This is an optimization exercise on Yosys and OpenROAD, whose aim is small area and a short achievable clock period, not a production implementation. Only simulation tests tie the RTL to the original design; equivalence was not proved. Not every run is shown, and edits may drop behaviour that the tests do not exercise.

==> run.sh <==
#!/bin/bash
# synth_recipe.tcl (not shown) runs the flow's synth.tcl, then flattens the netlist and writes it again
# the make line also repeats each setting of config.mk as NAME=value (left out here)
make -C /OpenROAD-flow-scripts/flow DESIGN_CONFIG=/design/flow/config.mk WORK_HOME=/design/flow/orfs CLKGATE_MAP_FILE= SYNTH_SCRIPT=/design/flow/synth_recipe.tcl finish
==> config.mk <==
export PLATFORM = sky130hd
export DESIGN_NAME = riscv_single_core
export DESIGN_NICKNAME = riscv_single_core
export VERILOG_FILES = /design/flow/design.v
export SDC_FILE = /design/flow/constraint.sdc
export NUM_CORES = 4
export LEC_CHECK = 0
export CAP_MARGIN = 20
export CORE_MARGIN = 2
export CORE_UTILIZATION = 40
export SLEW_MARGIN = 20
==> constraint.sdc <==
create_clock -name core_clock -period 17.0 [get_ports {clk}]
set_input_delay 3.4000 -clock core_clock [delete_from_list [all_inputs] [get_ports {clk}]]
set_output_delay 3.4000 -clock core_clock [all_outputs]
set_load 0.01 [all_outputs]
==> design.v <==
module mux(a,b,s,c);
  input [31:0]a,b;
  input s;
  output [31:0]c;
  assign c=(s==0)?a:b;
endmodule
module mux4(a,b,c,sel,d);
  input [31:0]a,b,c;
  input [1:0]sel;
  output reg [31:0]d;
  always@(*)begin
    case(sel)
      2'b00:d=a;
      2'b01:d=b;
      2'b10:d=c;
      2'b11:d=0;
    endcase
  end
endmodule
module pc_adder(a,b,c);
  input [31:0]a,b;
  output [31:0]c;
assign c=a+b;  
endmodule
module pctarget(input [31:0]PC,ImmExt,
output [31:0]Pctarget1
    );
    assign Pctarget1=PC+ImmExt;
endmodule
module programme_counter(pc_next,rst,clk,pc);
  input [31:0]pc_next;
  input clk,rst;
  output reg [31:0]pc;
  always@(posedge clk)begin
    if(!rst) begin    pc<=32'd0;  end
    else begin      pc<=pc_next;   end
  end
endmodule
module registerfile(a1,a2,a3,we3,clk,rst,rd1,rd2,wd3);
  input [4:0]a1,a2,a3;
  input we3,clk,rst;
  input [31:0]wd3;
  output [31:0]rd1,rd2;
 integer i;
  reg [31:0] registers[31:0];
  always @ (posedge clk)
    begin
        if(!rst) begin 
             for(i=0;i<32;i=i+1) begin  registers[i]=0;  end
         end
      else begin
        if(we3)  registers[a3] <= wd3;
        end
    end
assign rd1 = (!rst) ? 32'd0 : registers[a1];
assign rd2 = (!rst) ? 32'd0 : registers[a2];
endmodule
module extend(in,Immext,immsrc);
  input [31:7]in;
  input [1:0]immsrc;
  output [31:0]Immext;
  assign Immext = (immsrc == 2'b00) ? {{20{in[31]}}, in[31:20]} :
                  (immsrc == 2'b01) ? {{20{in[31]}}, in[31:25], in[11:7]} :
                  (immsrc == 2'b10) ? {{20{in[31]}}, in[7], in[30:25], in[11:8], 1'b0} :
                  (immsrc == 2'b11) ? {{12{in[31]}}, in[19:12], in[20], in[30:21], 1'b0} : 32'hX;
endmodule
module alu(a,b,alucontrol,overflow,carry,negative,zero,result);
  input [31:0]a,b;
  input [2:0]alucontrol;
  output overflow,carry,negative,zero;
  output [31:0]result;
  wire [31:0] a_and_b;
  wire [31:0] a_or_b;
  wire [31:0] not_b;
  wire [31:0] mux1;
  wire [31:0]extend;
  wire [31:0]tempadd;
  wire [31:0]tempmul;
   wire [15:0]tempmul1;
  wire cout;
  assign a_and_b=a&b;
  assign a_or_b=a|b;
  assign not_b=~b;
  assign mux1=(alucontrol[0]==1'b0)?b:not_b;
  assign {cout,tempadd}=a+mux1+alucontrol[0];
assign tempmul= a*b;
  assign extend={31'd0,tempadd[31]};
  assign result=(alucontrol[2:0]==3'b000)?tempadd:
    (alucontrol[2:0]==3'b001)?tempadd:
    (alucontrol[2:0]==3'b010)? a_and_b:
    (alucontrol[2:0]==3'b011)?a_or_b:
    (alucontrol[2:0]==3'd4)?tempmul:
    (alucontrol[2:0]==3'b101)?extend:31'dx;
  assign negative=result[31]; 
  assign zero=&(~result);
  assign overflow=(~(alucontrol[0]^a[31]^b[31]))&(a[31]^tempadd[31])&(~alucontrol[1]);
  assign carry=(~alucontrol[1])&(cout);
endmodule
module alu_decoder(
  input  [6:0]funct7,
  input [2:0] funct3,
  input [1:0] aluop,
  output reg [2:0] alucontrol
);
   always @(*) begin
    if (aluop == 2'b00) begin
      alucontrol <= 3'b000;
    end
    else if (aluop == 2'b01) begin
      alucontrol <= 3'b001;  
    end
    else if (aluop == 2'b10) begin
               if (funct3 == 3'b000) begin
                   if(funct7==7'b0000001)  begin alucontrol<=3'b100;  end  
                   else if(funct7==7'b00000)  begin alucontrol<=3'b000;  end  
                   else if(funct7==7'b0100000)  begin alucontrol<=3'b001;  end  
                   else begin alucontrol<=3'b000; end
                end
                else if (funct3 == 3'b010) begin
                alucontrol <= 3'b101;  
                   end
                else if (funct3 == 3'b110) begin
                 alucontrol <= 3'b011; 
                  end
                else if (funct3 == 3'b111) begin
                 alucontrol <= 3'b010;      
                   end
              else begin
         alucontrol <= 3'b000;
                 end
    end
    else begin   
      alucontrol <= 3'b000;
    end
  end
endmodule
module main_decoder(op,zero,pcsrc,resultsrc,memwrite,alusrc,immsrc,branch,regwrite,aluop);
 input zero;
  input [6:0]op;
  output   pcsrc;
  output reg memwrite,alusrc,regwrite;
  output reg [1:0]resultsrc;
  output reg [1:0]immsrc;  
  output reg [1:0]aluop;
 output reg branch;
  reg jump;
  always@(*)begin
    if(op==7'b0000011) begin  
      regwrite<=1'b1;
      immsrc<=2'b00;
      alusrc<=1'b1;
      memwrite<=1'b0;
      resultsrc<=2'b01;
      branch<=1'b0;
      aluop<=2'b00;
      jump<=1'b0;
    end
    else if(op==7'b0100011)begin  
       regwrite<=1'b0;
      immsrc<=2'b01;
      alusrc<=1'b1;
      memwrite<=1'b1;
      resultsrc<=2'b00;
      branch<=1'b0;
      aluop<=2'b00;
      jump<=1'b0;
    end
    else if(op==7'b0110011)begin  
           regwrite<=1'b1;
      immsrc<=2'b00;
      alusrc<=1'b0;
      memwrite<=1'b0;
      resultsrc<=2'b00;
      branch<=1'b0;
      aluop<=2'b10;
      jump<=1'b0;
    end
    else if(op==7'b1100011)begin   
      regwrite<=1'b0;
      immsrc<=2'b10;
      alusrc<=1'b0;
      memwrite<=1'b0;
      resultsrc<=2'b00;
      branch<=1'b1;
      aluop<=2'b01;
      jump<=1'b0;
    end
    else if(op==7'b0010011) begin  
    regwrite<=1'b1;
      immsrc<=2'b00;
      alusrc<=1'b1;
      memwrite<=1'b0;
      resultsrc<=2'b00;
      branch<=1'b0;
      aluop<=2'b00;
      jump<=1'b0;
     end   
    else if(op==7'b1101111) begin  
    regwrite<=1'b1;
      immsrc<=2'b11;
      alusrc<=1'b1;
      memwrite<=1'b0;
      resultsrc<=2'b10;
      branch<=1'b0;
      aluop<=2'b00;
      jump<=1'b1;
     end   
    else begin
     regwrite<=1'b0;
      immsrc<=2'b00;
      alusrc<=1'b0;
      memwrite<=1'b0;
      resultsrc<=2'b00;
      branch<=1'b0;
      aluop<=2'b00;
      jump<=1'b0;
    end
  end
  assign pcsrc=((zero&branch)|jump);
endmodule
module control_unit_top(op,zero,immsrc,regwrite,alusrc,memwrite,resultsrc,pcsrc,branch,funct3,funct7,alucontrol);
  input [6:0]op,funct7;
    input [2:0]funct3;
  input zero;
    output regwrite,alusrc,memwrite,branch,pcsrc;
  output [1:0]immsrc,resultsrc;
  output [2:0]alucontrol;
  wire [1:0]aluop;
  main_decoder main_decoder1(
    .op(op),
    .zero(zero),
    .pcsrc(pcsrc),
    .resultsrc(resultsrc),
    .memwrite(memwrite),
    .alusrc(alusrc),
    .immsrc(immsrc),
    .branch(branch),
    .regwrite(regwrite),
    .aluop(aluop)
  );
  alu_decoder alu_decoder1(
    .funct7(funct7),
    .funct3(funct3),
    .aluop(aluop),
    .alucontrol(alucontrol)
  );
endmodule
module riscv_single_core(clk,rst,imem_addr,imem_rdata,dmem_addr,dmem_wdata,dmem_we,dmem_re,dmem_rdata,overflow,carry,negative,branch);
  input clk,rst;
  output [31:0]imem_addr;
  input  [31:0]imem_rdata;
  output [31:0]dmem_addr,dmem_wdata;
  output dmem_we,dmem_re;
  input  [31:0]dmem_rdata;
  output  overflow,carry,negative,branch;
  wire [31:0]pctop,rdtop,rd1top,Immexttop,aluresulttop,readdata,pcnext,rd2top,srcb,result,pcplus4,pctar1;
wire [2:0]alucontroltop;
wire regwrite,memwrite,zero,alusrc,pcsrc;
  wire [1:0]immsrc,resultsrc;
  wire [4:0]a1,a2;
  wire [4:0]a3;
  wire [31:7]extendin;
  wire [6:0]op;
  wire [14:12]funct3;
  wire [31:25]funct7;
  assign a1=rdtop[19:15];
  assign a2=rdtop[24:20];
  assign a3=rdtop[11:7];
  assign extendin=rdtop[31:7];
  assign op=rdtop[6:0];
  assign funct3=rdtop[14:12];
  assign funct7=rdtop[31:25];
  assign imem_addr=pctop;
  assign rdtop=imem_rdata;
  assign dmem_addr=aluresulttop;
  assign dmem_wdata=rd2top;
  assign dmem_we=memwrite;
  assign dmem_re=(resultsrc==2'b01);
  assign readdata=dmem_rdata;
  programme_counter programme_counter1(
    .pc_next(pcnext),
    .rst(rst),
    .clk(clk),
    .pc(pctop)
  );
   pc_adder pcadder1(
    .a(pctop),
    .b(32'd4),
    .c(pcplus4)
   );
   mux programmcounter_and_pcsrc(
     .a(pcplus4),
    .b(pctar1),
    .s(pcsrc),
    .c(pcnext)
  );
  registerfile registerfile1(
    .a1(a1),
    .a2(a2),     
    .a3(a3),
    .we3(regwrite),
    .clk(clk),
    .rst(rst),
    .rd1(rd1top),
    .rd2(rd2top),
    .wd3(result)
  );
  extend extend1(
    .in(extendin),
    .immsrc(immsrc),
    .Immext(Immexttop)
  );
  alu alu1(
    .a(rd1top),
    .b(srcb),
    .alucontrol(alucontroltop),
    .overflow(overflow),
    .carry(carry),
    .negative(negative),
    .zero(zero),
    .result(aluresulttop)
  );
    mux mux_registerfile_to_alu(
    .a(rd2top),
    .b(Immexttop),
    .s(alusrc),
    .c(srcb)
  );
  control_unit_top control_unit_top1(
    .op(op),
    .zero(zero),
    .pcsrc(pcsrc),
    .immsrc(immsrc),
    .regwrite(regwrite),
    .alusrc(alusrc),
    .memwrite(memwrite),
    .resultsrc(resultsrc),
    .branch(branch),
    .funct3(funct3),
    .funct7(funct7),
    .alucontrol(alucontroltop)
  );
    mux4 mux_datamemory_to_registerfile(
    .a(aluresulttop),
    .b(readdata),
    .c(pcplus4),
    .sel(resultsrc),
    .d(result)
  );
  pctarget pctarget1(
   .PC(pctop),
   .ImmExt(Immexttop),
   .Pctarget1(pctar1)
  );
  endmodule
==> summary.md, run 1 <==
| Metric | Value |
|---|---|
| HPWL Detailed | `211000 microns` |
| Syn Std Cell Area | `0.0754 sq mm` |
| Dpl cells | `9154` |
| Buf/Inv on CP | `15` |
| Number of setup violations in the final report | `0` |
| Vias | `59000` |
| Post-synth EDFFs | `1024` |
| Final worst path period need | `16.73 ns` |
| DP Area | `0.0837 sq mm` |
| Final Util | `46.7%` |
| CTS tree | `built` |
| Top cell type by total area after synthesis | `edfxtp_1` |
| Fin. max-slew vios | `0` |
| Crit path DAT | `13.33 ns` |
| Min-delay worst type | `reg2reg` |
| Clk slew on worst S/H paths | `0.06 ns` |
| CP startpoint kind | `primary input` |
| Vias in the first global route | `58700` |
| Buffers added on ports | `167` |
| Pre-antenna DRT Iters | `6` |
| Area grow syn2layout | `16.2%` |
| CP endpoint kind | `output port` |
| Top cells by area, synth | `edfxtp_1 (41%), mux4_2 (15%), fa_1 (11%)` |
| Status | `complete, no violations` |
| Top cell type's share of synthesized area | `40.8%` |
| Routed len/inst | `33.8 microns` |
| Number of synthesized register bits | `1056` |
| Share of layout cells above drive strength 1 | `20.8%` |
| Initial antenna violation count | `8` |
| Worst Tran Pin Value | `1.11 ns` |
| Critical Path Fanout Max | `10` |
| Routability Congestion | `0.974` |
| Grt ovf | `0` |
| Delay of the slowest cell on the worst path | `0.56 ns` |
| Worst Skew | `0.0726 ns` |
| Vias/cell | `6.29` |
| TritonCTS sink count | `1056` |
| Synth cell types | `91` |
| Core Area | `0.187 sq mm` |
| Most frequent cell after synthesis | `nor2_1` |
| Kind of critical path | `in2out` |
| Most frequent CP cell | `fa_1` |
| Final Non-Filler Cells | `9371` |
| Max-slew headroom | `25.5%` |
| Bufs on Longest Clock Path | `3` |
| FP Rows | `159` |
| Post-synth top cells | `nor2_1 (1181), edfxtp_1 (1024), inv_1 (528), mux4_2 (506), nand2_1 (489)` |
| # nets final | `7446` |
| Setup tns final | `0 ns` |
| Worst-skew pair later-pin latency | `0.77 ns` |
| Hold buffers post-CTS | `0` |
| Routed Antenna Nets | `0` |
| Number of max-cap violations | `0` |
| Slowest-stage cell, CP | `clkdlybuf4s50_1` |
==> run 1: layout make-up <==
type / count / area (sq um)
fillers: 17100 / 99900
multi-input cells: 4359 / 40700
flip-flops and latches: 1056 / 31400
repair buffers: 724 / 6810
well taps: 2495 / 3120
clock buffers: 140 / 2970
inverters: 530 / 1990
clock inverters: 62 / 541
diodes: 5 / 12.5
==> run 1: cells by family after synthesis <==
| group | synth area share [%] |
|---|---|
| simple gates | 12.7 |
| flops | 41.7 |
| compound gates | 6.27 |
| mux | 17.4 |
| fa+ha+maj | 14.1 |
| xor+xnor | 2.21 |
| buf+inv | 5.67 |
==> run 1: flip-flops by register name, indices dropped and copies added (netlist names) <==
name                     flops
registerfile1.registers   1024
programme_counter1.pc       32
==> run 1: per-layer routing <==
layer / GRT usage, % / wire length [microns] / vias to the layer above
met4: 22.9 / 26900 / 2
met1: 39.6 / 108000 / 30000
met3: 7.59 / 36800 / 1075
met2: 51.7 / 145000 / 4341
li1: - / - / 23600
met5: 0 / 13 / -
==> run 1: worst paths after layout <==
kind | slack, ns | cells past startpoint | end | start
setup / recovery | 0.27 | 39 | dmem_addr[31] | imem_rdata[19]
hold / removal | 0.71 | 2 | programme_counter1.pc[0] | programme_counter1.pc[0]
setup reg to reg | 5.16 | 38 | programme_counter1.pc[29] | registerfile1.registers[23][3]
hold reg to reg | 0.71 | 2 | programme_counter1.pc[0] | programme_counter1.pc[0]
==> run 1: cell usage in the layout (no fill, tap or decap), types with 40 or more instances in the layout <==
cell,netlist,final
a21oi_1,157,146
a22o_1,43,40
a22oi_1,109,108
and2_1,144,142
buf_12,0,72
buf_4,18,488
clkbuf_16,0,116
clkdlybuf4s50_1,0,151
edfxtp_1,1024,1024
fa_1,410,410
ha_1,186,186
inv_1,528,524
mux2i_1,146,143
mux4_2,506,506
nand2_1,489,422
nand2_2,0,53
nand2b_1,45,45
nand3_1,85,85
nor2_1,1181,1171
nor2b_1,95,92
nor3_1,55,53
o21ai_0,94,90
xnor2_1,139,139
### Port wiring, run 1

(1 px per micron)
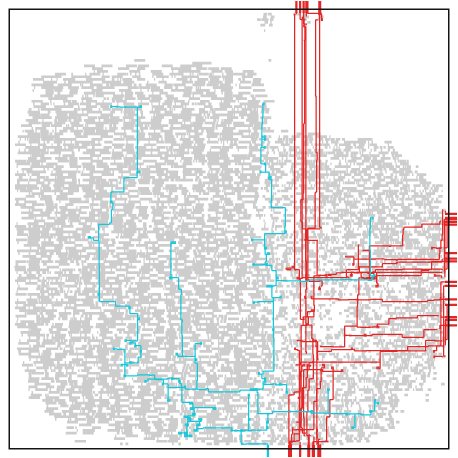
| colour | port | bits | direction | edge | end cells | buffers | wire |
|---|---|---|---|---|---|---|---|
| red | dmem_addr | 32 | output | 15 east, 10 south, 7 north | 32 | 36 | 5120 microns |
| cyan | rst | 1 | input | south | 82 | 3 | 2070 microns |

### Sequential cells coloured by netlist name, run 1

(1 px per micron) Other cells in grey.
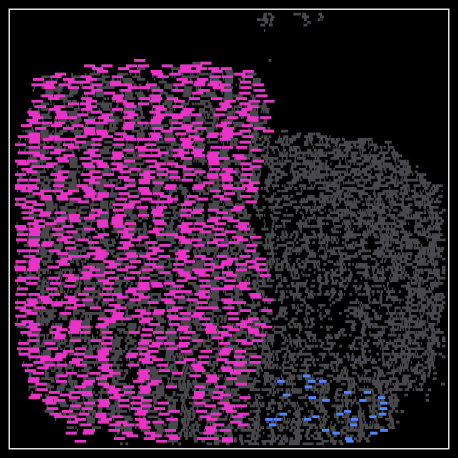
| colour | netlist name | sequential cells |
|---|---|---|
| blue | programme_counter1.pc | 32 |
| magenta | registerfile1.registers | 1024 |

### Placed cells, one colour a class, run 1

(1 px per micron)
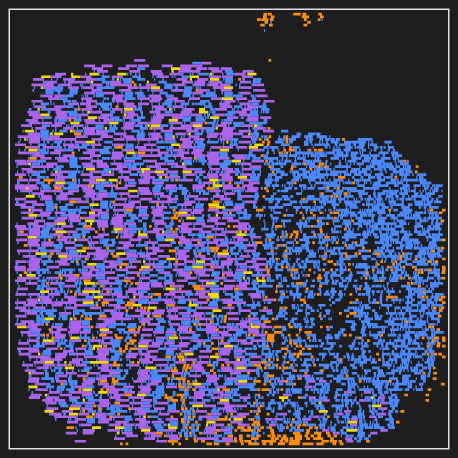
| colour | class | cells | share of their area |
|---|---|---|---|
| purple | flip-flops | 1056 | 37% |
| orange | other buffers and delay cells | 724 | 8.1% |
| blue | all other logic | 4889 | 51% |
| yellow | clock drivers and dummy loads | 202 | 4.2% |

### I/O pins on the die edge, run 1

(1 px per micron) Pins as bars across the die edge, other pins in grey.
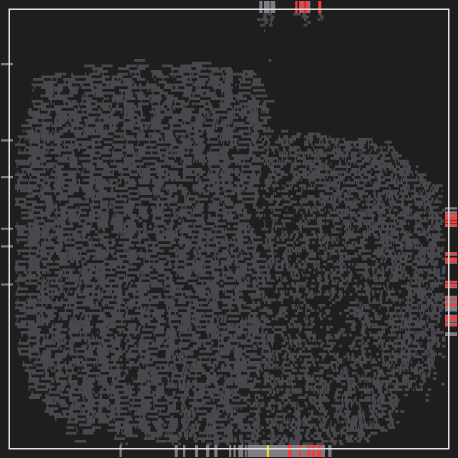
| colour | port | pins | direction | edge |
|---|---|---|---|---|
| yellow | rst | 1 | input | south |
| red | dmem_addr | 32 | output | 15 east, 10 south, 7 north |
all pins by edge: 101 south, 40 east, 21 north, 6 west

==> run 2: too many edits to list; what changed since run 1 <==
design.v: 355 -> 930 lines; modules unchanged: 0
  g_xor2: new, 5 lines
  g_xnor2: new, 5 lines
  g_nand2: new, 5 lines
  g_nor2: new, 5 lines
  g_and2: new, 5 lines
  g_nand4: new, 5 lines
  g_aoi22: new, 5 lines
  pc_adder: edited, 5 -> 5 lines
  pctarget: edited, 5 -> 8 lines
  programme_counter: edited, 9 -> 9 lines
  registerfile: edited, 19 -> 37 lines
  rf_rdbit: new, 13 lines
  rf_rd8: new, 5 lines
  extend: edited, 9 -> 8 lines
  alu: edited, 32 -> 21 lines
  mul32lo: new, 679 lines
  mul_benc: new, 7 lines
  mul_bsel4: new, 6 lines
  mul_bsel2: new, 6 lines
  mul_fa: new, 10 lines
  mul_fac: new, 6 lines
  mul_ha: new, 6 lines
  add32: new, 5 lines
  control_unit_top: edited, 27 -> 24 lines
  riscv_single_core: edited, 108 -> 40 lines
  removed: mux, mux4, alu_decoder, main_decoder
==> module mul_fac as of run 2 <==
module mul_fac(a, b, c, s, co);
  input a, b, c;
  output s, co;
  assign s = a ^ b ^ c;
  assign co = (a & b) | (a & c) | (b & c);
endmodule
==> module g_nand2 as of run 2 <==
module g_nand2(a, b, y);
  input a, b;
  output y;
  assign y = ~(a & b);
endmodule
==> module g_xor2 as of run 2 <==
module g_xor2(a, b, y);
  input a, b;
  output y;
  assign y = a ^ b;
endmodule
==> module alu as of run 2 <==
module alu(a, b, inv_b, op_mul, op_and, op_or, op_slt, mb, sum, prod, result, overflow, carry, negative);
  input [31:0] a, b, mb;
  input inv_b, op_mul, op_and, op_or, op_slt;
  output [31:0] sum, prod, result;
  output overflow, carry, negative;
  wire cout;
  wire [31:0] bx = inv_b ? ~b : b;
  assign {cout, sum} = a + bx + inv_b;
  mul32lo m(.a(a), .b(mb), .p(prod));
  wire logic_op = op_and | op_or;
  assign result = op_mul ? prod :
                  op_and ? (a & b) :
                  op_or  ? (a | b) :
                  op_slt ? {31'd0, sum[31]} : sum;
  assign negative = op_mul ? prod[31] :
                    op_and ? (a[31] & b[31]) :
                    op_or  ? (a[31] | b[31]) :
                    op_slt ? 1'b0 : sum[31];
  assign overflow = ~logic_op & ~(inv_b ^ a[31] ^ b[31]) & (a[31] ^ sum[31]);
  assign carry = ~logic_op & cout;
endmodule
==> module registerfile as of run 2 <==
module registerfile(clk, rst, a1, a2, a3, we3, wd3, rd1, rd2);
  input clk, rst, we3;
  input [4:0] a1, a2, a3;
  input [31:0] wd3;
  output [31:0] rd1, rd2;
  reg [31:0] valid;
  wire [31:0] wen;
  wire [31:0] q [0:31];
  wire [1023:0] qt;    
  genvar i, b;
  generate
    for (i = 0; i < 32; i = i + 1) begin : r
      reg [31:0] d;
      assign wen[i] = we3 & (a3 == i);
      always @(posedge clk)
        if (wen[i]) d <= wd3;
      assign q[i] = d;
      for (b = 0; b < 32; b = b + 1) begin : t
        assign qt[32*b + i] = d[b];
      end
    end
  endgenerate
  always @(posedge clk)
    if (!rst) valid <= 32'd0;
    else      valid <= valid | (wen & {32{rst}});
  wire [31:0] s1, s2;
  generate
    for (i = 0; i < 32; i = i + 1) begin : dec
      assign s1[i] = valid[i] & (a1 == i);
      assign s2[i] = valid[i] & (a2 == i);
    end
    for (b = 0; b < 32; b = b + 1) begin : rd
      rf_rdbit p1(.q(qt[32*b +: 32]), .s(s1), .y(rd1[b]));
      rf_rdbit p2(.q(qt[32*b +: 32]), .s(s2), .y(rd2[b]));
    end
  endgenerate
endmodule
==> module g_and2 as of run 2 <==
module g_and2(a, b, y);
  input a, b;
  output y;
  assign y = a & b;
endmodule
==> module g_aoi22 as of run 2 <==
module g_aoi22(a1, a2, b1, b2, y);
  input a1, a2, b1, b2;
  output y;
  assign y = ~((a1 & a2) | (b1 & b2));
endmodule
==> module extend as of run 2 <==
module extend(instr, is_s, is_j, imm);
  input [31:0] instr;
  input is_s, is_j;
  output [31:0] imm;
  assign imm = is_j ? {{12{instr[31]}}, instr[19:12], instr[20], instr[30:21], 1'b0} :
               is_s ? {{20{instr[31]}}, instr[31:25], instr[11:7]} :
                      {{20{instr[31]}}, instr[31:20]};
endmodule
==> module pc_adder as of run 2 <==
module pc_adder(a, c);
  input [31:0] a;
  output [31:0] c;
  assign c = a + 32'd4;
endmodule
==> module mul_benc as of run 2 <==
module mul_benc(b1, b0, bm, one, two, neg);
  input b1, b0, bm;
  output one, two, neg;
  assign one = b0 ^ bm;
  assign two = (b1 & ~b0 & ~bm) | (~b1 & b0 & bm);
  assign neg = b1;
endmodule
==> module control_unit_top as of run 2 <==
module control_unit_top(instr, is_r, is_l, is_s, is_b, is_j, alusrc, regwrite,
                        op_mul, op_and, op_or, op_slt, inv_b);
  input [31:0] instr;
  output is_r, is_l, is_s, is_b, is_j, alusrc, regwrite;
  output op_mul, op_and, op_or, op_slt, inv_b;
  wire [6:0] op = instr[6:0];
  wire [2:0] f3 = instr[14:12];
  wire [6:0] f7 = instr[31:25];
  assign is_r = op == 7'b0110011;
  wire   is_i = op == 7'b0010011;
  assign is_l = op == 7'b0000011;
  assign is_s = op == 7'b0100011;
  assign is_b = op == 7'b1100011;
  assign is_j = op == 7'b1101111;
  assign alusrc = is_l | is_s | is_i | is_j;
  assign regwrite = is_r | is_i | is_l | is_j;
  wire r0 = is_r & (f3 == 3'b000);
  assign op_mul = r0 & (f7 == 7'b0000001);
  wire op_sub = (r0 & (f7 == 7'b0100000)) | is_b;
  assign op_slt = is_r & (f3 == 3'b010);
  assign op_or  = is_r & (f3 == 3'b110);
  assign op_and = is_r & (f3 == 3'b111);
  assign inv_b = op_sub | op_slt;
endmodule
==> module mul_bsel2 as of run 2 <==
module mul_bsel2(a, one, two, neg, pp);
  input [2:0] a;
  input one, two, neg;
  output [1:0] pp;
  assign pp = ((a[2:1] & {2{one}}) | (a[1:0] & {2{two}})) ^ {2{neg}};
endmodule
==> module g_xnor2 as of run 2 <==
module g_xnor2(a, b, y);
  input a, b;
  output y;
  assign y = ~(a ^ b);
endmodule
==> module add32 as of run 2 <==
module add32(a, b, s);
  input [31:0] a, b;
  output [31:0] s;
  assign s = a + b;
endmodule
==> module programme_counter as of run 2 <==
module programme_counter(pc_next,rst,clk,pc);
  input [31:0]pc_next;
  input clk,rst;
  output reg [31:0]pc;
  always@(posedge clk)begin
    if(!rst) pc<=32'd0;
    else     pc<=pc_next;
  end
endmodule
==> module mul_ha as of run 2 <==
module mul_ha(a, b, s, co);
  input a, b;
  output s, co;
  g_xor2 x0(.a(a), .b(b), .y(s));
  g_and2 a0(.a(a), .b(b), .y(co));
endmodule
==> module mul_fa as of run 2 <==
module mul_fa(a, b, c, s, co);
  input a, b, c;
  output s, co;
  wire t, n1, n2;
  g_xor2 x0(.a(a), .b(b), .y(t));
  g_xor2 x1(.a(t), .b(c), .y(s));
  g_nand2 a0(.a(a), .b(b), .y(n1));
  g_nand2 a1(.a(t), .b(c), .y(n2));
  g_nand2 a2(.a(n1), .b(n2), .y(co));
endmodule
==> module riscv_single_core as of run 2 <==
module riscv_single_core(clk,rst,imem_addr,imem_rdata,dmem_addr,dmem_wdata,dmem_we,dmem_re,dmem_rdata,overflow,carry,negative,branch);
  input clk,rst;
  output [31:0]imem_addr;
  input  [31:0]imem_rdata;
  output [31:0]dmem_addr,dmem_wdata;
  output dmem_we,dmem_re;
  input  [31:0]dmem_rdata;
  output  overflow,carry,negative,branch;
  wire [31:0] instr = imem_rdata;
  wire [31:0] pc;
  wire [31:0] rd1, rd2, imm, srcb, sum, prod, pcplus4, pctarget;
  wire is_r, is_l, is_s, is_b, is_j, alusrc, regwrite;
  wire op_mul, op_and, op_or, op_slt, inv_b;
  wire [31:0] result, wd;
  control_unit_top ctrl(
    .instr(instr), .is_r(is_r), .is_l(is_l), .is_s(is_s), .is_b(is_b), .is_j(is_j),
    .alusrc(alusrc), .regwrite(regwrite),
    .op_mul(op_mul), .op_and(op_and), .op_or(op_or), .op_slt(op_slt), .inv_b(inv_b));
  extend ext(.instr(instr), .is_s(is_s), .is_j(is_j), .imm(imm));
  registerfile rf(
    .clk(clk), .rst(rst),
    .a1(instr[19:15]), .a2(instr[24:20]), .a3(instr[11:7]),
    .we3(regwrite), .wd3(wd), .rd1(rd1), .rd2(rd2));
  assign srcb = alusrc ? imm : rd2;
  alu alu1(
    .a(rd1), .b(srcb), .inv_b(inv_b), .op_mul(op_mul), .op_and(op_and), .op_or(op_or), .op_slt(op_slt),
    .mb(rd2), .sum(sum), .prod(prod), .result(result),
    .overflow(overflow), .carry(carry), .negative(negative));
  assign wd = is_l ? dmem_rdata : is_j ? pcplus4 : result;
  wire pcsrc = (is_b & (rd1 == rd2)) | is_j;
  pc_adder pcadd(.a(pc), .c(pcplus4));
  pctarget pct(.PC(pc), .instr(instr), .is_j(is_j), .Pctarget1(pctarget));
  programme_counter pcreg(.clk(clk), .rst(rst), .pc_next(pcsrc ? pctarget : pcplus4), .pc(pc));
  assign imem_addr = pc;
  assign dmem_addr = sum;
  assign dmem_wdata = rd2;
  assign dmem_we = is_s;
  assign dmem_re = is_l;
  assign branch = is_b;
endmodule
==> module g_nor2 as of run 2 <==
module g_nor2(a, b, y);
  input a, b;
  output y;
  assign y = ~(a | b);
endmodule
==> module g_nand4 as of run 2 <==
module g_nand4(a, b, c, d, y);
  input a, b, c, d;
  output y;
  assign y = ~(a & b & c & d);
endmodule
==> module rf_rdbit as of run 2 <==
module rf_rdbit(q, s, y);
  input [31:0] q, s;
  output y;
  wire [3:0] m;
  wire [1:0] k;
  rf_rd8 o0(.q(q[7:0]), .s(s[7:0]), .y(m[0]));
  rf_rd8 o1(.q(q[15:8]), .s(s[15:8]), .y(m[1]));
  rf_rd8 o2(.q(q[23:16]), .s(s[23:16]), .y(m[2]));
  rf_rd8 o3(.q(q[31:24]), .s(s[31:24]), .y(m[3]));
  g_nor2 k0(.a(m[0]), .b(m[1]), .y(k[0]));
  g_nor2 k1(.a(m[2]), .b(m[3]), .y(k[1]));
  g_nand2 k2(.a(k[0]), .b(k[1]), .y(y));
endmodule
==> module mul_bsel4 as of run 2 <==
module mul_bsel4(a, one, two, neg, pp);
  input [4:0] a;
  input one, two, neg;
  output [3:0] pp;
  assign pp = ((a[4:1] & {4{one}}) | (a[3:0] & {4{two}})) ^ {4{neg}};
endmodule
==> module pctarget as of run 2 <==
module pctarget(PC, instr, is_j, Pctarget1);
  input [31:0] PC, instr;
  input is_j;
  output [31:0] Pctarget1;
  wire [31:0] off = is_j ? {{12{instr[31]}}, instr[19:12], instr[20], instr[30:21], 1'b0} :
                           {{20{instr[31]}}, instr[7], instr[30:25], instr[11:8], 1'b0};
  assign Pctarget1 = PC + off;
endmodule
==> module rf_rd8 as of run 2 <==
module rf_rd8(q, s, y);
  input [7:0] q, s;
  output y;
  assign y = |(q & s);
endmodule
==> flow/run.sh (new file) <==
#!/bin/bash
set -euo pipefail
bash standard.sh MATCH_CELL_FOOTPRINT=0 "BUFFER_PORTS_ARGS=-buffer_cell sky130_fd_sc_hd__buf_4" finish > standard_flow.log 2>&1
==> standard.sh (new file) <==
#!/bin/bash
# synth_recipe.tcl (not shown) runs the flow's synth.tcl, then flattens the netlist and writes it again
# the make line also repeats each setting of config.mk as NAME=value (left out here)
make -C /OpenROAD-flow-scripts/flow DESIGN_CONFIG=/design/flow/config.mk WORK_HOME=/design/flow/orfs CLKGATE_MAP_FILE= SYNTH_SCRIPT=/design/flow/synth_recipe.tcl "${@:-finish}"
--- a/config.mk
+++ b/config.mk
@@ -8,4 +8,6 @@
 export CAP_MARGIN = 20
 export CORE_MARGIN = 2
-export CORE_UTILIZATION = 40
+export CORE_UTILIZATION = 50
+export SETUP_SLACK_MARGIN = 4
 export SLEW_MARGIN = 20
+export SYNTH_HIERARCHICAL = 1
removed: run.sh
### Port wiring, run 2

(1 px per micron)
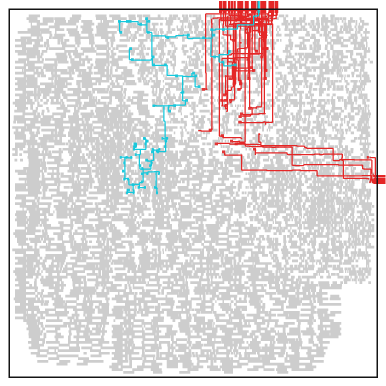
| colour | port | bits | direction | edge | end cells | buffers | wire |
|---|---|---|---|---|---|---|---|
| cyan | rst | 1 | input | north | 72 | 1 | 824 microns |
| red | dmem_addr | 32 | output | 27 north, 5 east | 32 | 32 | 3820 microns |

### Full-chip view from the flow's report step, run 2

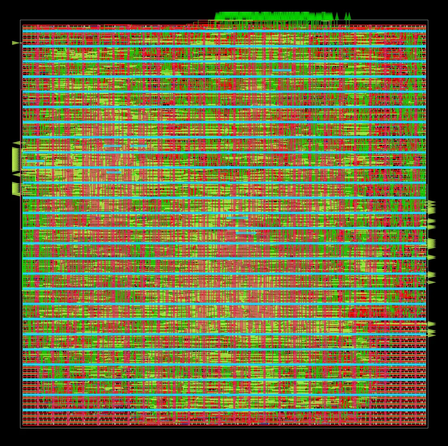
Final Util: 61.3%
IO Count: 168
Die Ht: 366 microns

==> summary.md, run 2 <==
| Metric | Value |
|---|---|
| Fill count | `10500 (was 17100)` |
| Largest net degree at the start of global routing | `73 (was 63)` |
| Max-slew headroom | `13.6% (was 25.5%)` |
| Share of layout cells above drive strength 1 | `23.4% (was 20.8%)` |
| Fin. max-slew vios | `0 (unchanged)` |
| Status | `complete, no violations (unchanged)` |
| Vias | `60200 (was 59000)` |
| Worst Skew | `0.0580 ns (was 0.0726 ns)` |
| # nets final | `6767 (was 7446)` |
| Final Hold Slack | `0.532 ns (was 0.706 ns)` |
| Vias in the first global route | `55500 (was 58700)` |
| Routed len/inst | `36.6 microns (was 33.8 microns)` |
| Pre-antenna DRT Iters | `9 (was 6)` |
| CTS root buf | `clkbuf_16 (unchanged)` |
| Area grow syn2layout | `21.4% (was 16.2%)` |
| Syn Std Cell Area | `0.0657 sq mm (was 0.0754 sq mm)` |
| Buffers added on ports | `167 (unchanged)` |
| Critical Path Fanout Max | `6 (was 10)` |
| Largest regs | `rf.r.d x1024, pcreg.pc x32, rf.valid x32 (was registerfile1.registers x1024, programme_counter1.pc x32)` |
| Largest register by flop count | `rf.r.d (was registerfile1.registers)` |
| Clk slew on worst S/H paths | `0.06 ns (about the same)` |
| Most frequent CP cell | `xor2_1 (was fa_1)` |
| GRT Overall Usage | `44.4% (was 32.7%)` |
| CP endpoint kind | `output port (unchanged)` |
| Kind of critical path | `in2out (unchanged)` |
| TritonCTS sink count | `1088 (was 1056)` |
| Routed Antenna Nets | `0 (unchanged)` |
| Setup tns final | `0 ns (unchanged)` |
| CP startpoint kind | `primary input (unchanged)` |
| Number of max-cap violations | `0 (unchanged)` |
| Core Area | `0.130 sq mm (was 0.187 sq mm)` |
| Leading cell type in the layout, fill and taps excluded | `a22oi_1 (was nor2_1)` |
| Number of setup violations in the final report | `0 (unchanged)` |
| Slowest-stage cell, CP | `nand4_1 (was clkdlybuf4s50_1)` |
| Vias/cell | `7.15 (was 6.29)` |
| Worst Tran Pin Value | `1.29 ns (was 1.11 ns)` |
| Final worst path period need | `14.39 ns (was 16.73 ns)` |
| CTS tree | `built (unchanged)` |
| FP Rows | `132 (was 159)` |
| HPWL Detailed | `189000 microns (was 211000 microns)` |
| Initial antenna violation count | `21 (was 8)` |
| Max FFs per register | `1024 (unchanged)` |
| Bufs on Longest Clock Path | `3 (unchanged)` |
| Min-delay worst type | `reg2reg (unchanged)` |
| Grt ovf | `0 (unchanged)` |
| Routability Congestion | `1.02 (was 0.974)` |
### Placed cells, one colour a class, run 2

(1 px per micron)
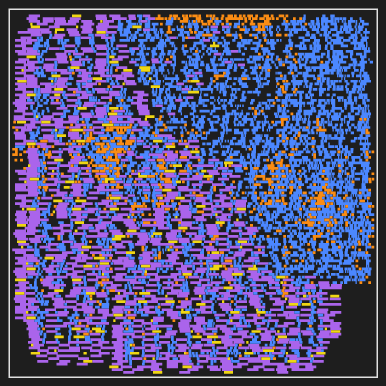
| colour | class | cells | share of their area |
|---|---|---|---|
| blue | all other logic | 4673 | 46% |
| orange | other buffers and delay cells | 701 | 7.9% |
| purple | flip-flops | 1088 | 41% |
| yellow | clock drivers and dummy loads | 197 | 4.6% |

## run 2: final timing paths
kind / from / end / slack [ns] / cells past startpoint
worst min register to register: rf.valid[16] / rf.valid[16] / 0.53 / 2
worst max register to register: rf.valid[1] / rf.r[23].d[30] / 7.11 / 37
worst max-delay path: imem_rdata[22] / negative / 2.61 / 35
worst min-delay path: rf.valid[16] / rf.valid[16] / 0.53 / 2
## run 2: layer usage
metal	share of wire [%]	global-route usage, %	vias to the layer above
met5	0.032	0.641	-
li1	-	-	24500
met2	41	63.7	4996
met1	35	54.8	29300
met3	15	16.7	1319
met4	9.2	31.5	14
## run 2: tightest hold or removal path: stages, from the launching register on
cell	delay, ns
dfxtp_1	0.34
nand2_1	0.07
o21ai_0	0.07
## run 2: stage by stage
step / area, sq um / std cells / setup slack, ns
6_report: 79700 / 8416 / 2.61
5_1_grt: 79700 / 8403 / 2.50
4_1_cts: 78800 / 8367 / 3.17
3_5_place_dp: 70400 / 7848 / 1.21
3_3_place_gp: 70400 / 7847 / 1.13
2_1_floorplan: 65900 / 5910 / 4.01
## run 2: cell type report
class,instances,area [sq um],area share [%]
diodes,15,37.5,0.0471
well taps,1742,2180,2.74
clock inverters,60,664,0.834
inverters,33,124,0.155
repair buffers,701,6110,7.66
multi-input cells,4640,35700,44.7
flip-flops and latches,1088,32000,40.2
clock buffers,137,2890,3.63
## run 2: what timing repair did
action / 4_1_cts / 5_1_grt
setup buffers: 277 / 31
hold buffers: 0 / 0
gates resized for setup: 464 / 91
pin swaps: 188 / 66
cloned: 45 / 0
setup endpoints to repair: 43 / 2
## Run 3: what changed since run 2
--- a/design.v
+++ b/design.v
@@ -119,20 +119,17 @@
                       {{20{instr[31]}}, instr[31:20]};
 endmodule
-module alu(a, b, inv_b, op_mul, op_and, op_or, op_slt, mb, sum, prod, result, overflow, carry, negative);
-  input [31:0] a, b, mb;
-  input inv_b, op_mul, op_and, op_or, op_slt;
-  output [31:0] sum, prod, result;
+module alu(a, b, inv_b, op_and, op_or, op_slt, sum, result, overflow, carry, negative);
+  input [31:0] a, b;
+  input inv_b, op_and, op_or, op_slt;
+  output [31:0] sum, result;
   output overflow, carry, negative;
   wire cout;
   wire [31:0] bx = inv_b ? ~b : b;
   assign {cout, sum} = a + bx + inv_b;
-  mul32lo m(.a(a), .b(mb), .p(prod));
   wire logic_op = op_and | op_or;
-  assign result = op_mul ? prod :
-                  op_and ? (a & b) :
+  assign result = op_and ? (a & b) :
                   op_or  ? (a | b) :
                   op_slt ? {31'd0, sum[31]} : sum;
-  assign negative = op_mul ? prod[31] :
-                    op_and ? (a[31] & b[31]) :
+  assign negative = op_and ? (a[31] & b[31]) :
                     op_or  ? (a[31] | b[31]) :
                     op_slt ? 1'b0 : sum[31];
@@ -140,4 +137,12 @@
   assign carry = ~logic_op & cout;
 endmodule
+module late_mux(s, sn, late, early, y);
+  input s, sn, late, early;
+  output y;
+  wire n1, n2;
+  g_nand2 a0(.a(s), .b(late), .y(n1));
+  g_nand2 a1(.a(sn), .b(early), .y(n2));
+  g_nand2 a2(.a(n1), .b(n2), .y(y));
+endmodule
 module mul32lo(a, b, p);
   input [31:0] a, b;
@@ -902,5 +907,5 @@
   wire is_r, is_l, is_s, is_b, is_j, alusrc, regwrite;
   wire op_mul, op_and, op_or, op_slt, inv_b;
-  wire [31:0] result, wd;
+  wire [31:0] wd;
   control_unit_top ctrl(
     .instr(instr), .is_r(is_r), .is_l(is_l), .is_s(is_s), .is_b(is_b), .is_j(is_j),
@@ -913,9 +918,20 @@
     .we3(regwrite), .wd3(wd), .rd1(rd1), .rd2(rd2));
   assign srcb = alusrc ? imm : rd2;
+  wire [31:0] res_other, wd_other;
+  wire neg_other;
   alu alu1(
-    .a(rd1), .b(srcb), .inv_b(inv_b), .op_mul(op_mul), .op_and(op_and), .op_or(op_or), .op_slt(op_slt),
-    .mb(rd2), .sum(sum), .prod(prod), .result(result),
-    .overflow(overflow), .carry(carry), .negative(negative));
-  assign wd = is_l ? dmem_rdata : is_j ? pcplus4 : result;
+    .a(rd1), .b(srcb), .inv_b(inv_b), .op_and(op_and), .op_or(op_or), .op_slt(op_slt),
+    .sum(sum), .result(res_other),
+    .overflow(overflow), .carry(carry), .negative(neg_other));
+  mul32lo mul(.a(rd1), .b(rd2), .p(prod));
+  assign wd_other = is_l ? dmem_rdata : is_j ? pcplus4 : res_other;
+  wire op_mul_n = ~op_mul;
+  genvar gi;
+  generate
+    for (gi = 0; gi < 32; gi = gi + 1) begin : wsel
+      late_mux m(.s(op_mul), .sn(op_mul_n), .late(prod[gi]), .early(wd_other[gi]), .y(wd[gi]));
+    end
+  endgenerate
+  late_mux nsel(.s(op_mul), .sn(op_mul_n), .late(prod[31]), .early(neg_other), .y(negative));
   wire pcsrc = (is_b & (rd1 == rd2)) | is_j;
   pc_adder pcadd(.a(pc), .c(pcplus4));
--- a/config.mk
+++ b/config.mk
@@ -8,5 +8,5 @@
 export CAP_MARGIN = 20
 export CORE_MARGIN = 2
-export CORE_UTILIZATION = 50
+export CORE_UTILIZATION = 60
 export SETUP_SLACK_MARGIN = 4
 export SLEW_MARGIN = 20
### Port wiring, run 3

(1.5 px per micron)
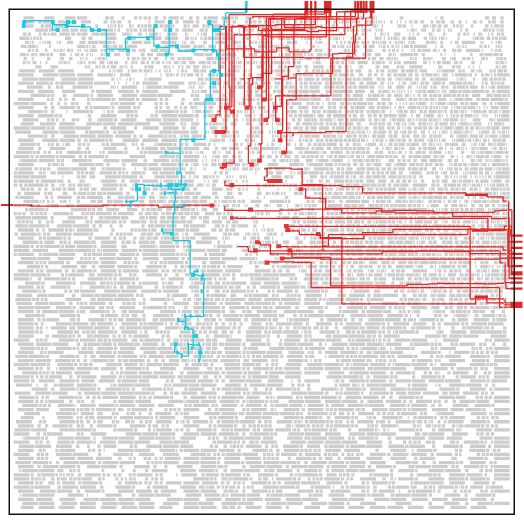
| colour | port | bits | direction | edge | end cells | buffers | wire |
|---|---|---|---|---|---|---|---|
| cyan | rst | 1 | input | north | 72 | 1 | 740 microns |
| red | dmem_addr | 32 | output | 17 north, 14 east, 1 west | 32 | 34 | 5330 microns |

### Sequential cells coloured by netlist name, run 3

(1.5 px per micron) Other sequential cells in the stronger grey, the rest of the logic in the fainter grey.
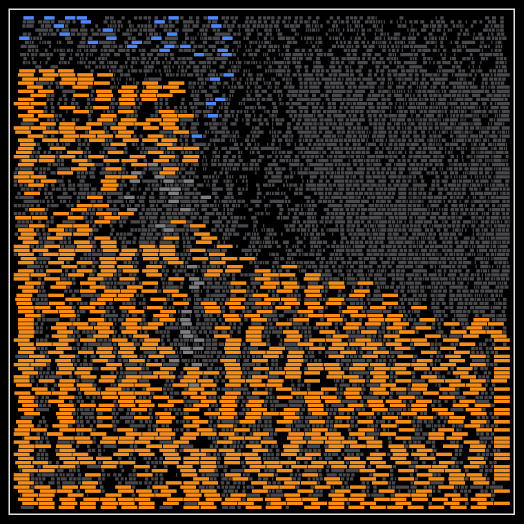
| colour | netlist name | sequential cells |
|---|---|---|
| orange | rf.r.d | 1024 |
| blue | pcreg.pc | 32 |
not coloured: 32

==> summary.md, run 3 <==
| Metric | Value |
|---|---|
| Min-delay worst type | `reg2reg (unchanged)` |
| Status | `complete, no violations (unchanged)` |
| Core Area | `0.109 sq mm (was 0.130 sq mm)` |
| Max-slew headroom | `20.4% (was 13.6%)` |
| GRT Overall Usage | `49.7% (was 44.4%)` |
| Delay of the slowest cell on the worst path | `0.38 ns (was 0.73 ns)` |
| Register-to-Register Setup Slack | `8.22 ns (was 7.11 ns)` |
| Routed len/inst | `35.4 microns (was 36.6 microns)` |
| HPWL Detailed | `179000 microns (was 189000 microns)` |
| CP endpoint kind | `output port (unchanged)` |
| Pre-CTS setup slack | `1.51 ns (was 1.21 ns)` |
| Routability Congestion | `1.01 (was 1.02)` |
| Number of setup violations in the final report | `0 (unchanged)` |
| Bufs on Longest Clock Path | `3 (unchanged)` |
| Vias/cell | `7.46 (was 7.15)` |
| Most frequent CP cell | `nand2_1 (was xor2_1)` |
| Largest net degree at the start of global routing | `73 (unchanged)` |
| Buffers added on ports | `167 (unchanged)` |
| Fin. max-slew vios | `0 (unchanged)` |
| CTS tree | `built (unchanged)` |
| Crit path DAT | `10.23 ns (was 10.99 ns)` |
| IO Count | `168 (unchanged)` |
| Dpl cells | `7579 (was 7848)` |
| Fill count | `7163 (was 10500)` |
| Initial antenna violation count | `17 (was 21)` |
| Kind of critical path | `in2out (unchanged)` |
| Max FFs per register | `1024 (unchanged)` |
| Vias | `61600 (was 60200)` |
| Hold buffers post-CTS | `0 (unchanged)` |
| Pre-antenna DRT Iters | `13 (was 9)` |
| Vias in the first global route | `56300 (was 55500)` |
| Grt ovf | `0 (unchanged)` |
| Worst Tran Pin Value | `1.18 ns (was 1.29 ns)` |
| Largest register by flop count | `rf.r.d (unchanged)` |
| Final worst path period need | `13.63 ns (was 14.39 ns)` |
| Critical Path Fanout Max | `11 (was 6)` |
| Clk slew on worst S/H paths | `0.06 ns (about the same)` |
| Die Ht | `336 microns (was 366 microns)` |
| Final Non-Filler Cells | `8256 (was 8416)` |
| Worst-skew pair later-pin latency | `0.77 ns (was 0.78 ns)` |
| TritonCTS sink count | `1088 (unchanged)` |
| Final setup margin | `3.37 ns (was 2.61 ns)` |
| CTS root buf | `clkbuf_16 (unchanged)` |
| Worst Skew | `0.101 ns (was 0.0580 ns)` |
| Syn Std Cell Area | `0.0660 sq mm (was 0.0657 sq mm)` |
| Routed Antenna Nets | `0 (unchanged)` |
| # nets final | `6939 (was 6767)` |
| Setup tns final | `0 ns (unchanged)` |
| FP Rows | `121 (was 132)` |
### Placed cells, one colour a class, run 3

(1.5 px per micron)
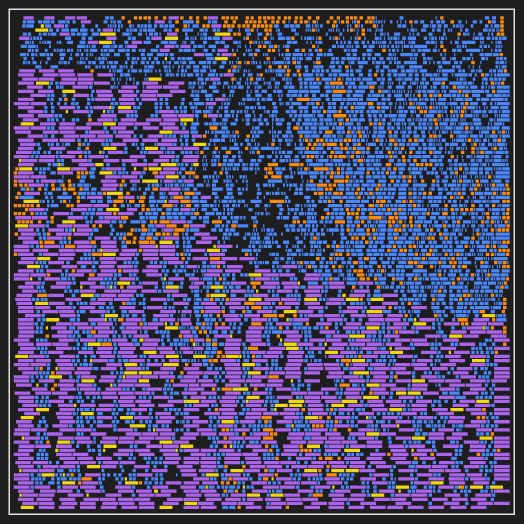
| colour | class | cells | share of their area |
|---|---|---|---|
| blue | all other logic | 4779 | 47% |
| yellow | clock drivers and dummy loads | 198 | 4.5% |
| purple | flip-flops | 1088 | 40% |
| orange | other buffers and delay cells | 766 | 8.3% |

[run 3: per-stage QoR]
step | utilization, % | hold slack [ns] | instance area [sq um]
3_5_place_dp | 64.0 | 0.454 | 69800
2_1_floorplan | - | 0.433 | 66200
4_1_cts | 72.7 | 0.510 | 79200
5_1_grt | 74.9 | 0.566 | 81700
3_3_place_gp | 64.0 | 0.451 | 69700
6_report | 75.0 | 0.536 | 81700
[run 3: repair_timing]
action | 4_1_cts | 5_1_grt
gates cloned | 52 | 5
pin swaps | 252 | 214
endpoints found under the setup margin | 15 | 2
buffers inserted | 319 | 91
resized for setup | 574 | 275
[run 3: per-layer routing]
| layer | wire length, microns | GRT usage (%) | vias to the layer above |
|---|---|---|---|
| met5 | 506 | 2.26 | - |
| met1 | 97500 | 61.4 | 29500 |
| met4 | 26900 | 33.2 | 18 |
| met2 | 116000 | 68.6 | 5788 |
| met3 | 52000 | 23.8 | 1586 |
| li1 | - | - | 24800 |
[run 3: path summary, 6_finish.rpt]
check	from	end	depth (start not counted)
setup / recovery	imem_rdata[24]	negative	40
hold / removal	rf.valid[11]	rf.valid[11]	2
setup reg to reg	rf.valid[21]	rf.r[25].d[27]	37
hold reg to reg	rf.valid[11]	rf.valid[11]	2
[run 3: area by class of cell]
type	instances	area, sq um	area share [%]
repair buffers	766	6650	8.14
flip-flops and latches	1088	32000	39.2
diodes	11	27.5	0.0337
inverters	63	236	0.289
multi-input cells	4716	37400	45.8
clock buffers	131	2810	3.44
well taps	1414	1770	2.17
clock inverters	67	793	0.971
[run 3: critical path: cells and delay by family]
family,cells,cell delay [ns]
and+or+nand+nor,18,2.76
xor gates and xnor gates,7,1.56
buffers and inverters,7,1.12
AOI/OAI and AO/OA,7,1.12
adders and majority gates,1,0.22
## Run 4: what changed since run 3
--- a/design.v
+++ b/design.v
@@ -119,22 +119,36 @@
                       {{20{instr[31]}}, instr[31:20]};
 endmodule
-module alu(a, b, inv_b, op_and, op_or, op_slt, sum, result, overflow, carry, negative);
-  input [31:0] a, b;
-  input inv_b, op_and, op_or, op_slt;
+module alu(a, rd2, imm, alusrc, alusrc_n, inv_b, op_and, op_or, op_slt, sum, result, overflow, carry, negative);
+  input [31:0] a, rd2, imm;
+  input alusrc, alusrc_n, inv_b, op_and, op_or, op_slt;
   output [31:0] sum, result;
   output overflow, carry, negative;
+  wire [31:0] r2x = rd2 ^ {32{inv_b}};
+  wire [31:0] bx;
+  genvar i;
+  generate
+    for (i = 0; i < 32; i = i + 1) begin : bsel
+      late_mux m(.s(alusrc_n), .sn(alusrc), .late(r2x[i]), .early(imm[i]), .y(bx[i]));
+    end
+  endgenerate
   wire cout;
-  wire [31:0] bx = inv_b ? ~b : b;
-  assign {cout, sum} = a + bx + inv_b;
+  addc32 ad(.a(a), .b(bx), .cin(inv_b), .s(sum), .cout(cout));
   wire logic_op = op_and | op_or;
-  assign result = op_and ? (a & b) :
-                  op_or  ? (a | b) :
+  assign result = op_and ? (a & rd2) :
+                  op_or  ? (a | rd2) :
                   op_slt ? {31'd0, sum[31]} : sum;
-  assign negative = op_and ? (a[31] & b[31]) :
-                    op_or  ? (a[31] | b[31]) :
+  assign negative = op_and ? (a[31] & rd2[31]) :
+                    op_or  ? (a[31] | rd2[31]) :
                     op_slt ? 1'b0 : sum[31];
-  assign overflow = ~logic_op & ~(inv_b ^ a[31] ^ b[31]) & (a[31] ^ sum[31]);
+  assign overflow = ~logic_op & ~(a[31] ^ bx[31]) & (a[31] ^ sum[31]);
   assign carry = ~logic_op & cout;
 endmodule
+module addc32(a, b, cin, s, cout);
+  input [31:0] a, b;
+  input cin;
+  output [31:0] s;
+  output cout;
+  assign {cout, s} = a + b + cin;
+endmodule
 module late_mux(s, sn, late, early, y);
   input s, sn, late, early;
@@ -904,5 +918,5 @@
   wire [31:0] instr = imem_rdata;
   wire [31:0] pc;
-  wire [31:0] rd1, rd2, imm, srcb, sum, prod, pcplus4, pctarget;
+  wire [31:0] rd1, rd2, imm, sum, prod, pcplus4, pctarget;
   wire is_r, is_l, is_s, is_b, is_j, alusrc, regwrite;
   wire op_mul, op_and, op_or, op_slt, inv_b;
@@ -917,9 +931,9 @@
     .a1(instr[19:15]), .a2(instr[24:20]), .a3(instr[11:7]),
     .we3(regwrite), .wd3(wd), .rd1(rd1), .rd2(rd2));
-  assign srcb = alusrc ? imm : rd2;
   wire [31:0] res_other, wd_other;
   wire neg_other;
   alu alu1(
-    .a(rd1), .b(srcb), .inv_b(inv_b), .op_and(op_and), .op_or(op_or), .op_slt(op_slt),
+    .a(rd1), .rd2(rd2), .imm(imm), .alusrc(alusrc), .alusrc_n(~alusrc), .inv_b(inv_b),
+    .op_and(op_and), .op_or(op_or), .op_slt(op_slt),
     .sum(sum), .result(res_other),
     .overflow(overflow), .carry(carry), .negative(neg_other));
### Port wiring, run 4

(1.5 px per micron)
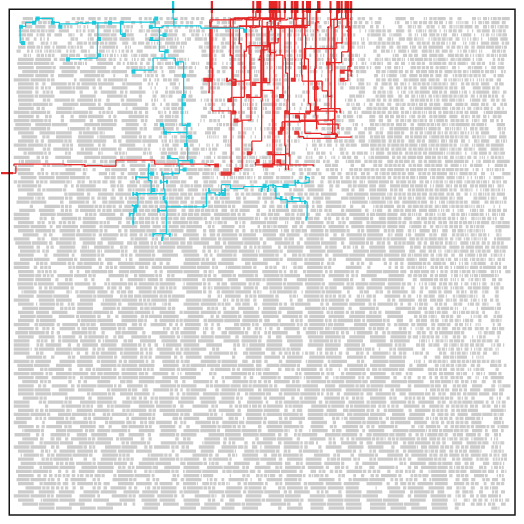
| colour | port | bits | direction | edge | end cells | buffers | wire |
|---|---|---|---|---|---|---|---|
| cyan | rst | 1 | input | north | 72 | 1 | 824 microns |
| red | dmem_addr | 32 | output | 31 north, 1 west | 32 | 32 | 3120 microns |

### Full-chip view from the flow's report step, run 4

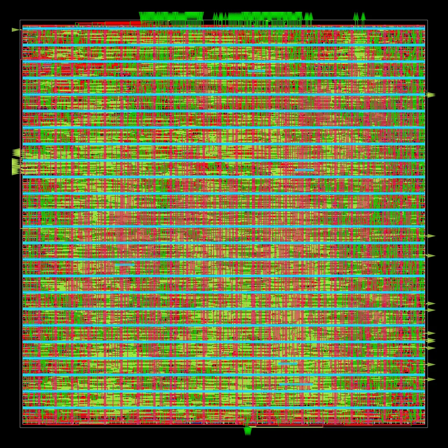
FP Rows: 121
Die Area: 0.113 sq mm
Final Util: 75.2%
Die Ht: 336 microns

==> summary.md, run 4 <==
| Metric | Value |
|---|---|
| Largest net degree at the start of global routing | `73 (unchanged)` |
| Final Hold Slack | `0.489 ns (was 0.536 ns)` |
| Crit path DAT | `10.18 ns (was 10.23 ns)` |
| Pre-antenna DRT Iters | `9 (was 13)` |
| Dpl cells | `7695 (was 7579)` |
| Vias in the first global route | `58600 (was 56300)` |
| Setup tns final | `0 ns (unchanged)` |
| Initial antenna violation count | `15 (was 17)` |
| Leading cell type in the layout, fill and taps excluded | `a22oi_1 (unchanged)` |
| CTS root buf | `clkbuf_16 (unchanged)` |
| Routability Congestion | `1.02 (was 1.01)` |
| Final worst path period need | `13.58 ns (was 13.63 ns)` |
| Status | `complete, no violations (unchanged)` |
| # nets final | `7025 (was 6939)` |
| Max FFs per register | `1024 (unchanged)` |
| Vias | `62000 (was 61600)` |
| Final setup margin | `3.42 ns (was 3.37 ns)` |
| TritonCTS sink count | `1088 (unchanged)` |
| Largest regs | `rf.r.d x1024, pcreg.pc x32, rf.valid x32 (unchanged)` |
| Number of max-cap violations | `0 (unchanged)` |
| Hold Startpoint | `rf.valid[1] (was rf.valid[11])` |
| HPWL Detailed | `177000 microns (was 179000 microns)` |
| Buffers added on ports | `167 (unchanged)` |
| Kind of critical path | `in2out (unchanged)` |
| Register-to-Register Setup Slack | `8.35 ns (was 8.22 ns)` |
| Critical R2R Launch | `rf.valid[29] (was rf.valid[21])` |
| Worst Tran Pin Value | `1.22 ns (was 1.18 ns)` |
| Core Area | `0.109 sq mm (about the same)` |
### I/O pins on the die edge, run 4

(1.5 px per micron) Pins as bars across the die edge, other pins in grey.
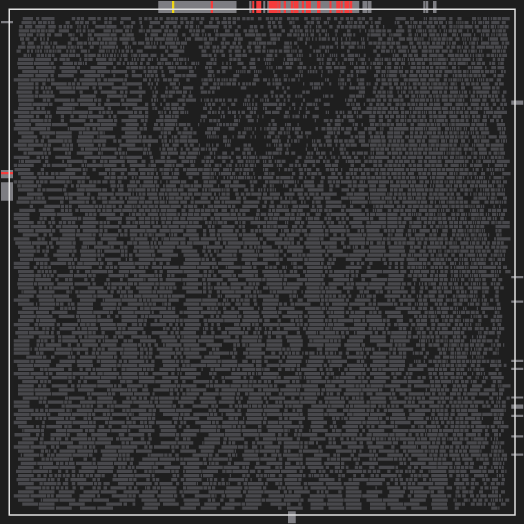
| colour | port | pins | direction | edge |
|---|---|---|---|---|
| red | dmem_addr | 32 | output | 31 north, 1 west |
| yellow | rst | 1 | input | north |
all pins by edge: 137 north, 14 west, 12 east, 5 south

-- run 4: cell type report --
type | instances | area [sq um] | share of cell area [%]
inverters | 32 | 120 | 0.146
diodes | 8 | 20.0 | 0.0244
flip-flops and latches | 1088 | 32000 | 39.0
well taps | 1476 | 1850 | 2.25
clock buffers | 123 | 2740 | 3.33
clock inverters | 75 | 978 | 1.19
repair buffers | 856 | 7520 | 9.16
multi-input cells | 4748 | 36900 | 44.9
-- run 4: routing by layer --
layer	up-vias	wire length [microns]	GRT usage, %
met5	-	79	0
met4	10	28300	36.6
met3	1583	47700	18.9
met2	5710	120000	72.9
met1	29700	93800	61.2
li1	25000	-	-
-- run 4: what timing repair did --
action | 4_1_cts | 5_1_grt
buffers inserted | 420 | 42
cloned | 43 | 0
gates resized for setup | 691 | 81
setup endpoints to repair | 2 | 1
pin swaps | 358 | 91
-- run 4: critical path, delay by kind of cell --
| kind | cells | cell delay (ns) |
|---|---|---|
| adder cells (fa/ha/maj) | 1 | 0.32 |
| AO/OA/AOI/OAI | 5 | 0.99 |
| XOR/XNOR | 11 | 2.49 |
| AND/OR/NAND/NOR | 10 | 2.02 |
| buffers and inverters | 6 | 0.92 |
-- run 4: worst max path at each step --
| stage | cells after the start | to | from | slack, ns |
|---|---|---|---|---|
| global route | 35 | negative | imem_rdata[22] | 3.29 |
| finish | 33 | negative | imem_rdata[23] | 3.42 |
| floorplan | 31 | negative | imem_rdata[22] | 4.09 |
| CTS | 36 | negative | imem_rdata[22] | 3.97 |
| global placement | 32 | negative | imem_rdata[20] | 1.88 |
| detailed placement | 31 | negative | imem_rdata[20] | 1.78 |
## Run 5: what changed since run 4
--- a/config.mk
+++ b/config.mk
@@ -9,5 +9,5 @@
 export CORE_MARGIN = 2
 export CORE_UTILIZATION = 60
-export SETUP_SLACK_MARGIN = 4
+export SETUP_SLACK_MARGIN = 3
 export SLEW_MARGIN = 20
 export SYNTH_HIERARCHICAL = 1
### Full-chip view from the flow's report step, run 5

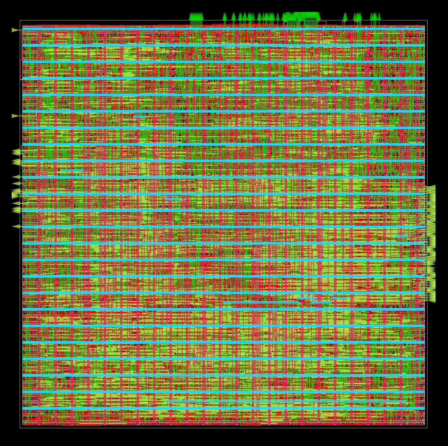
Final Util: 71.3%
Post-Layout Inst Area: 0.0779 sq mm

### Port wiring, run 5

(1.5 px per micron)
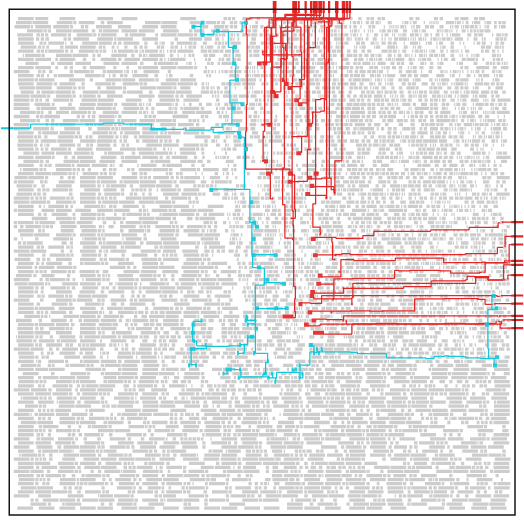
| colour | port | bits | direction | edge | end cells | buffers | wire |
|---|---|---|---|---|---|---|---|
| cyan | rst | 1 | input | west | 72 | 2 | 1030 microns |
| red | dmem_addr | 32 | output | 21 north, 11 east | 32 | 32 | 4200 microns |

==> summary.md, run 5 <==
| Metric | Value |
|---|---|
| CP endpoint kind | `output port (unchanged)` |
| Final Non-Filler Cells | `8083 (was 8406)` |
| Fill count | `7850 (was 7200)` |
| Delay of the slowest cell on the worst path | `0.58 ns (was 0.38 ns)` |
| Worst Skew | `0.117 ns (was 0.0903 ns)` |
| Final worst path period need | `13.98 ns (was 13.58 ns)` |
| Area grow syn2layout | `17.6% (was 24.0%)` |
| Status | `complete, no violations (unchanged)` |
| Largest regs | `rf.r.d x1024, pcreg.pc x32, rf.valid x32 (unchanged)` |
| Routability Congestion | `1.08 (was 1.02)` |
| Initial antenna violation count | `15 (unchanged)` |
| Syn Std Cell Area | `0.0662 sq mm (unchanged)` |
| Share of layout cells above drive strength 1 | `20.6% (was 26.6%)` |
| Worst Tran Pin Value | `1.17 ns (was 1.22 ns)` |
| Bufs on Longest Clock Path | `3 (unchanged)` |
| Kind of critical path | `in2out (unchanged)` |
| Slowest-stage cell, CP | `nor2_1 (was and3_2)` |
| Seq. cell area | `0.0320 sq mm (unchanged)` |
| Pre-antenna DRT Iters | `7 (was 9)` |
| Leading cell types in the layout, fill and taps excluded | `a22oi_1 (1211), edfxtp_1 (1024), nand2_1 (883), buf_4 (501), xor2_1 (438) (was a22oi_1 (1174), edfxtp_1 (1024), nand2_1 (868), buf_4 (724), xor2_1 (409))` |
| CP startpoint kind | `primary input (unchanged)` |
| Largest net degree at the start of global routing | `65 (was 73)` |
| TritonCTS sink count | `1088 (unchanged)` |
| Number of max-cap violations | `0 (unchanged)` |
| Routed Antenna Nets | `0 (unchanged)` |
| HPWL Detailed | `186000 microns (was 177000 microns)` |
| Buffers added on ports | `167 (unchanged)` |
| Number of setup violations in the final report | `0 (unchanged)` |
| Largest register by flop count | `rf.r.d (unchanged)` |
| Vias/cell | `7.23 (was 7.38)` |
| Final Hold Slack | `0.488 ns (was 0.489 ns)` |
| Fin. max-slew vios | `0 (unchanged)` |
| CTS tree | `built (unchanged)` |
| Most frequent CP cell | `buf_4 (was xor2_1)` |
| FP Rows | `121 (unchanged)` |
| Leading cell type in the layout, fill and taps excluded | `a22oi_1 (unchanged)` |
### Sequential cells coloured by netlist name, run 5

(1.5 px per micron) Other sequential cells in the stronger grey, the rest of the logic in the fainter grey.
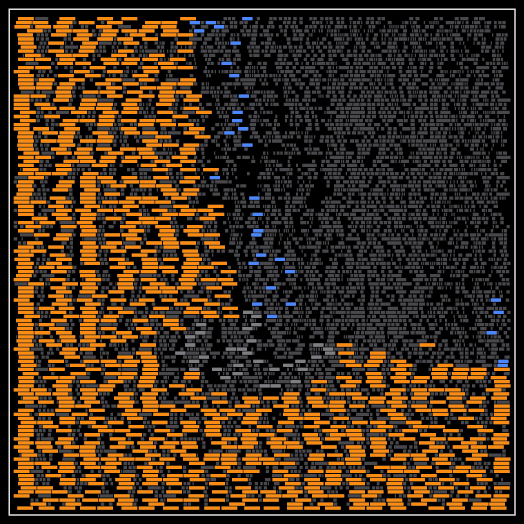
| colour | netlist name | sequential cells |
|---|---|---|
| orange | rf.r.d | 1024 |
| blue | pcreg.pc | 32 |

run 5: repair_timing:
item,CTS,global route
cloned,1,7
buffers inserted,44,142
gates resized for setup,235,284
endpoints found under the hold margin,0,0
pin swaps,27,162
setup endpoints to repair,1,1
run 5: cell type report:
cell class                      instances  area share, %
Inverter                               32          0.154
Clock buffer                          129           3.55
Sequential cell                      1088           41.1
Timing Repair Buffer                  569           6.18
Tap cell                             1476           2.37
Multi-Input combinational cell       4714           45.7
Clock inverter                         68          0.908
Antenna cell                            7         0.0225
run 5: tightest hold or removal path: stages (launching register included):
cell and delay [ns]:
dfxtp_1 0.34, nand2_1 0.05, o21ai_0 0.06
run 5: path summary, 6_finish.rpt:
| path | end | depth (start not counted) | slack (ns) | startpoint |
|---|---|---|---|---|
| worst min-delay path | rf.valid[19] | 2 | 0.49 | rf.valid[19] |
| worst min register to register | rf.valid[19] | 2 | 0.49 | rf.valid[19] |
| worst max register to register | rf.r[19].d[22] | 24 | 8.17 | rf.valid[26] |
| worst max-delay path | negative | 28 | 3.02 | imem_rdata[15] |
run 5: per-layer routing:
layer	GRT usage, %	routed length (microns)	up-vias
met3	20.0	48700	960
met4	28.1	21000	18
met5	1.23	339	-
li1	-	-	24300
met2	63.9	109000	4959
met1	61.1	94800	28200
run 5: metrics by stage:
stage / worst slack, ns / utilization (%)
after floorplan: 3.74 / -
after global placement: 1.67 / 64.4
after detailed placement: 1.56 / 64.4
after CTS: 3.00 / 68.8
after global routing: 2.92 / 71.3
final: 3.02 / 71.3
## Run 6: what changed since run 5
--- a/config.mk
+++ b/config.mk
@@ -9,5 +9,5 @@
 export CORE_MARGIN = 2
 export CORE_UTILIZATION = 60
-export SETUP_SLACK_MARGIN = 3
+export SETUP_SLACK_MARGIN = 3.5
 export SLEW_MARGIN = 20
 export SYNTH_HIERARCHICAL = 1
### Port wiring, run 6

(1.5 px per micron)
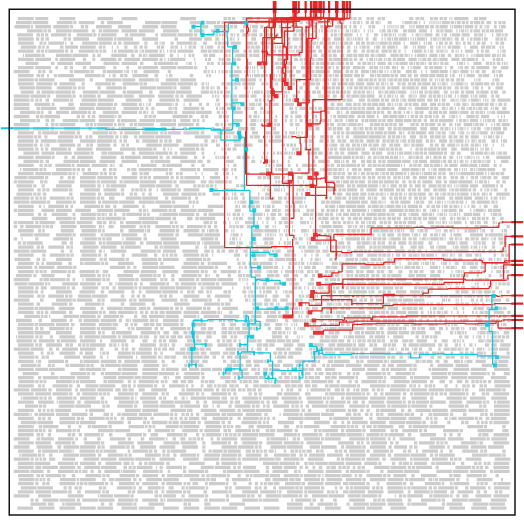
| colour | port | bits | direction | edge | end cells | buffers | wire |
|---|---|---|---|---|---|---|---|
| cyan | rst | 1 | input | west | 72 | 2 | 1030 microns |
| red | dmem_addr | 32 | output | 21 north, 11 east | 32 | 32 | 4400 microns |

### Full-chip view from the flow's report step, run 6

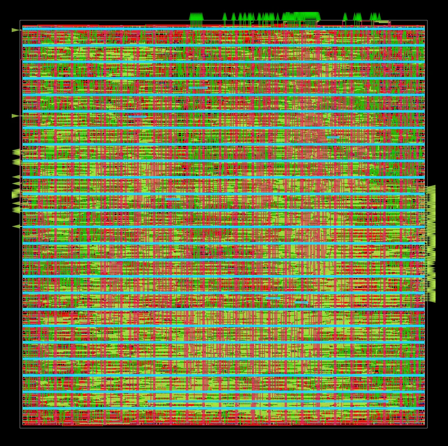
Final Util: 74.5%
Total Wirelength: 285000 microns

==> summary.md, run 6 <==
| Metric | Value |
|---|---|
| Status | `complete, no violations (unchanged)` |
| Grt ovf | `0 (unchanged)` |
| Fin. max-slew vios | `0 (unchanged)` |
| Most frequent CP cell | `nand2_1 (was buf_4)` |
| Final worst path period need | `13.83 ns (was 13.98 ns)` |
| Pre-antenna DRT Iters | `9 (was 7)` |
| Buf/Inv on CP | `7 (was 6)` |
| Critical Path Fanout Max | `32 (unchanged)` |
| Syn Std Cell Area | `0.0662 sq mm (unchanged)` |
| Number of setup violations in the final report | `0 (unchanged)` |
| IO Count | `168 (unchanged)` |
| FP Rows | `121 (unchanged)` |
| Leading cell types in the layout, fill and taps excluded | `a22oi_1 (1187), edfxtp_1 (1024), nand2_1 (854), buf_4 (657), xor2_1 (357) (was a22oi_1 (1211), edfxtp_1 (1024), nand2_1 (883), buf_4 (501), xor2_1 (438))` |
| Delay of the slowest cell on the worst path | `0.41 ns (was 0.58 ns)` |
| CP startpoint kind | `primary input (unchanged)` |
| Core Area | `0.109 sq mm (unchanged)` |
| Share of layout cells above drive strength 1 | `26.2% (was 20.6%)` |
| TritonCTS sink count | `1088 (unchanged)` |
| Max FFs per register | `1024 (unchanged)` |
| Vias in the first global route | `54300 (was 53100)` |
| Area grow syn2layout | `22.8% (was 17.6%)` |
| Die Ht | `336 microns (unchanged)` |
| Largest regs | `rf.r.d x1024, pcreg.pc x32, rf.valid x32 (unchanged)` |
| Worst-skew pair later-pin latency | `0.76 ns (about the same)` |
| Min-delay worst type | `reg2reg (unchanged)` |
| Initial antenna violation count | `13 (was 15)` |
| GRT Overall Usage | `47.5% (was 46.7%)` |
| CP endpoint kind | `output port (unchanged)` |
| HPWL Detailed | `186000 microns (unchanged)` |
| Die Area | `0.113 sq mm (unchanged)` |
| Slowest-stage cell, CP | `nor2_2 (was nor2_1)` |
| Vias | `60200 (was 58400)` |
| Setup tns final | `0 ns (unchanged)` |
| Worst Skew | `0.115 ns (was 0.117 ns)` |
| Clk slew on worst S/H paths | `0.06 ns (about the same)` |
| Largest register by flop count | `rf.r.d (unchanged)` |
| Bufs on Longest Clock Path | `3 (unchanged)` |
| Worst Tran Pin Value | `1.25 ns (was 1.17 ns)` |
| Largest net degree at the start of global routing | `65 (unchanged)` |
| Leading cell type in the layout, fill and taps excluded | `a22oi_1 (unchanged)` |
| Vias/cell | `7.26 (was 7.23)` |
| Routed len/inst | `34.3 microns (was 33.9 microns)` |
| # nets final | `6912 (was 6705)` |
| Kind of critical path | `in2out (unchanged)` |
### Placed cells, one colour a class, run 6

(1.5 px per micron)
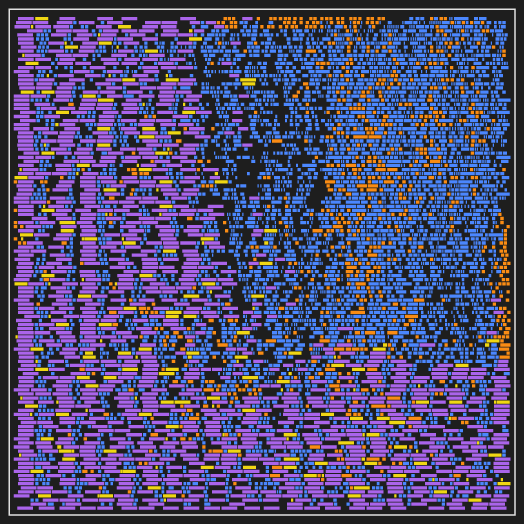
| colour | class | cells | share of their area |
|---|---|---|---|
| yellow | clock drivers and dummy loads | 197 | 4.4% |
| blue | all other logic | 4751 | 47% |
| purple | flip-flops | 1088 | 40% |
| orange | other buffers and delay cells | 771 | 8.4% |

run 6: changes by cell type in the layout (fill, tap and decap cells not counted), sizes merged:
cell | before | now
nor2b | 12 | 13
buf | 567 | 766
and3 | 80 | 83
clkbuf | 131 | 134
and2 | 72 | 73
run 6: final cells by class:
| type | instances | area, sq um |
|---|---|---|
| multi-input combinational | 4719 | 37100 |
| timing repair buffer | 771 | 6670 |
| fill | 7299 | 27900 |
| sequential | 1088 | 32000 |
| antenna | 7 | 17.5 |
| tap | 1476 | 1850 |
| inverter | 32 | 120 |
| clock buffer | 129 | 2760 |
| clock inverter | 68 | 707 |
run 6: final timing paths:
path / start / depth (start not counted) / endpoint / slack [ns]
worst max register to register: rf.valid[22] / 28 / rf.r[23].d[22] / 8.14
worst max-delay path: imem_rdata[24] / 35 / negative / 3.17
worst min register to register: rf.valid[18] / 2 / rf.valid[18] / 0.49
worst min-delay path: rf.valid[18] / 2 / rf.valid[18] / 0.49
run 6: layer usage:
| layer | part of all wire [%] | wire (microns) | track usage (%) |
|---|---|---|---|
| met2 | 40 | 113000 | 65.3 |
| met1 | 34 | 95600 | 60.9 |
| met4 | 8.3 | 23800 | 28.7 |
| met5 | 0.092 | 261 | 0 |
| met3 | 18 | 51600 | 22.0 |
run 6: repair_timing:
item                                    in CTS  in global routing
hold buffers                                 0                  0
buffers inserted                           175                208
gates cloned                                 5                 13
gates resized for setup                    453                396
pin swaps                                  146                263
endpoints found under the setup margin       2                  1
run 6: stage by stage:
step                      setup WS [ns]  cell area, sq um  std cells  hold WS (ns)
after floorplan                    3.74             66300       6006         0.434
after global placement             1.67             70300       7683         0.447
after detailed placement           1.56             70400       7685         0.455
after CTS                          3.51             77300       8062         0.479
after global routing               3.07             81300       8283         0.503
final                              3.17             81300       8290         0.489
run 6: worst register-to-register path, delay by kind of cell (launching register included):
family | cells | cell delay (ns)
and+or+nand+nor | 8 | 2.88
adders and majority gates | 4 | 1.82
buffers and inverters | 6 | 1.28
DFF | 1 | 0.39
xor gates and xnor gates | 4 | 0.63
AOI/OAI and AO/OA | 6 | 1.61
## Run 7: what changed since run 6
==> flow/run.sh (replaced) <==
#!/bin/bash
set -euo pipefail
bash standard.sh MATCH_CELL_FOOTPRINT=0 "BUFFER_PORTS_ARGS=-buffer_cell sky130_fd_sc_hd__buf_2" finish > standard_flow.log 2>&1
--- a/config.mk
+++ b/config.mk
@@ -8,6 +8,6 @@
 export CAP_MARGIN = 20
 export CORE_MARGIN = 2
-export CORE_UTILIZATION = 60
-export SETUP_SLACK_MARGIN = 3.5
+export CORE_UTILIZATION = 55
+export SETUP_SLACK_MARGIN = 3
 export SLEW_MARGIN = 20
 export SYNTH_HIERARCHICAL = 1
### Placed cells, one colour a class, run 7

(1.5 px per micron)
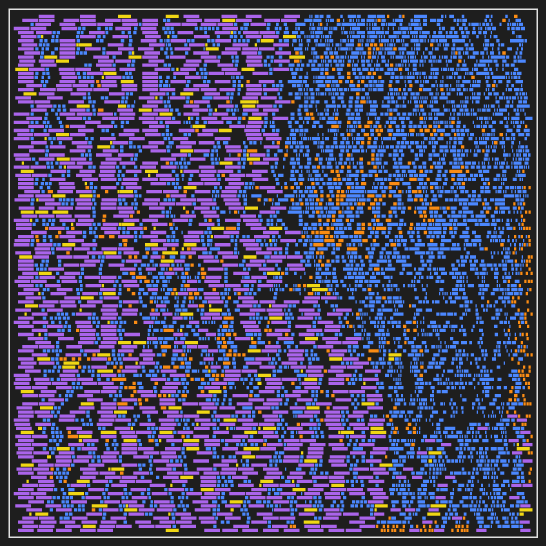
| colour | class | cells | share of their area |
|---|---|---|---|
| orange | other buffers and delay cells | 566 | 5.7% |
| yellow | clock drivers and dummy loads | 201 | 4.7% |
| blue | all other logic | 4743 | 47% |
| purple | flip-flops | 1088 | 42% |

### I/O pins on the die edge, run 7

(1.5 px per micron) Pins as bars across the die edge, other pins in grey.
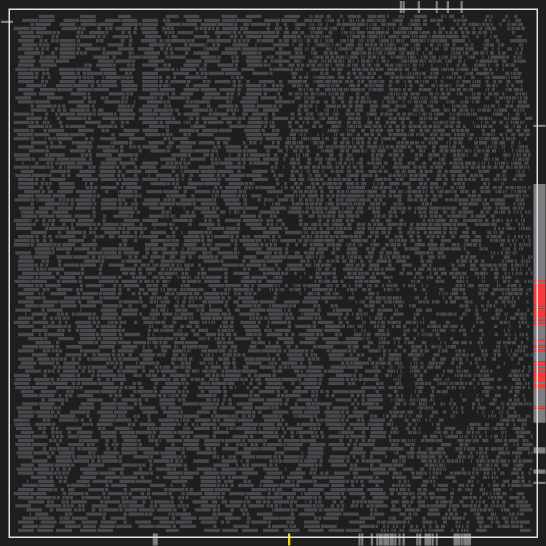
| colour | port | pins | direction | edge |
|---|---|---|---|---|
| yellow | rst | 1 | input | south |
| red | dmem_addr | 32 | output | east |

==> summary.md, run 7 <==
| Metric | Value |
|---|---|
| Fin. max-slew vios | `0 (unchanged)` |
| Worst Tran Pin Value | `1.22 ns (was 1.25 ns)` |
| Leading cell type in the layout, fill and taps excluded | `a22oi_1 (unchanged)` |
| CP startpoint kind | `primary input (unchanged)` |
| Buffers added on ports | `167 (unchanged)` |
| Total Wirelength | `272000 microns (was 285000 microns)` |
| CTS tree | `built (unchanged)` |
| HPWL Detailed | `183000 microns (was 186000 microns)` |
| FP Rows | `127 (was 121)` |
| Area grow syn2layout | `17.3% (was 22.8%)` |
| Largest register by flop count | `rf.r.d (unchanged)` |
| Vias | `56900 (was 60200)` |
| Max-slew headroom | `18.2% (was 16.6%)` |
| Final Hold Slack | `0.478 ns (was 0.489 ns)` |
| Routed Antenna Nets | `0 (unchanged)` |
| Critical Path Fanout Max | `16 (was 32)` |
| Dpl cells | `7856 (was 7685)` |
| Crit path DAT | `10.61 ns (was 10.43 ns)` |
| Slowest-stage cell, CP | `and3_1 (was nor2_2)` |
| Register-to-Register Setup Slack | `8.20 ns (was 8.14 ns)` |
| Max FFs per register | `1024 (unchanged)` |
| Die Area | `0.123 sq mm (was 0.113 sq mm)` |
| Hold buffers post-CTS | `0 (unchanged)` |
| Largest regs | `rf.r.d x1024, pcreg.pc x32, rf.valid x32 (unchanged)` |
| TritonCTS sink count | `1088 (unchanged)` |
| Routability Congestion | `1.05 (was 1.08)` |
| Core Area | `0.120 sq mm (was 0.109 sq mm)` |
| Status | `complete, no violations (unchanged)` |
| Vias in the first global route | `52400 (was 54300)` |
| Critical R2R Launch | `rf.valid[16] (was rf.valid[22])` |
| GRT Overall Usage | `42.6% (was 47.5%)` |
| Min-delay worst type | `reg2reg (unchanged)` |
### Sequential cells coloured by netlist name, run 7

(1.5 px per micron) Other sequential cells in the stronger grey, the rest of the logic in the fainter grey.
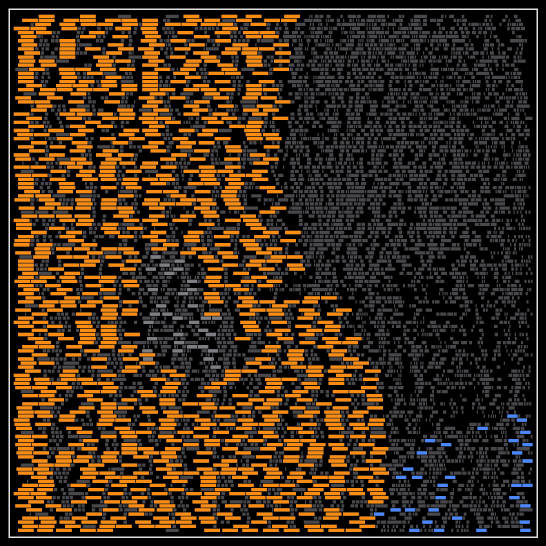
| colour | netlist name | sequential cells |
|---|---|---|
| orange | rf.r.d | 1024 |
| blue | pcreg.pc | 32 |

## run 7: worst max-delay path, delay by kind of cell
| family | cells | cell delay [ns] |
|---|---|---|
| xor gates and xnor gates | 10 | 2.43 |
| and+or+nand+nor | 12 | 2.10 |
| AOI/OAI and AO/OA | 6 | 0.98 |
| buffers and inverters | 5 | 1.36 |
| adders and majority gates | 1 | 0.26 |
## run 7: through the flow
stage / instance area (sq um) / worst slack, ns / utilization (%)
floorplan: 66300 / 3.74 / -
global placement: 70400 / 0.953 / 58.8
detailed placement: 70400 / 0.929 / 58.8
CTS: 75200 / 3.00 / 62.9
global route: 77700 / 2.82 / 64.9
finish: 77700 / 2.99 / 64.9
## run 7: metal layers
metal	global-route usage [%]	part of all wire [%]
met3	14.1	14
met5	0	0.025
met4	30.5	8.5
met1	55.0	36
met2	60.2	41
## run 7: cell type report
class | instances | area (sq um)
timing repair buffer | 566 | 4290
fill | 9475 | 42000
inverter | 32 | 120
clock inverter | 62 | 703
tap | 1612 | 2020
sequential | 1088 | 32000
clock buffer | 139 | 2880
multi-input combinational | 4711 | 35600
antenna | 6 | 15.0
## run 7: repair_timing
action                                 in CTS  in global routing
endpoints found under the hold margin       0                  0
pin swaps                                  36                159
setup endpoints to repair                   1                  1
buffers inserted                           40                108
gates cloned                                0                  5
resized for setup                         246                285
## run 7: how the worst min path moves through the flow
stage,cells past startpoint,from,endpoint
3_3_place_gp,2,rf.valid[11],rf.valid[11]
3_5_place_dp,2,rf.valid[22],rf.valid[22]
6_report,2,rf.valid[11],rf.valid[11]
2_1_floorplan,2,rf.valid[10],rf.valid[10]
5_1_grt,2,rf.valid[13],rf.valid[13]
4_1_cts,2,rf.valid[11],rf.valid[11]
## Run 8: what changed since run 7
--- a/config.mk
+++ b/config.mk
@@ -8,5 +8,6 @@
 export CAP_MARGIN = 20
 export CORE_MARGIN = 2
-export CORE_UTILIZATION = 55
+export CORE_UTILIZATION = 60
+export CTS_BUF_LIST = sky130_fd_sc_hd__clkbuf_8
 export SETUP_SLACK_MARGIN = 3
 export SLEW_MARGIN = 20
### Full-chip view from the flow's report step, run 8

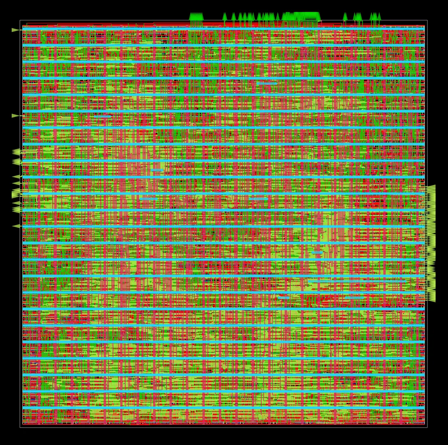
Chip Width: 336 microns
Post-Layout Inst Area: 0.0768 sq mm
Final Util: 70.4%
Final Non-Filler Cells: 8170

### I/O pins on the die edge, run 8

(1.5 px per micron) Pins as bars across the die edge, other pins in grey.
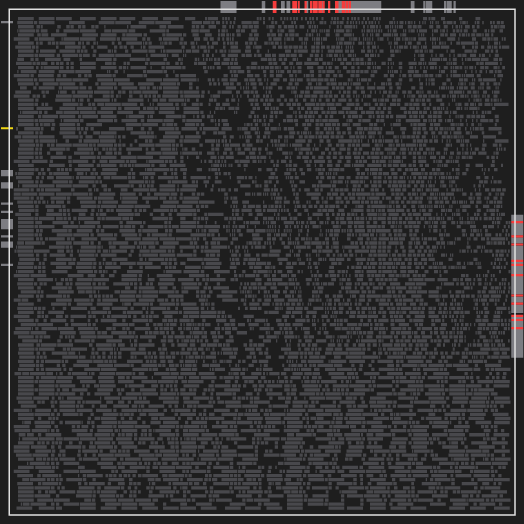
| colour | port | pins | direction | edge |
|---|---|---|---|---|
| red | dmem_addr | 32 | output | 21 north, 11 east |
| yellow | rst | 1 | input | west |
all pins by edge: 79 north, 69 east, 20 west

==> summary.md, run 8 <==
| Metric | Value |
|---|---|
| Worst Skew | `0.0570 ns (was 0.0912 ns)` |
| Max-slew headroom | `17.9% (was 18.2%)` |
| Pre-antenna DRT Iters | `10 (was 9)` |
| HPWL Detailed | `184000 microns (was 183000 microns)` |
| Initial antenna violation count | `20 (was 16)` |
| Bufs on Longest Clock Path | `3 (unchanged)` |
| Delay of the slowest cell on the worst path | `0.47 ns (was 0.67 ns)` |
| Max FFs per register | `1024 (unchanged)` |
| Routed Antenna Nets | `0 (unchanged)` |
| Final Hold Slack | `0.490 ns (was 0.478 ns)` |
| Leading cell type in the layout, fill and taps excluded | `a22oi_1 (unchanged)` |
| Slowest-stage cell, CP | `fa_1 (was and3_1)` |
| Vias/cell | `7.16 (was 6.93)` |
| Critical R2R Launch | `rf.valid[0] (was rf.valid[16])` |
| Hold Startpoint | `rf.valid[25] (was rf.valid[11])` |
| Vias in the first global route | `53200 (was 52400)` |
| Number of setup violations in the final report | `0 (unchanged)` |
| Critical Path Fanout Max | `10 (was 16)` |
| Share of layout cells above drive strength 1 | `20.7% (was 20.9%)` |
| Vias | `58500 (was 56900)` |
| Leading cell types in the layout, fill and taps excluded | `a22oi_1 (1204), edfxtp_1 (1024), nand2_1 (893), xor2_1 (446), xnor2_1 (339) (was a22oi_1 (1210), edfxtp_1 (1024), nand2_1 (884), xor2_1 (414), buf_4 (340))` |
| GRT Overall Usage | `47.0% (was 42.6%)` |
| Total Wirelength | `276000 microns (was 272000 microns)` |
| Setup tns final | `0 ns (unchanged)` |
| Final worst path period need | `13.99 ns (was 14.01 ns)` |
| Number of max-cap violations | `0 (unchanged)` |
| Grt ovf | `0 (unchanged)` |
| Area grow syn2layout | `16.1% (was 17.3%)` |
| Min-delay worst type | `reg2reg (unchanged)` |
| Hold buffers post-CTS | `0 (unchanged)` |
| Worst-skew pair later-pin latency | `0.90 ns (was 0.78 ns)` |
| Kind of critical path | `in2out (unchanged)` |
| Buffers added on ports | `167 (unchanged)` |
| Status | `complete, no violations (unchanged)` |
### Port wiring, run 8

(1.5 px per micron)
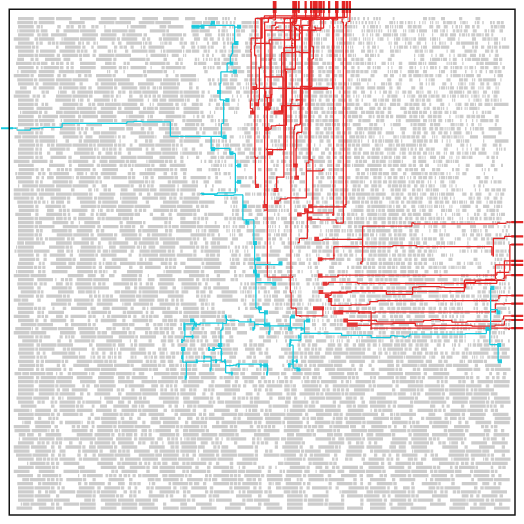
| colour | port | bits | direction | edge | end cells | buffers | wire |
|---|---|---|---|---|---|---|---|
| red | dmem_addr | 32 | output | 21 north, 11 east | 32 | 32 | 4450 microns |
| cyan | rst | 1 | input | west | 72 | 2 | 1070 microns |

## run 8: area by class of cell
type | count | area, sq um
fillers | 8066 | 32300
well taps | 1476 | 1850
multi-input cells | 4714 | 35600
flip-flops and latches | 1088 | 32000
repair buffers | 545 | 4090
inverters | 32 | 120
diodes | 11 | 27.5
clock buffers | 171 | 2350
clock inverters | 133 | 790
## run 8: worst max-delay path: cells and delay by family
family / cells / cell delay (ns)
XOR/XNOR: 1 / 0.24
AO/OA/AOI/OAI: 9 / 1.86
adder cells (fa/ha/maj): 3 / 1.27
AND/OR/NAND/NOR: 12 / 2.60
buffers and inverters: 6 / 1.14
## run 8: path summary, 6_finish.rpt
check | endpoint | cells past startpoint
max | negative | 31
min | rf.valid[25] | 2
max reg2reg | rf.r[18].d[30] | 27
min reg2reg | rf.valid[25] | 2
## run 8: what timing repair did
item,4_1_cts,5_1_grt
gates cloned,3,4
buffers inserted,36,123
gates resized for setup,244,267
pin swaps,28,157
hold endpoints to repair,0,0
setup endpoints to repair,2,1
## run 8: stage by stage
| stage | area [sq um] | worst slack, ns |
|---|---|---|
| 6_report | 76800 | 3.01 |
| 3_5_place_dp | 69900 | 1.52 |
| 4_1_cts | 74300 | 3.01 |
| 5_1_grt | 76800 | 2.86 |
| 2_1_floorplan | 66300 | 3.74 |
| 3_3_place_gp | 69900 | 1.58 |
## run 8: per-layer routing
layer | part of all wire (%) | global-route usage, % | vias to the layer above
met1 | 34 | 59.3 | 28200
li1 | - | - | 24400
met5 | 0.061 | 0.553 | -
met4 | 8.0 | 30.0 | 18
met2 | 40 | 64.2 | 4919
met3 | 18 | 22.3 | 1016
## Run 9: what changed since run 8
--- a/design.v
+++ b/design.v
@@ -948,4 +948,10 @@
   endgenerate
   late_mux nsel(.s(op_mul), .sn(op_mul_n), .late(prod[31]), .early(neg_other), .y(negative));
+  wire [31:0] aluresult;
+  generate
+    for (gi = 0; gi < 32; gi = gi + 1) begin : asel
+      late_mux m(.s(op_mul), .sn(op_mul_n), .late(prod[gi]), .early(res_other[gi]), .y(aluresult[gi]));
+    end
+  endgenerate
   wire pcsrc = (is_b & (rd1 == rd2)) | is_j;
   pc_adder pcadd(.a(pc), .c(pcplus4));
@@ -953,5 +959,5 @@
   programme_counter pcreg(.clk(clk), .rst(rst), .pc_next(pcsrc ? pctarget : pcplus4), .pc(pc));
   assign imem_addr = pc;
-  assign dmem_addr = sum;
+  assign dmem_addr = aluresult;
   assign dmem_wdata = rd2;
   assign dmem_we = is_s;
### I/O pins on the die edge, run 9

(1.5 px per micron) Pins as bars across the die edge, other pins in grey.
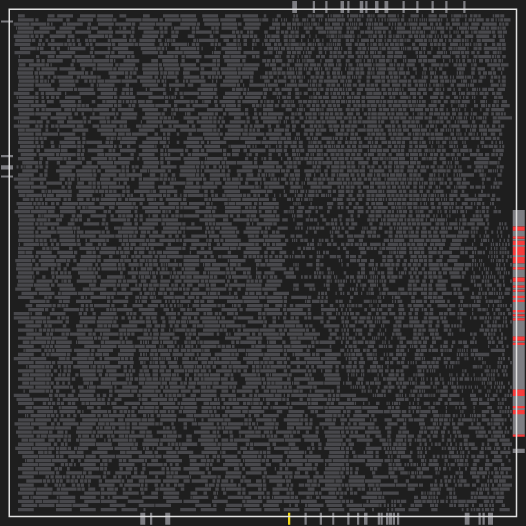
| colour | port | pins | direction | edge |
|---|---|---|---|---|
| yellow | rst | 1 | input | south |
| red | dmem_addr | 32 | output | east |
all pins by edge: 113 east, 30 south, 20 north, 5 west

### Full-chip view from the flow's report step, run 9

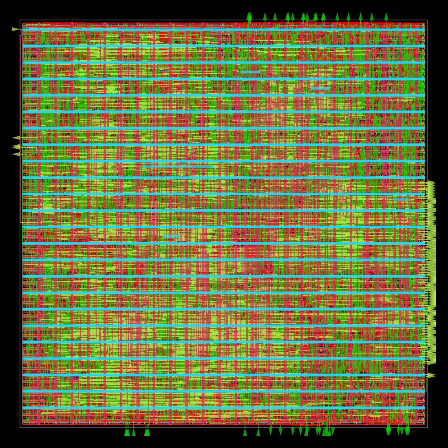
Die Ht: 337 microns
Final Non-Filler Cells: 8482

==> summary.md, run 9 <==
| Metric | Value |
|---|---|
| Vias in the first global route | `53900 (was 53200)` |
| Dpl cells | `7810 (was 7687)` |
| Chip Width | `337 microns (was 336 microns)` |
| CP startpoint kind | `primary input (unchanged)` |
| Buffers added on ports | `167 (unchanged)` |
| Pre-antenna DRT Iters | `12 (was 10)` |
| GRT Overall Usage | `45.1% (was 47.0%)` |
| Vias | `59900 (was 58500)` |
| Share of layout cells above drive strength 1 | `25.1% (was 20.7%)` |
| Critical R2R Launch | `rf.valid[20] (was rf.valid[0])` |
| Delay of the slowest cell on the worst path | `0.83 ns (was 0.47 ns)` |
| Grt ovf | `0 (unchanged)` |
| Hold Startpoint | `rf.valid[10] (was rf.valid[25])` |
| Area grow syn2layout | `20.8% (was 16.1%)` |
| Routed Antenna Nets | `0 (unchanged)` |
| TritonCTS sink count | `1088 (unchanged)` |
| Worst Skew | `0.113 ns (was 0.0570 ns)` |
| Fin. max-slew vios | `0 (unchanged)` |
| Largest net degree at the start of global routing | `73 (was 65)` |
| Routed len/inst | `32.1 microns (was 33.8 microns)` |
| Most frequent CP cell | `xor2_1` |
| Number of max-cap violations | `0 (unchanged)` |
| Slowest-stage cell, CP | `nor2_1 (was fa_1)` |
| HPWL Detailed | `177000 microns (was 184000 microns)` |
| CTS tree | `built (unchanged)` |
| Worst Tran Pin Value | `1.23 ns (about the same)` |
| Core Area | `0.110 sq mm (was 0.109 sq mm)` |
| Final worst path period need | `14.19 ns (was 13.99 ns)` |
| Largest regs | `rf.r.d x1024, pcreg.pc x32, rf.valid x32 (unchanged)` |
| Setup crit start | `imem_rdata[22] (was imem_rdata[24])` |
| Clk slew on worst S/H paths | `0.06 ns (about the same)` |
| Final Hold Slack | `0.487 ns (was 0.490 ns)` |
| Worst-skew pair later-pin latency | `0.94 ns (was 0.90 ns)` |
| IO Count | `168 (unchanged)` |
| Total Wirelength | `272000 microns (was 276000 microns)` |
| Max FFs per register | `1024 (unchanged)` |
| CTS root buf | `clkbuf_8 (unchanged)` |
| Status | `complete, no violations (unchanged)` |
| Leading cell types in the layout, fill and taps excluded | `a22oi_1 (1181), edfxtp_1 (1024), nand2_1 (954), buf_4 (460), xor2_1 (400) (was a22oi_1 (1204), edfxtp_1 (1024), nand2_1 (893), xor2_1 (446), xnor2_1 (339))` |
| Syn Std Cell Area | `0.0666 sq mm (was 0.0662 sq mm)` |
| Routability Congestion | `0.993 (was 1.05)` |
| CP endpoint kind | `output port (unchanged)` |
| Kind of critical path | `in2out (unchanged)` |
| Initial antenna violation count | `10 (was 20)` |
| Bufs on Longest Clock Path | `3 (unchanged)` |
| Max-slew headroom | `17.8% (was 17.9%)` |
| Critical Path Fanout Max | `8 (was 10)` |
### Sequential cells coloured by netlist name, run 9

(1.5 px per micron) Other sequential cells in the stronger grey, the rest of the logic in the fainter grey.
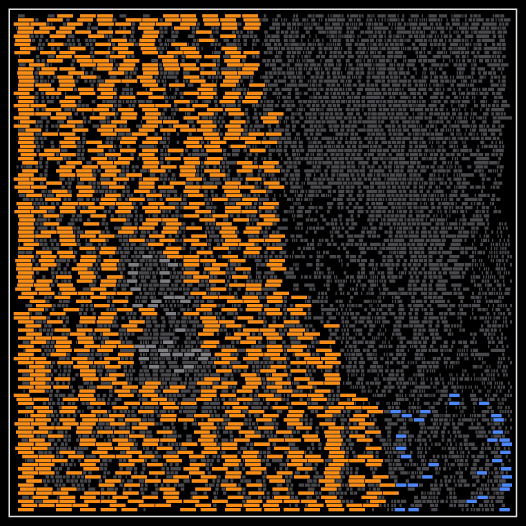
| colour | netlist name | sequential cells |
|---|---|---|
| blue | pcreg.pc | 32 |
| orange | rf.r.d | 1024 |
not coloured: 32

[run 9: through the flow]
step / setup slack (ns) / cell area [sq um] / utilization (%)
floorplan: 3.42 / 66700 / -
global placement: 1.40 / 70300 / 63.7
detailed placement: 1.22 / 70400 / 63.8
CTS: 3.00 / 76100 / 68.9
global route: 2.71 / 80400 / 72.9
finish: 2.81 / 80400 / 72.9
[run 9: path summary, 6_finish.rpt]
| path | depth (start not counted) | slack (ns) | endpoint |
|---|---|---|---|
| setup / recovery | 26 | 2.81 | dmem_addr[30] |
| hold / removal | 2 | 0.49 | rf.valid[10] |
| setup reg to reg | 23 | 8.38 | rf.r[13].d[30] |
| hold reg to reg | 2 | 0.49 | rf.valid[10] |
[run 9: final cells by class]
type	count	area, sq um	share of cell area, %
multi-input cells	4823	37100	46.1
flip-flops and latches	1088	32000	39.8
repair buffers	726	5980	7.43
clock buffers	178	2450	3.05
well taps	1488	1860	2.31
clock inverters	143	886	1.10
inverters	32	120	0.149
diodes	4	10.0	0.0124
[run 9: worst max-delay path, delay by kind of cell]
family | cells | cell delay (ns)
AO/OA/AOI/OAI | 2 | 0.26
XOR/XNOR | 10 | 3.06
buffers and inverters | 4 | 0.58
multiplexers | 1 | 0.28
AND/OR/NAND/NOR | 8 | 2.92
adder cells (fa/ha/maj) | 1 | 0.27
[run 9: what timing repair did]
item | 4_1_cts | 5_1_grt
buffers inserted | 97 | 225
setup endpoints to repair | 23 | 19
hold buffers | 0 | 0
pin swaps | 91 | 285
gates resized for setup | 356 | 425
gates cloned | 7 | 17
[run 9: layer usage]
metal	global-route usage, %	routed length (microns)	vias to the layer above
met1	57.1	93400	28900
met5	0.0426	106	-
met3	16.4	42700	1032
met2	64.8	114000	4947
li1	-	-	25000
met4	30.3	22100	10
## Run 10: what changed since run 9
==> flow/run.sh (replaced) <==
#!/bin/bash
set -euo pipefail
bash standard.sh MATCH_CELL_FOOTPRINT=0 "BUFFER_PORTS_ARGS=-buffer_cell sky130_fd_sc_hd__buf_4" finish > standard_flow.log 2>&1
--- a/config.mk
+++ b/config.mk
@@ -9,5 +9,4 @@
 export CORE_MARGIN = 2
 export CORE_UTILIZATION = 60
-export CTS_BUF_LIST = sky130_fd_sc_hd__clkbuf_8
 export SETUP_SLACK_MARGIN = 3
 export SLEW_MARGIN = 20
### I/O pins on the die edge, run 10

(1.5 px per micron) Pins as bars across the die edge, other pins in grey.
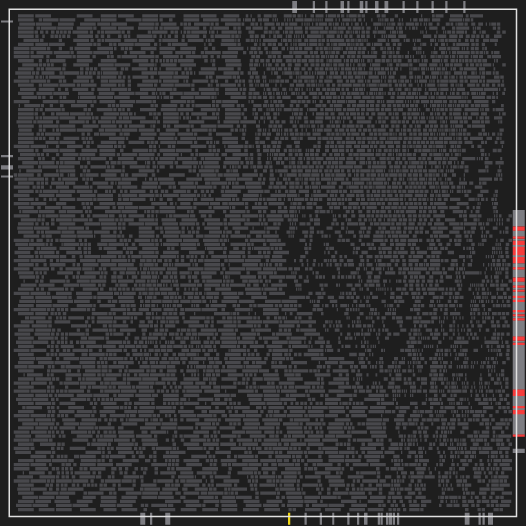
| colour | port | pins | direction | edge |
|---|---|---|---|---|
| red | dmem_addr | 32 | output | east |
| yellow | rst | 1 | input | south |
all pins by edge: 113 east, 30 south, 20 north, 5 west

### Sequential cells coloured by netlist name, run 10

(1.5 px per micron) Other sequential cells in the stronger grey, the rest of the logic in the fainter grey.
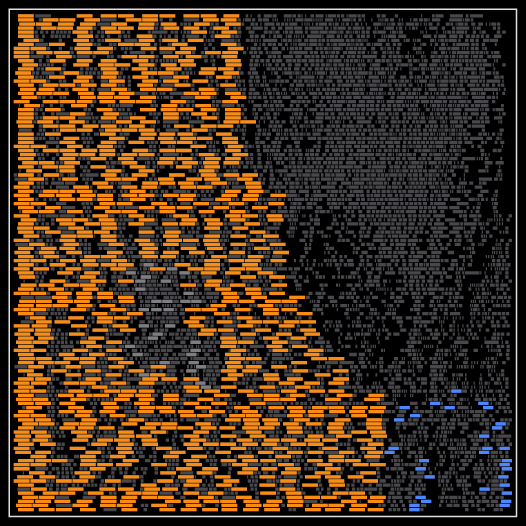
| colour | netlist name | sequential cells |
|---|---|---|
| orange | rf.r.d | 1024 |
| blue | pcreg.pc | 32 |
not coloured: 32

==> summary.md, run 10 <==
| Metric | Value |
|---|---|
| Status | `complete, no violations (unchanged)` |
| Largest register by flop count | `rf.r.d (unchanged)` |
| HPWL Detailed | `179000 microns (was 177000 microns)` |
| Fin. max-slew vios | `0 (unchanged)` |
| Final worst path period need | `14.26 ns (was 14.19 ns)` |
| Vias | `59900 (about the same)` |
| Largest regs | `rf.r.d x1024, pcreg.pc x32, rf.valid x32 (unchanged)` |
| Max-slew headroom | `21.5% (was 17.8%)` |
| Crit path DAT | `10.86 ns (was 10.79 ns)` |
| Total Wirelength | `276000 microns (was 272000 microns)` |
| Bufs on Longest Clock Path | `3 (unchanged)` |
| Die Area | `0.114 sq mm (unchanged)` |
| Share of layout cells above drive strength 1 | `25.1% (about the same)` |
| DP Area | `0.0709 sq mm (was 0.0704 sq mm)` |
| Clk slew on worst S/H paths | `0.06 ns (about the same)` |
| Post-Layout Inst Area | `0.0811 sq mm (was 0.0804 sq mm)` |
| Routed Antenna Nets | `0 (unchanged)` |
| CP endpoint kind | `output port (unchanged)` |
| Chip Width | `337 microns (unchanged)` |
| Final Util | `73.5% (was 72.9%)` |
| Min-delay worst type | `reg2reg (unchanged)` |
| Area grow syn2layout | `21.8% (was 20.8%)` |
| Slowest-stage cell, CP | `a221oi_1 (was nor2_1)` |
| Kind of critical path | `in2out (unchanged)` |
| Buffers added on ports | `167 (unchanged)` |
| Worst-skew pair later-pin latency | `0.74 ns (was 0.94 ns)` |
| GRT Overall Usage | `46.0% (was 45.1%)` |
| Pre-antenna DRT Iters | `7 (was 12)` |
| FP Rows | `122 (unchanged)` |
| Worst Tran Pin Value | `1.18 ns (was 1.23 ns)` |
| Vias in the first global route | `54200 (was 53900)` |
| TritonCTS sink count | `1088 (unchanged)` |
| Critical Path Fanout Max | `8 (unchanged)` |
| Number of max-cap violations | `0 (unchanged)` |
| # nets final | `6964 (was 7039)` |
| CTS tree | `built (unchanged)` |
| Worst Skew | `0.0810 ns (was 0.113 ns)` |
| Die Ht | `337 microns (unchanged)` |
### Port wiring, run 10

(1.5 px per micron)
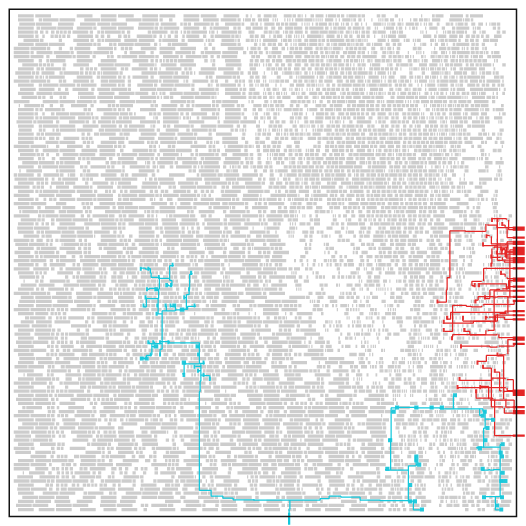
| colour | port | bits | direction | edge | end cells | buffers | wire |
|---|---|---|---|---|---|---|---|
| cyan | rst | 1 | input | south | 72 | 1 | 870 microns |
| red | dmem_addr | 32 | output | east | 32 | 32 | 1210 microns |

## run 10: cell types whose count changed in the layout (fill, tap and decap cells not counted), sizes merged, moves of 4 or more
cell / previous run / this run
and3: 90 / 84
buf: 720 / 727
clkbuf: 184 / 125
clkinv: 58 / 54
bufinv: 4 / 10
inv: 110 / 35
## run 10: per-stage QoR
step	cells	worst slack [ns]
after detailed placement	7804	1.16
after CTS	8150	3.00
after global routing	8346	2.50
after floorplan	6102	3.42
after global placement	7798	1.21
final	8348	2.74
## run 10: worst max-delay path, delay by kind of cell
kind	cells	cell delay (ns)
buffers and inverters	7	1.06
adders and majority gates	1	0.25
AOI/OAI and AO/OA	8	2.03
and+or+nand+nor	11	2.17
xor gates and xnor gates	8	1.90
## run 10: routing by layer
layer | routed length (microns) | GRT usage (%)
met1 | 93100 | 58.6
met2 | 113000 | 65.3
met3 | 43000 | 15.4
met4 | 26400 | 33.6
met5 | 218 | 0.0851
## run 10: worst paths after layout
path | start | end | slack (ns) | cells after the start
setup / recovery | imem_rdata[21] | dmem_addr[26] | 2.74 | 35
hold / removal | rf.valid[11] | rf.valid[11] | 0.47 | 2
setup reg to reg | rf.valid[19] | rf.r[10].d[26] | 8.55 | 32
hold reg to reg | rf.valid[11] | rf.valid[11] | 0.47 | 2
## run 10: area by class of cell
class | count | area [sq um]
inverter | 32 | 120
clock buffer | 121 | 2710
timing repair buffer | 731 | 6340
antenna | 3 | 7.51
fill | 7511 | 29300
clock inverter | 73 | 781
tap | 1488 | 1860
multi-input combinational | 4812 | 37300
sequential | 1088 | 32000
## run 10: repair_timing
item | 4_1_cts | 5_1_grt
setup endpoints to repair | 24 | 21
resized for setup | 381 | 414
cloned | 4 | 11
buffers inserted | 148 | 181
pin swaps | 136 | 226

==> screenshots <==
I/O pins on the die edge.
shot_01.png
(1 px per micron) Pins as bars across the die edge, other pins in grey.
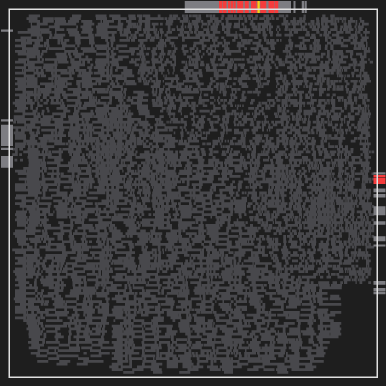
shot_02.png
(1.5 px per micron) Pins as bars across the die edge, other pins in grey.
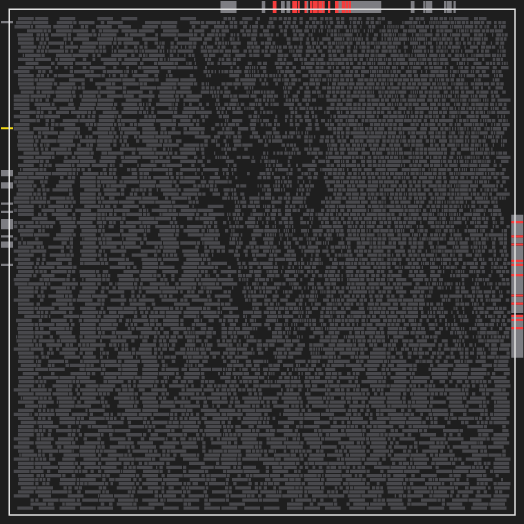
For run 2, see shot_01.png.
For run 6, see shot_02.png.

Key to shot_02.png:
| colour | port | pins | direction | edge |
|---|---|---|---|---|
| red | dmem_addr | 32 | output | 21 north, 11 east |
| yellow | rst | 1 | input | west |


==> screenshots <==
Sequential cells coloured by netlist name.
(1.5 px per micron) Other sequential cells in the stronger grey, the rest of the logic in the fainter grey.
image #1
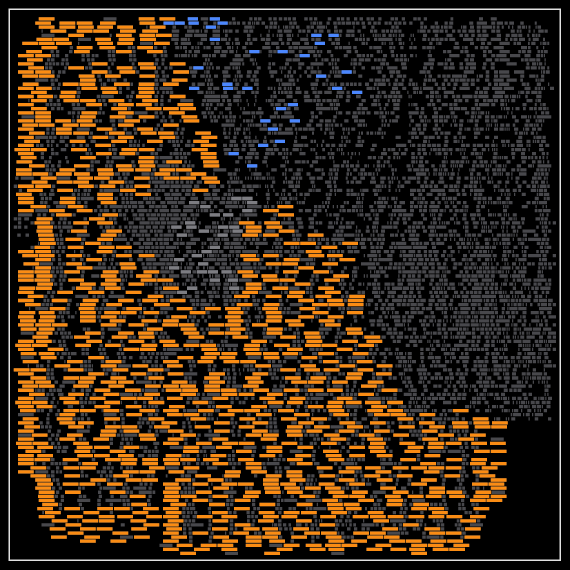
image #2
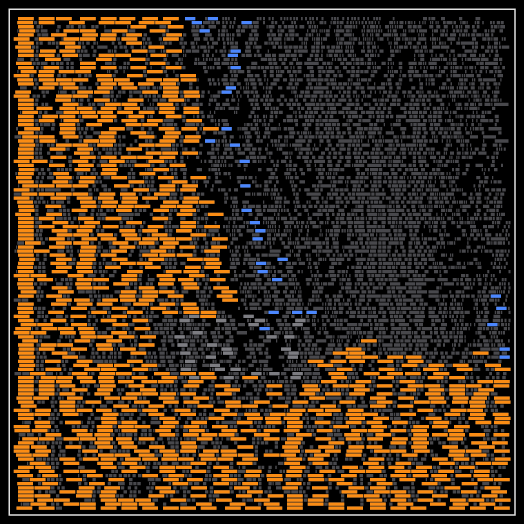
image #3
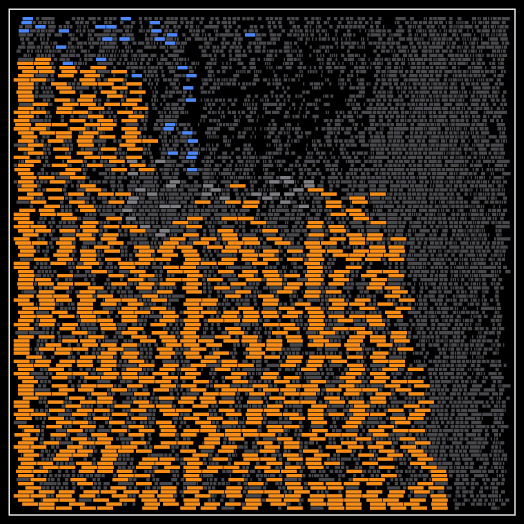
| picture | from |
|---|---|
| image #1 | run 2 |
| image #2 | run 8 |
| image #3 | run 4 |

Key to image #2:
| colour | netlist name | sequential cells |
|---|---|---|
| blue | pcreg.pc | 32 |
| orange | rf.r.d | 1024 |

## what the ideal ports hide
The results above use ideal ports. As a check the final layouts listed here were re-extracted and re-timed, cells and wires unchanged.
Step 1 sets driving cells, clkbuf_16 on the clock port and buf_2 on the other inputs (assumed; they add their load-dependent delay and slew).
Step 2 also shifts input and output timing later by t, the mid clock arrival at the registers, as if the neighbouring blocks saw the same clock.
Slacks: ideal ports / drivers / drivers and shift; pairs: ideal ports / drivers.
run	t, ns	setup slack, ns	worst hold slack (ns)	worst slew at a driven data input, ns
run 1	0.816	0.265 / 0.221 / 0.221	0.706 / 0.706 / 0.706	0.12
run 2	0.833	2.605 / 2.435 / 2.435	0.532 / 0.532 / 0.532	0.24
run 3	0.796	3.371 / 3.249 / 3.249	0.536 / 0.536 / 0.536	0.13
run 4	0.753	3.416 / 3.275 / 3.275	0.489 / 0.489 / 0.489	0.17
run 5	0.778	3.019 / 2.869 / 2.869	0.488 / 0.488 / 0.488	0.19
run 6	0.782	3.168 / 3.056 / 3.056	0.489 / 0.489 / 0.489	0.19
run 7	0.812	2.994 / 2.968 / 2.968	0.478 / 0.478 / 0.478	0.22
run 8	0.947	3.011 / 2.965 / 2.965	0.490 / 0.490 / 0.490	0.19
run 9	0.952	2.810 / 2.664 / 2.664	0.487 / 0.487 / 0.487	0.17
run 10	0.778	2.743 / 2.650 / 2.650	0.471 / 0.471 / 0.471	0.13
After both steps every run listed still meets setup and hold. The setup slack of run 2, which loses most, moves by -0.170 ns with the drivers and by -0.170 ns with both steps.
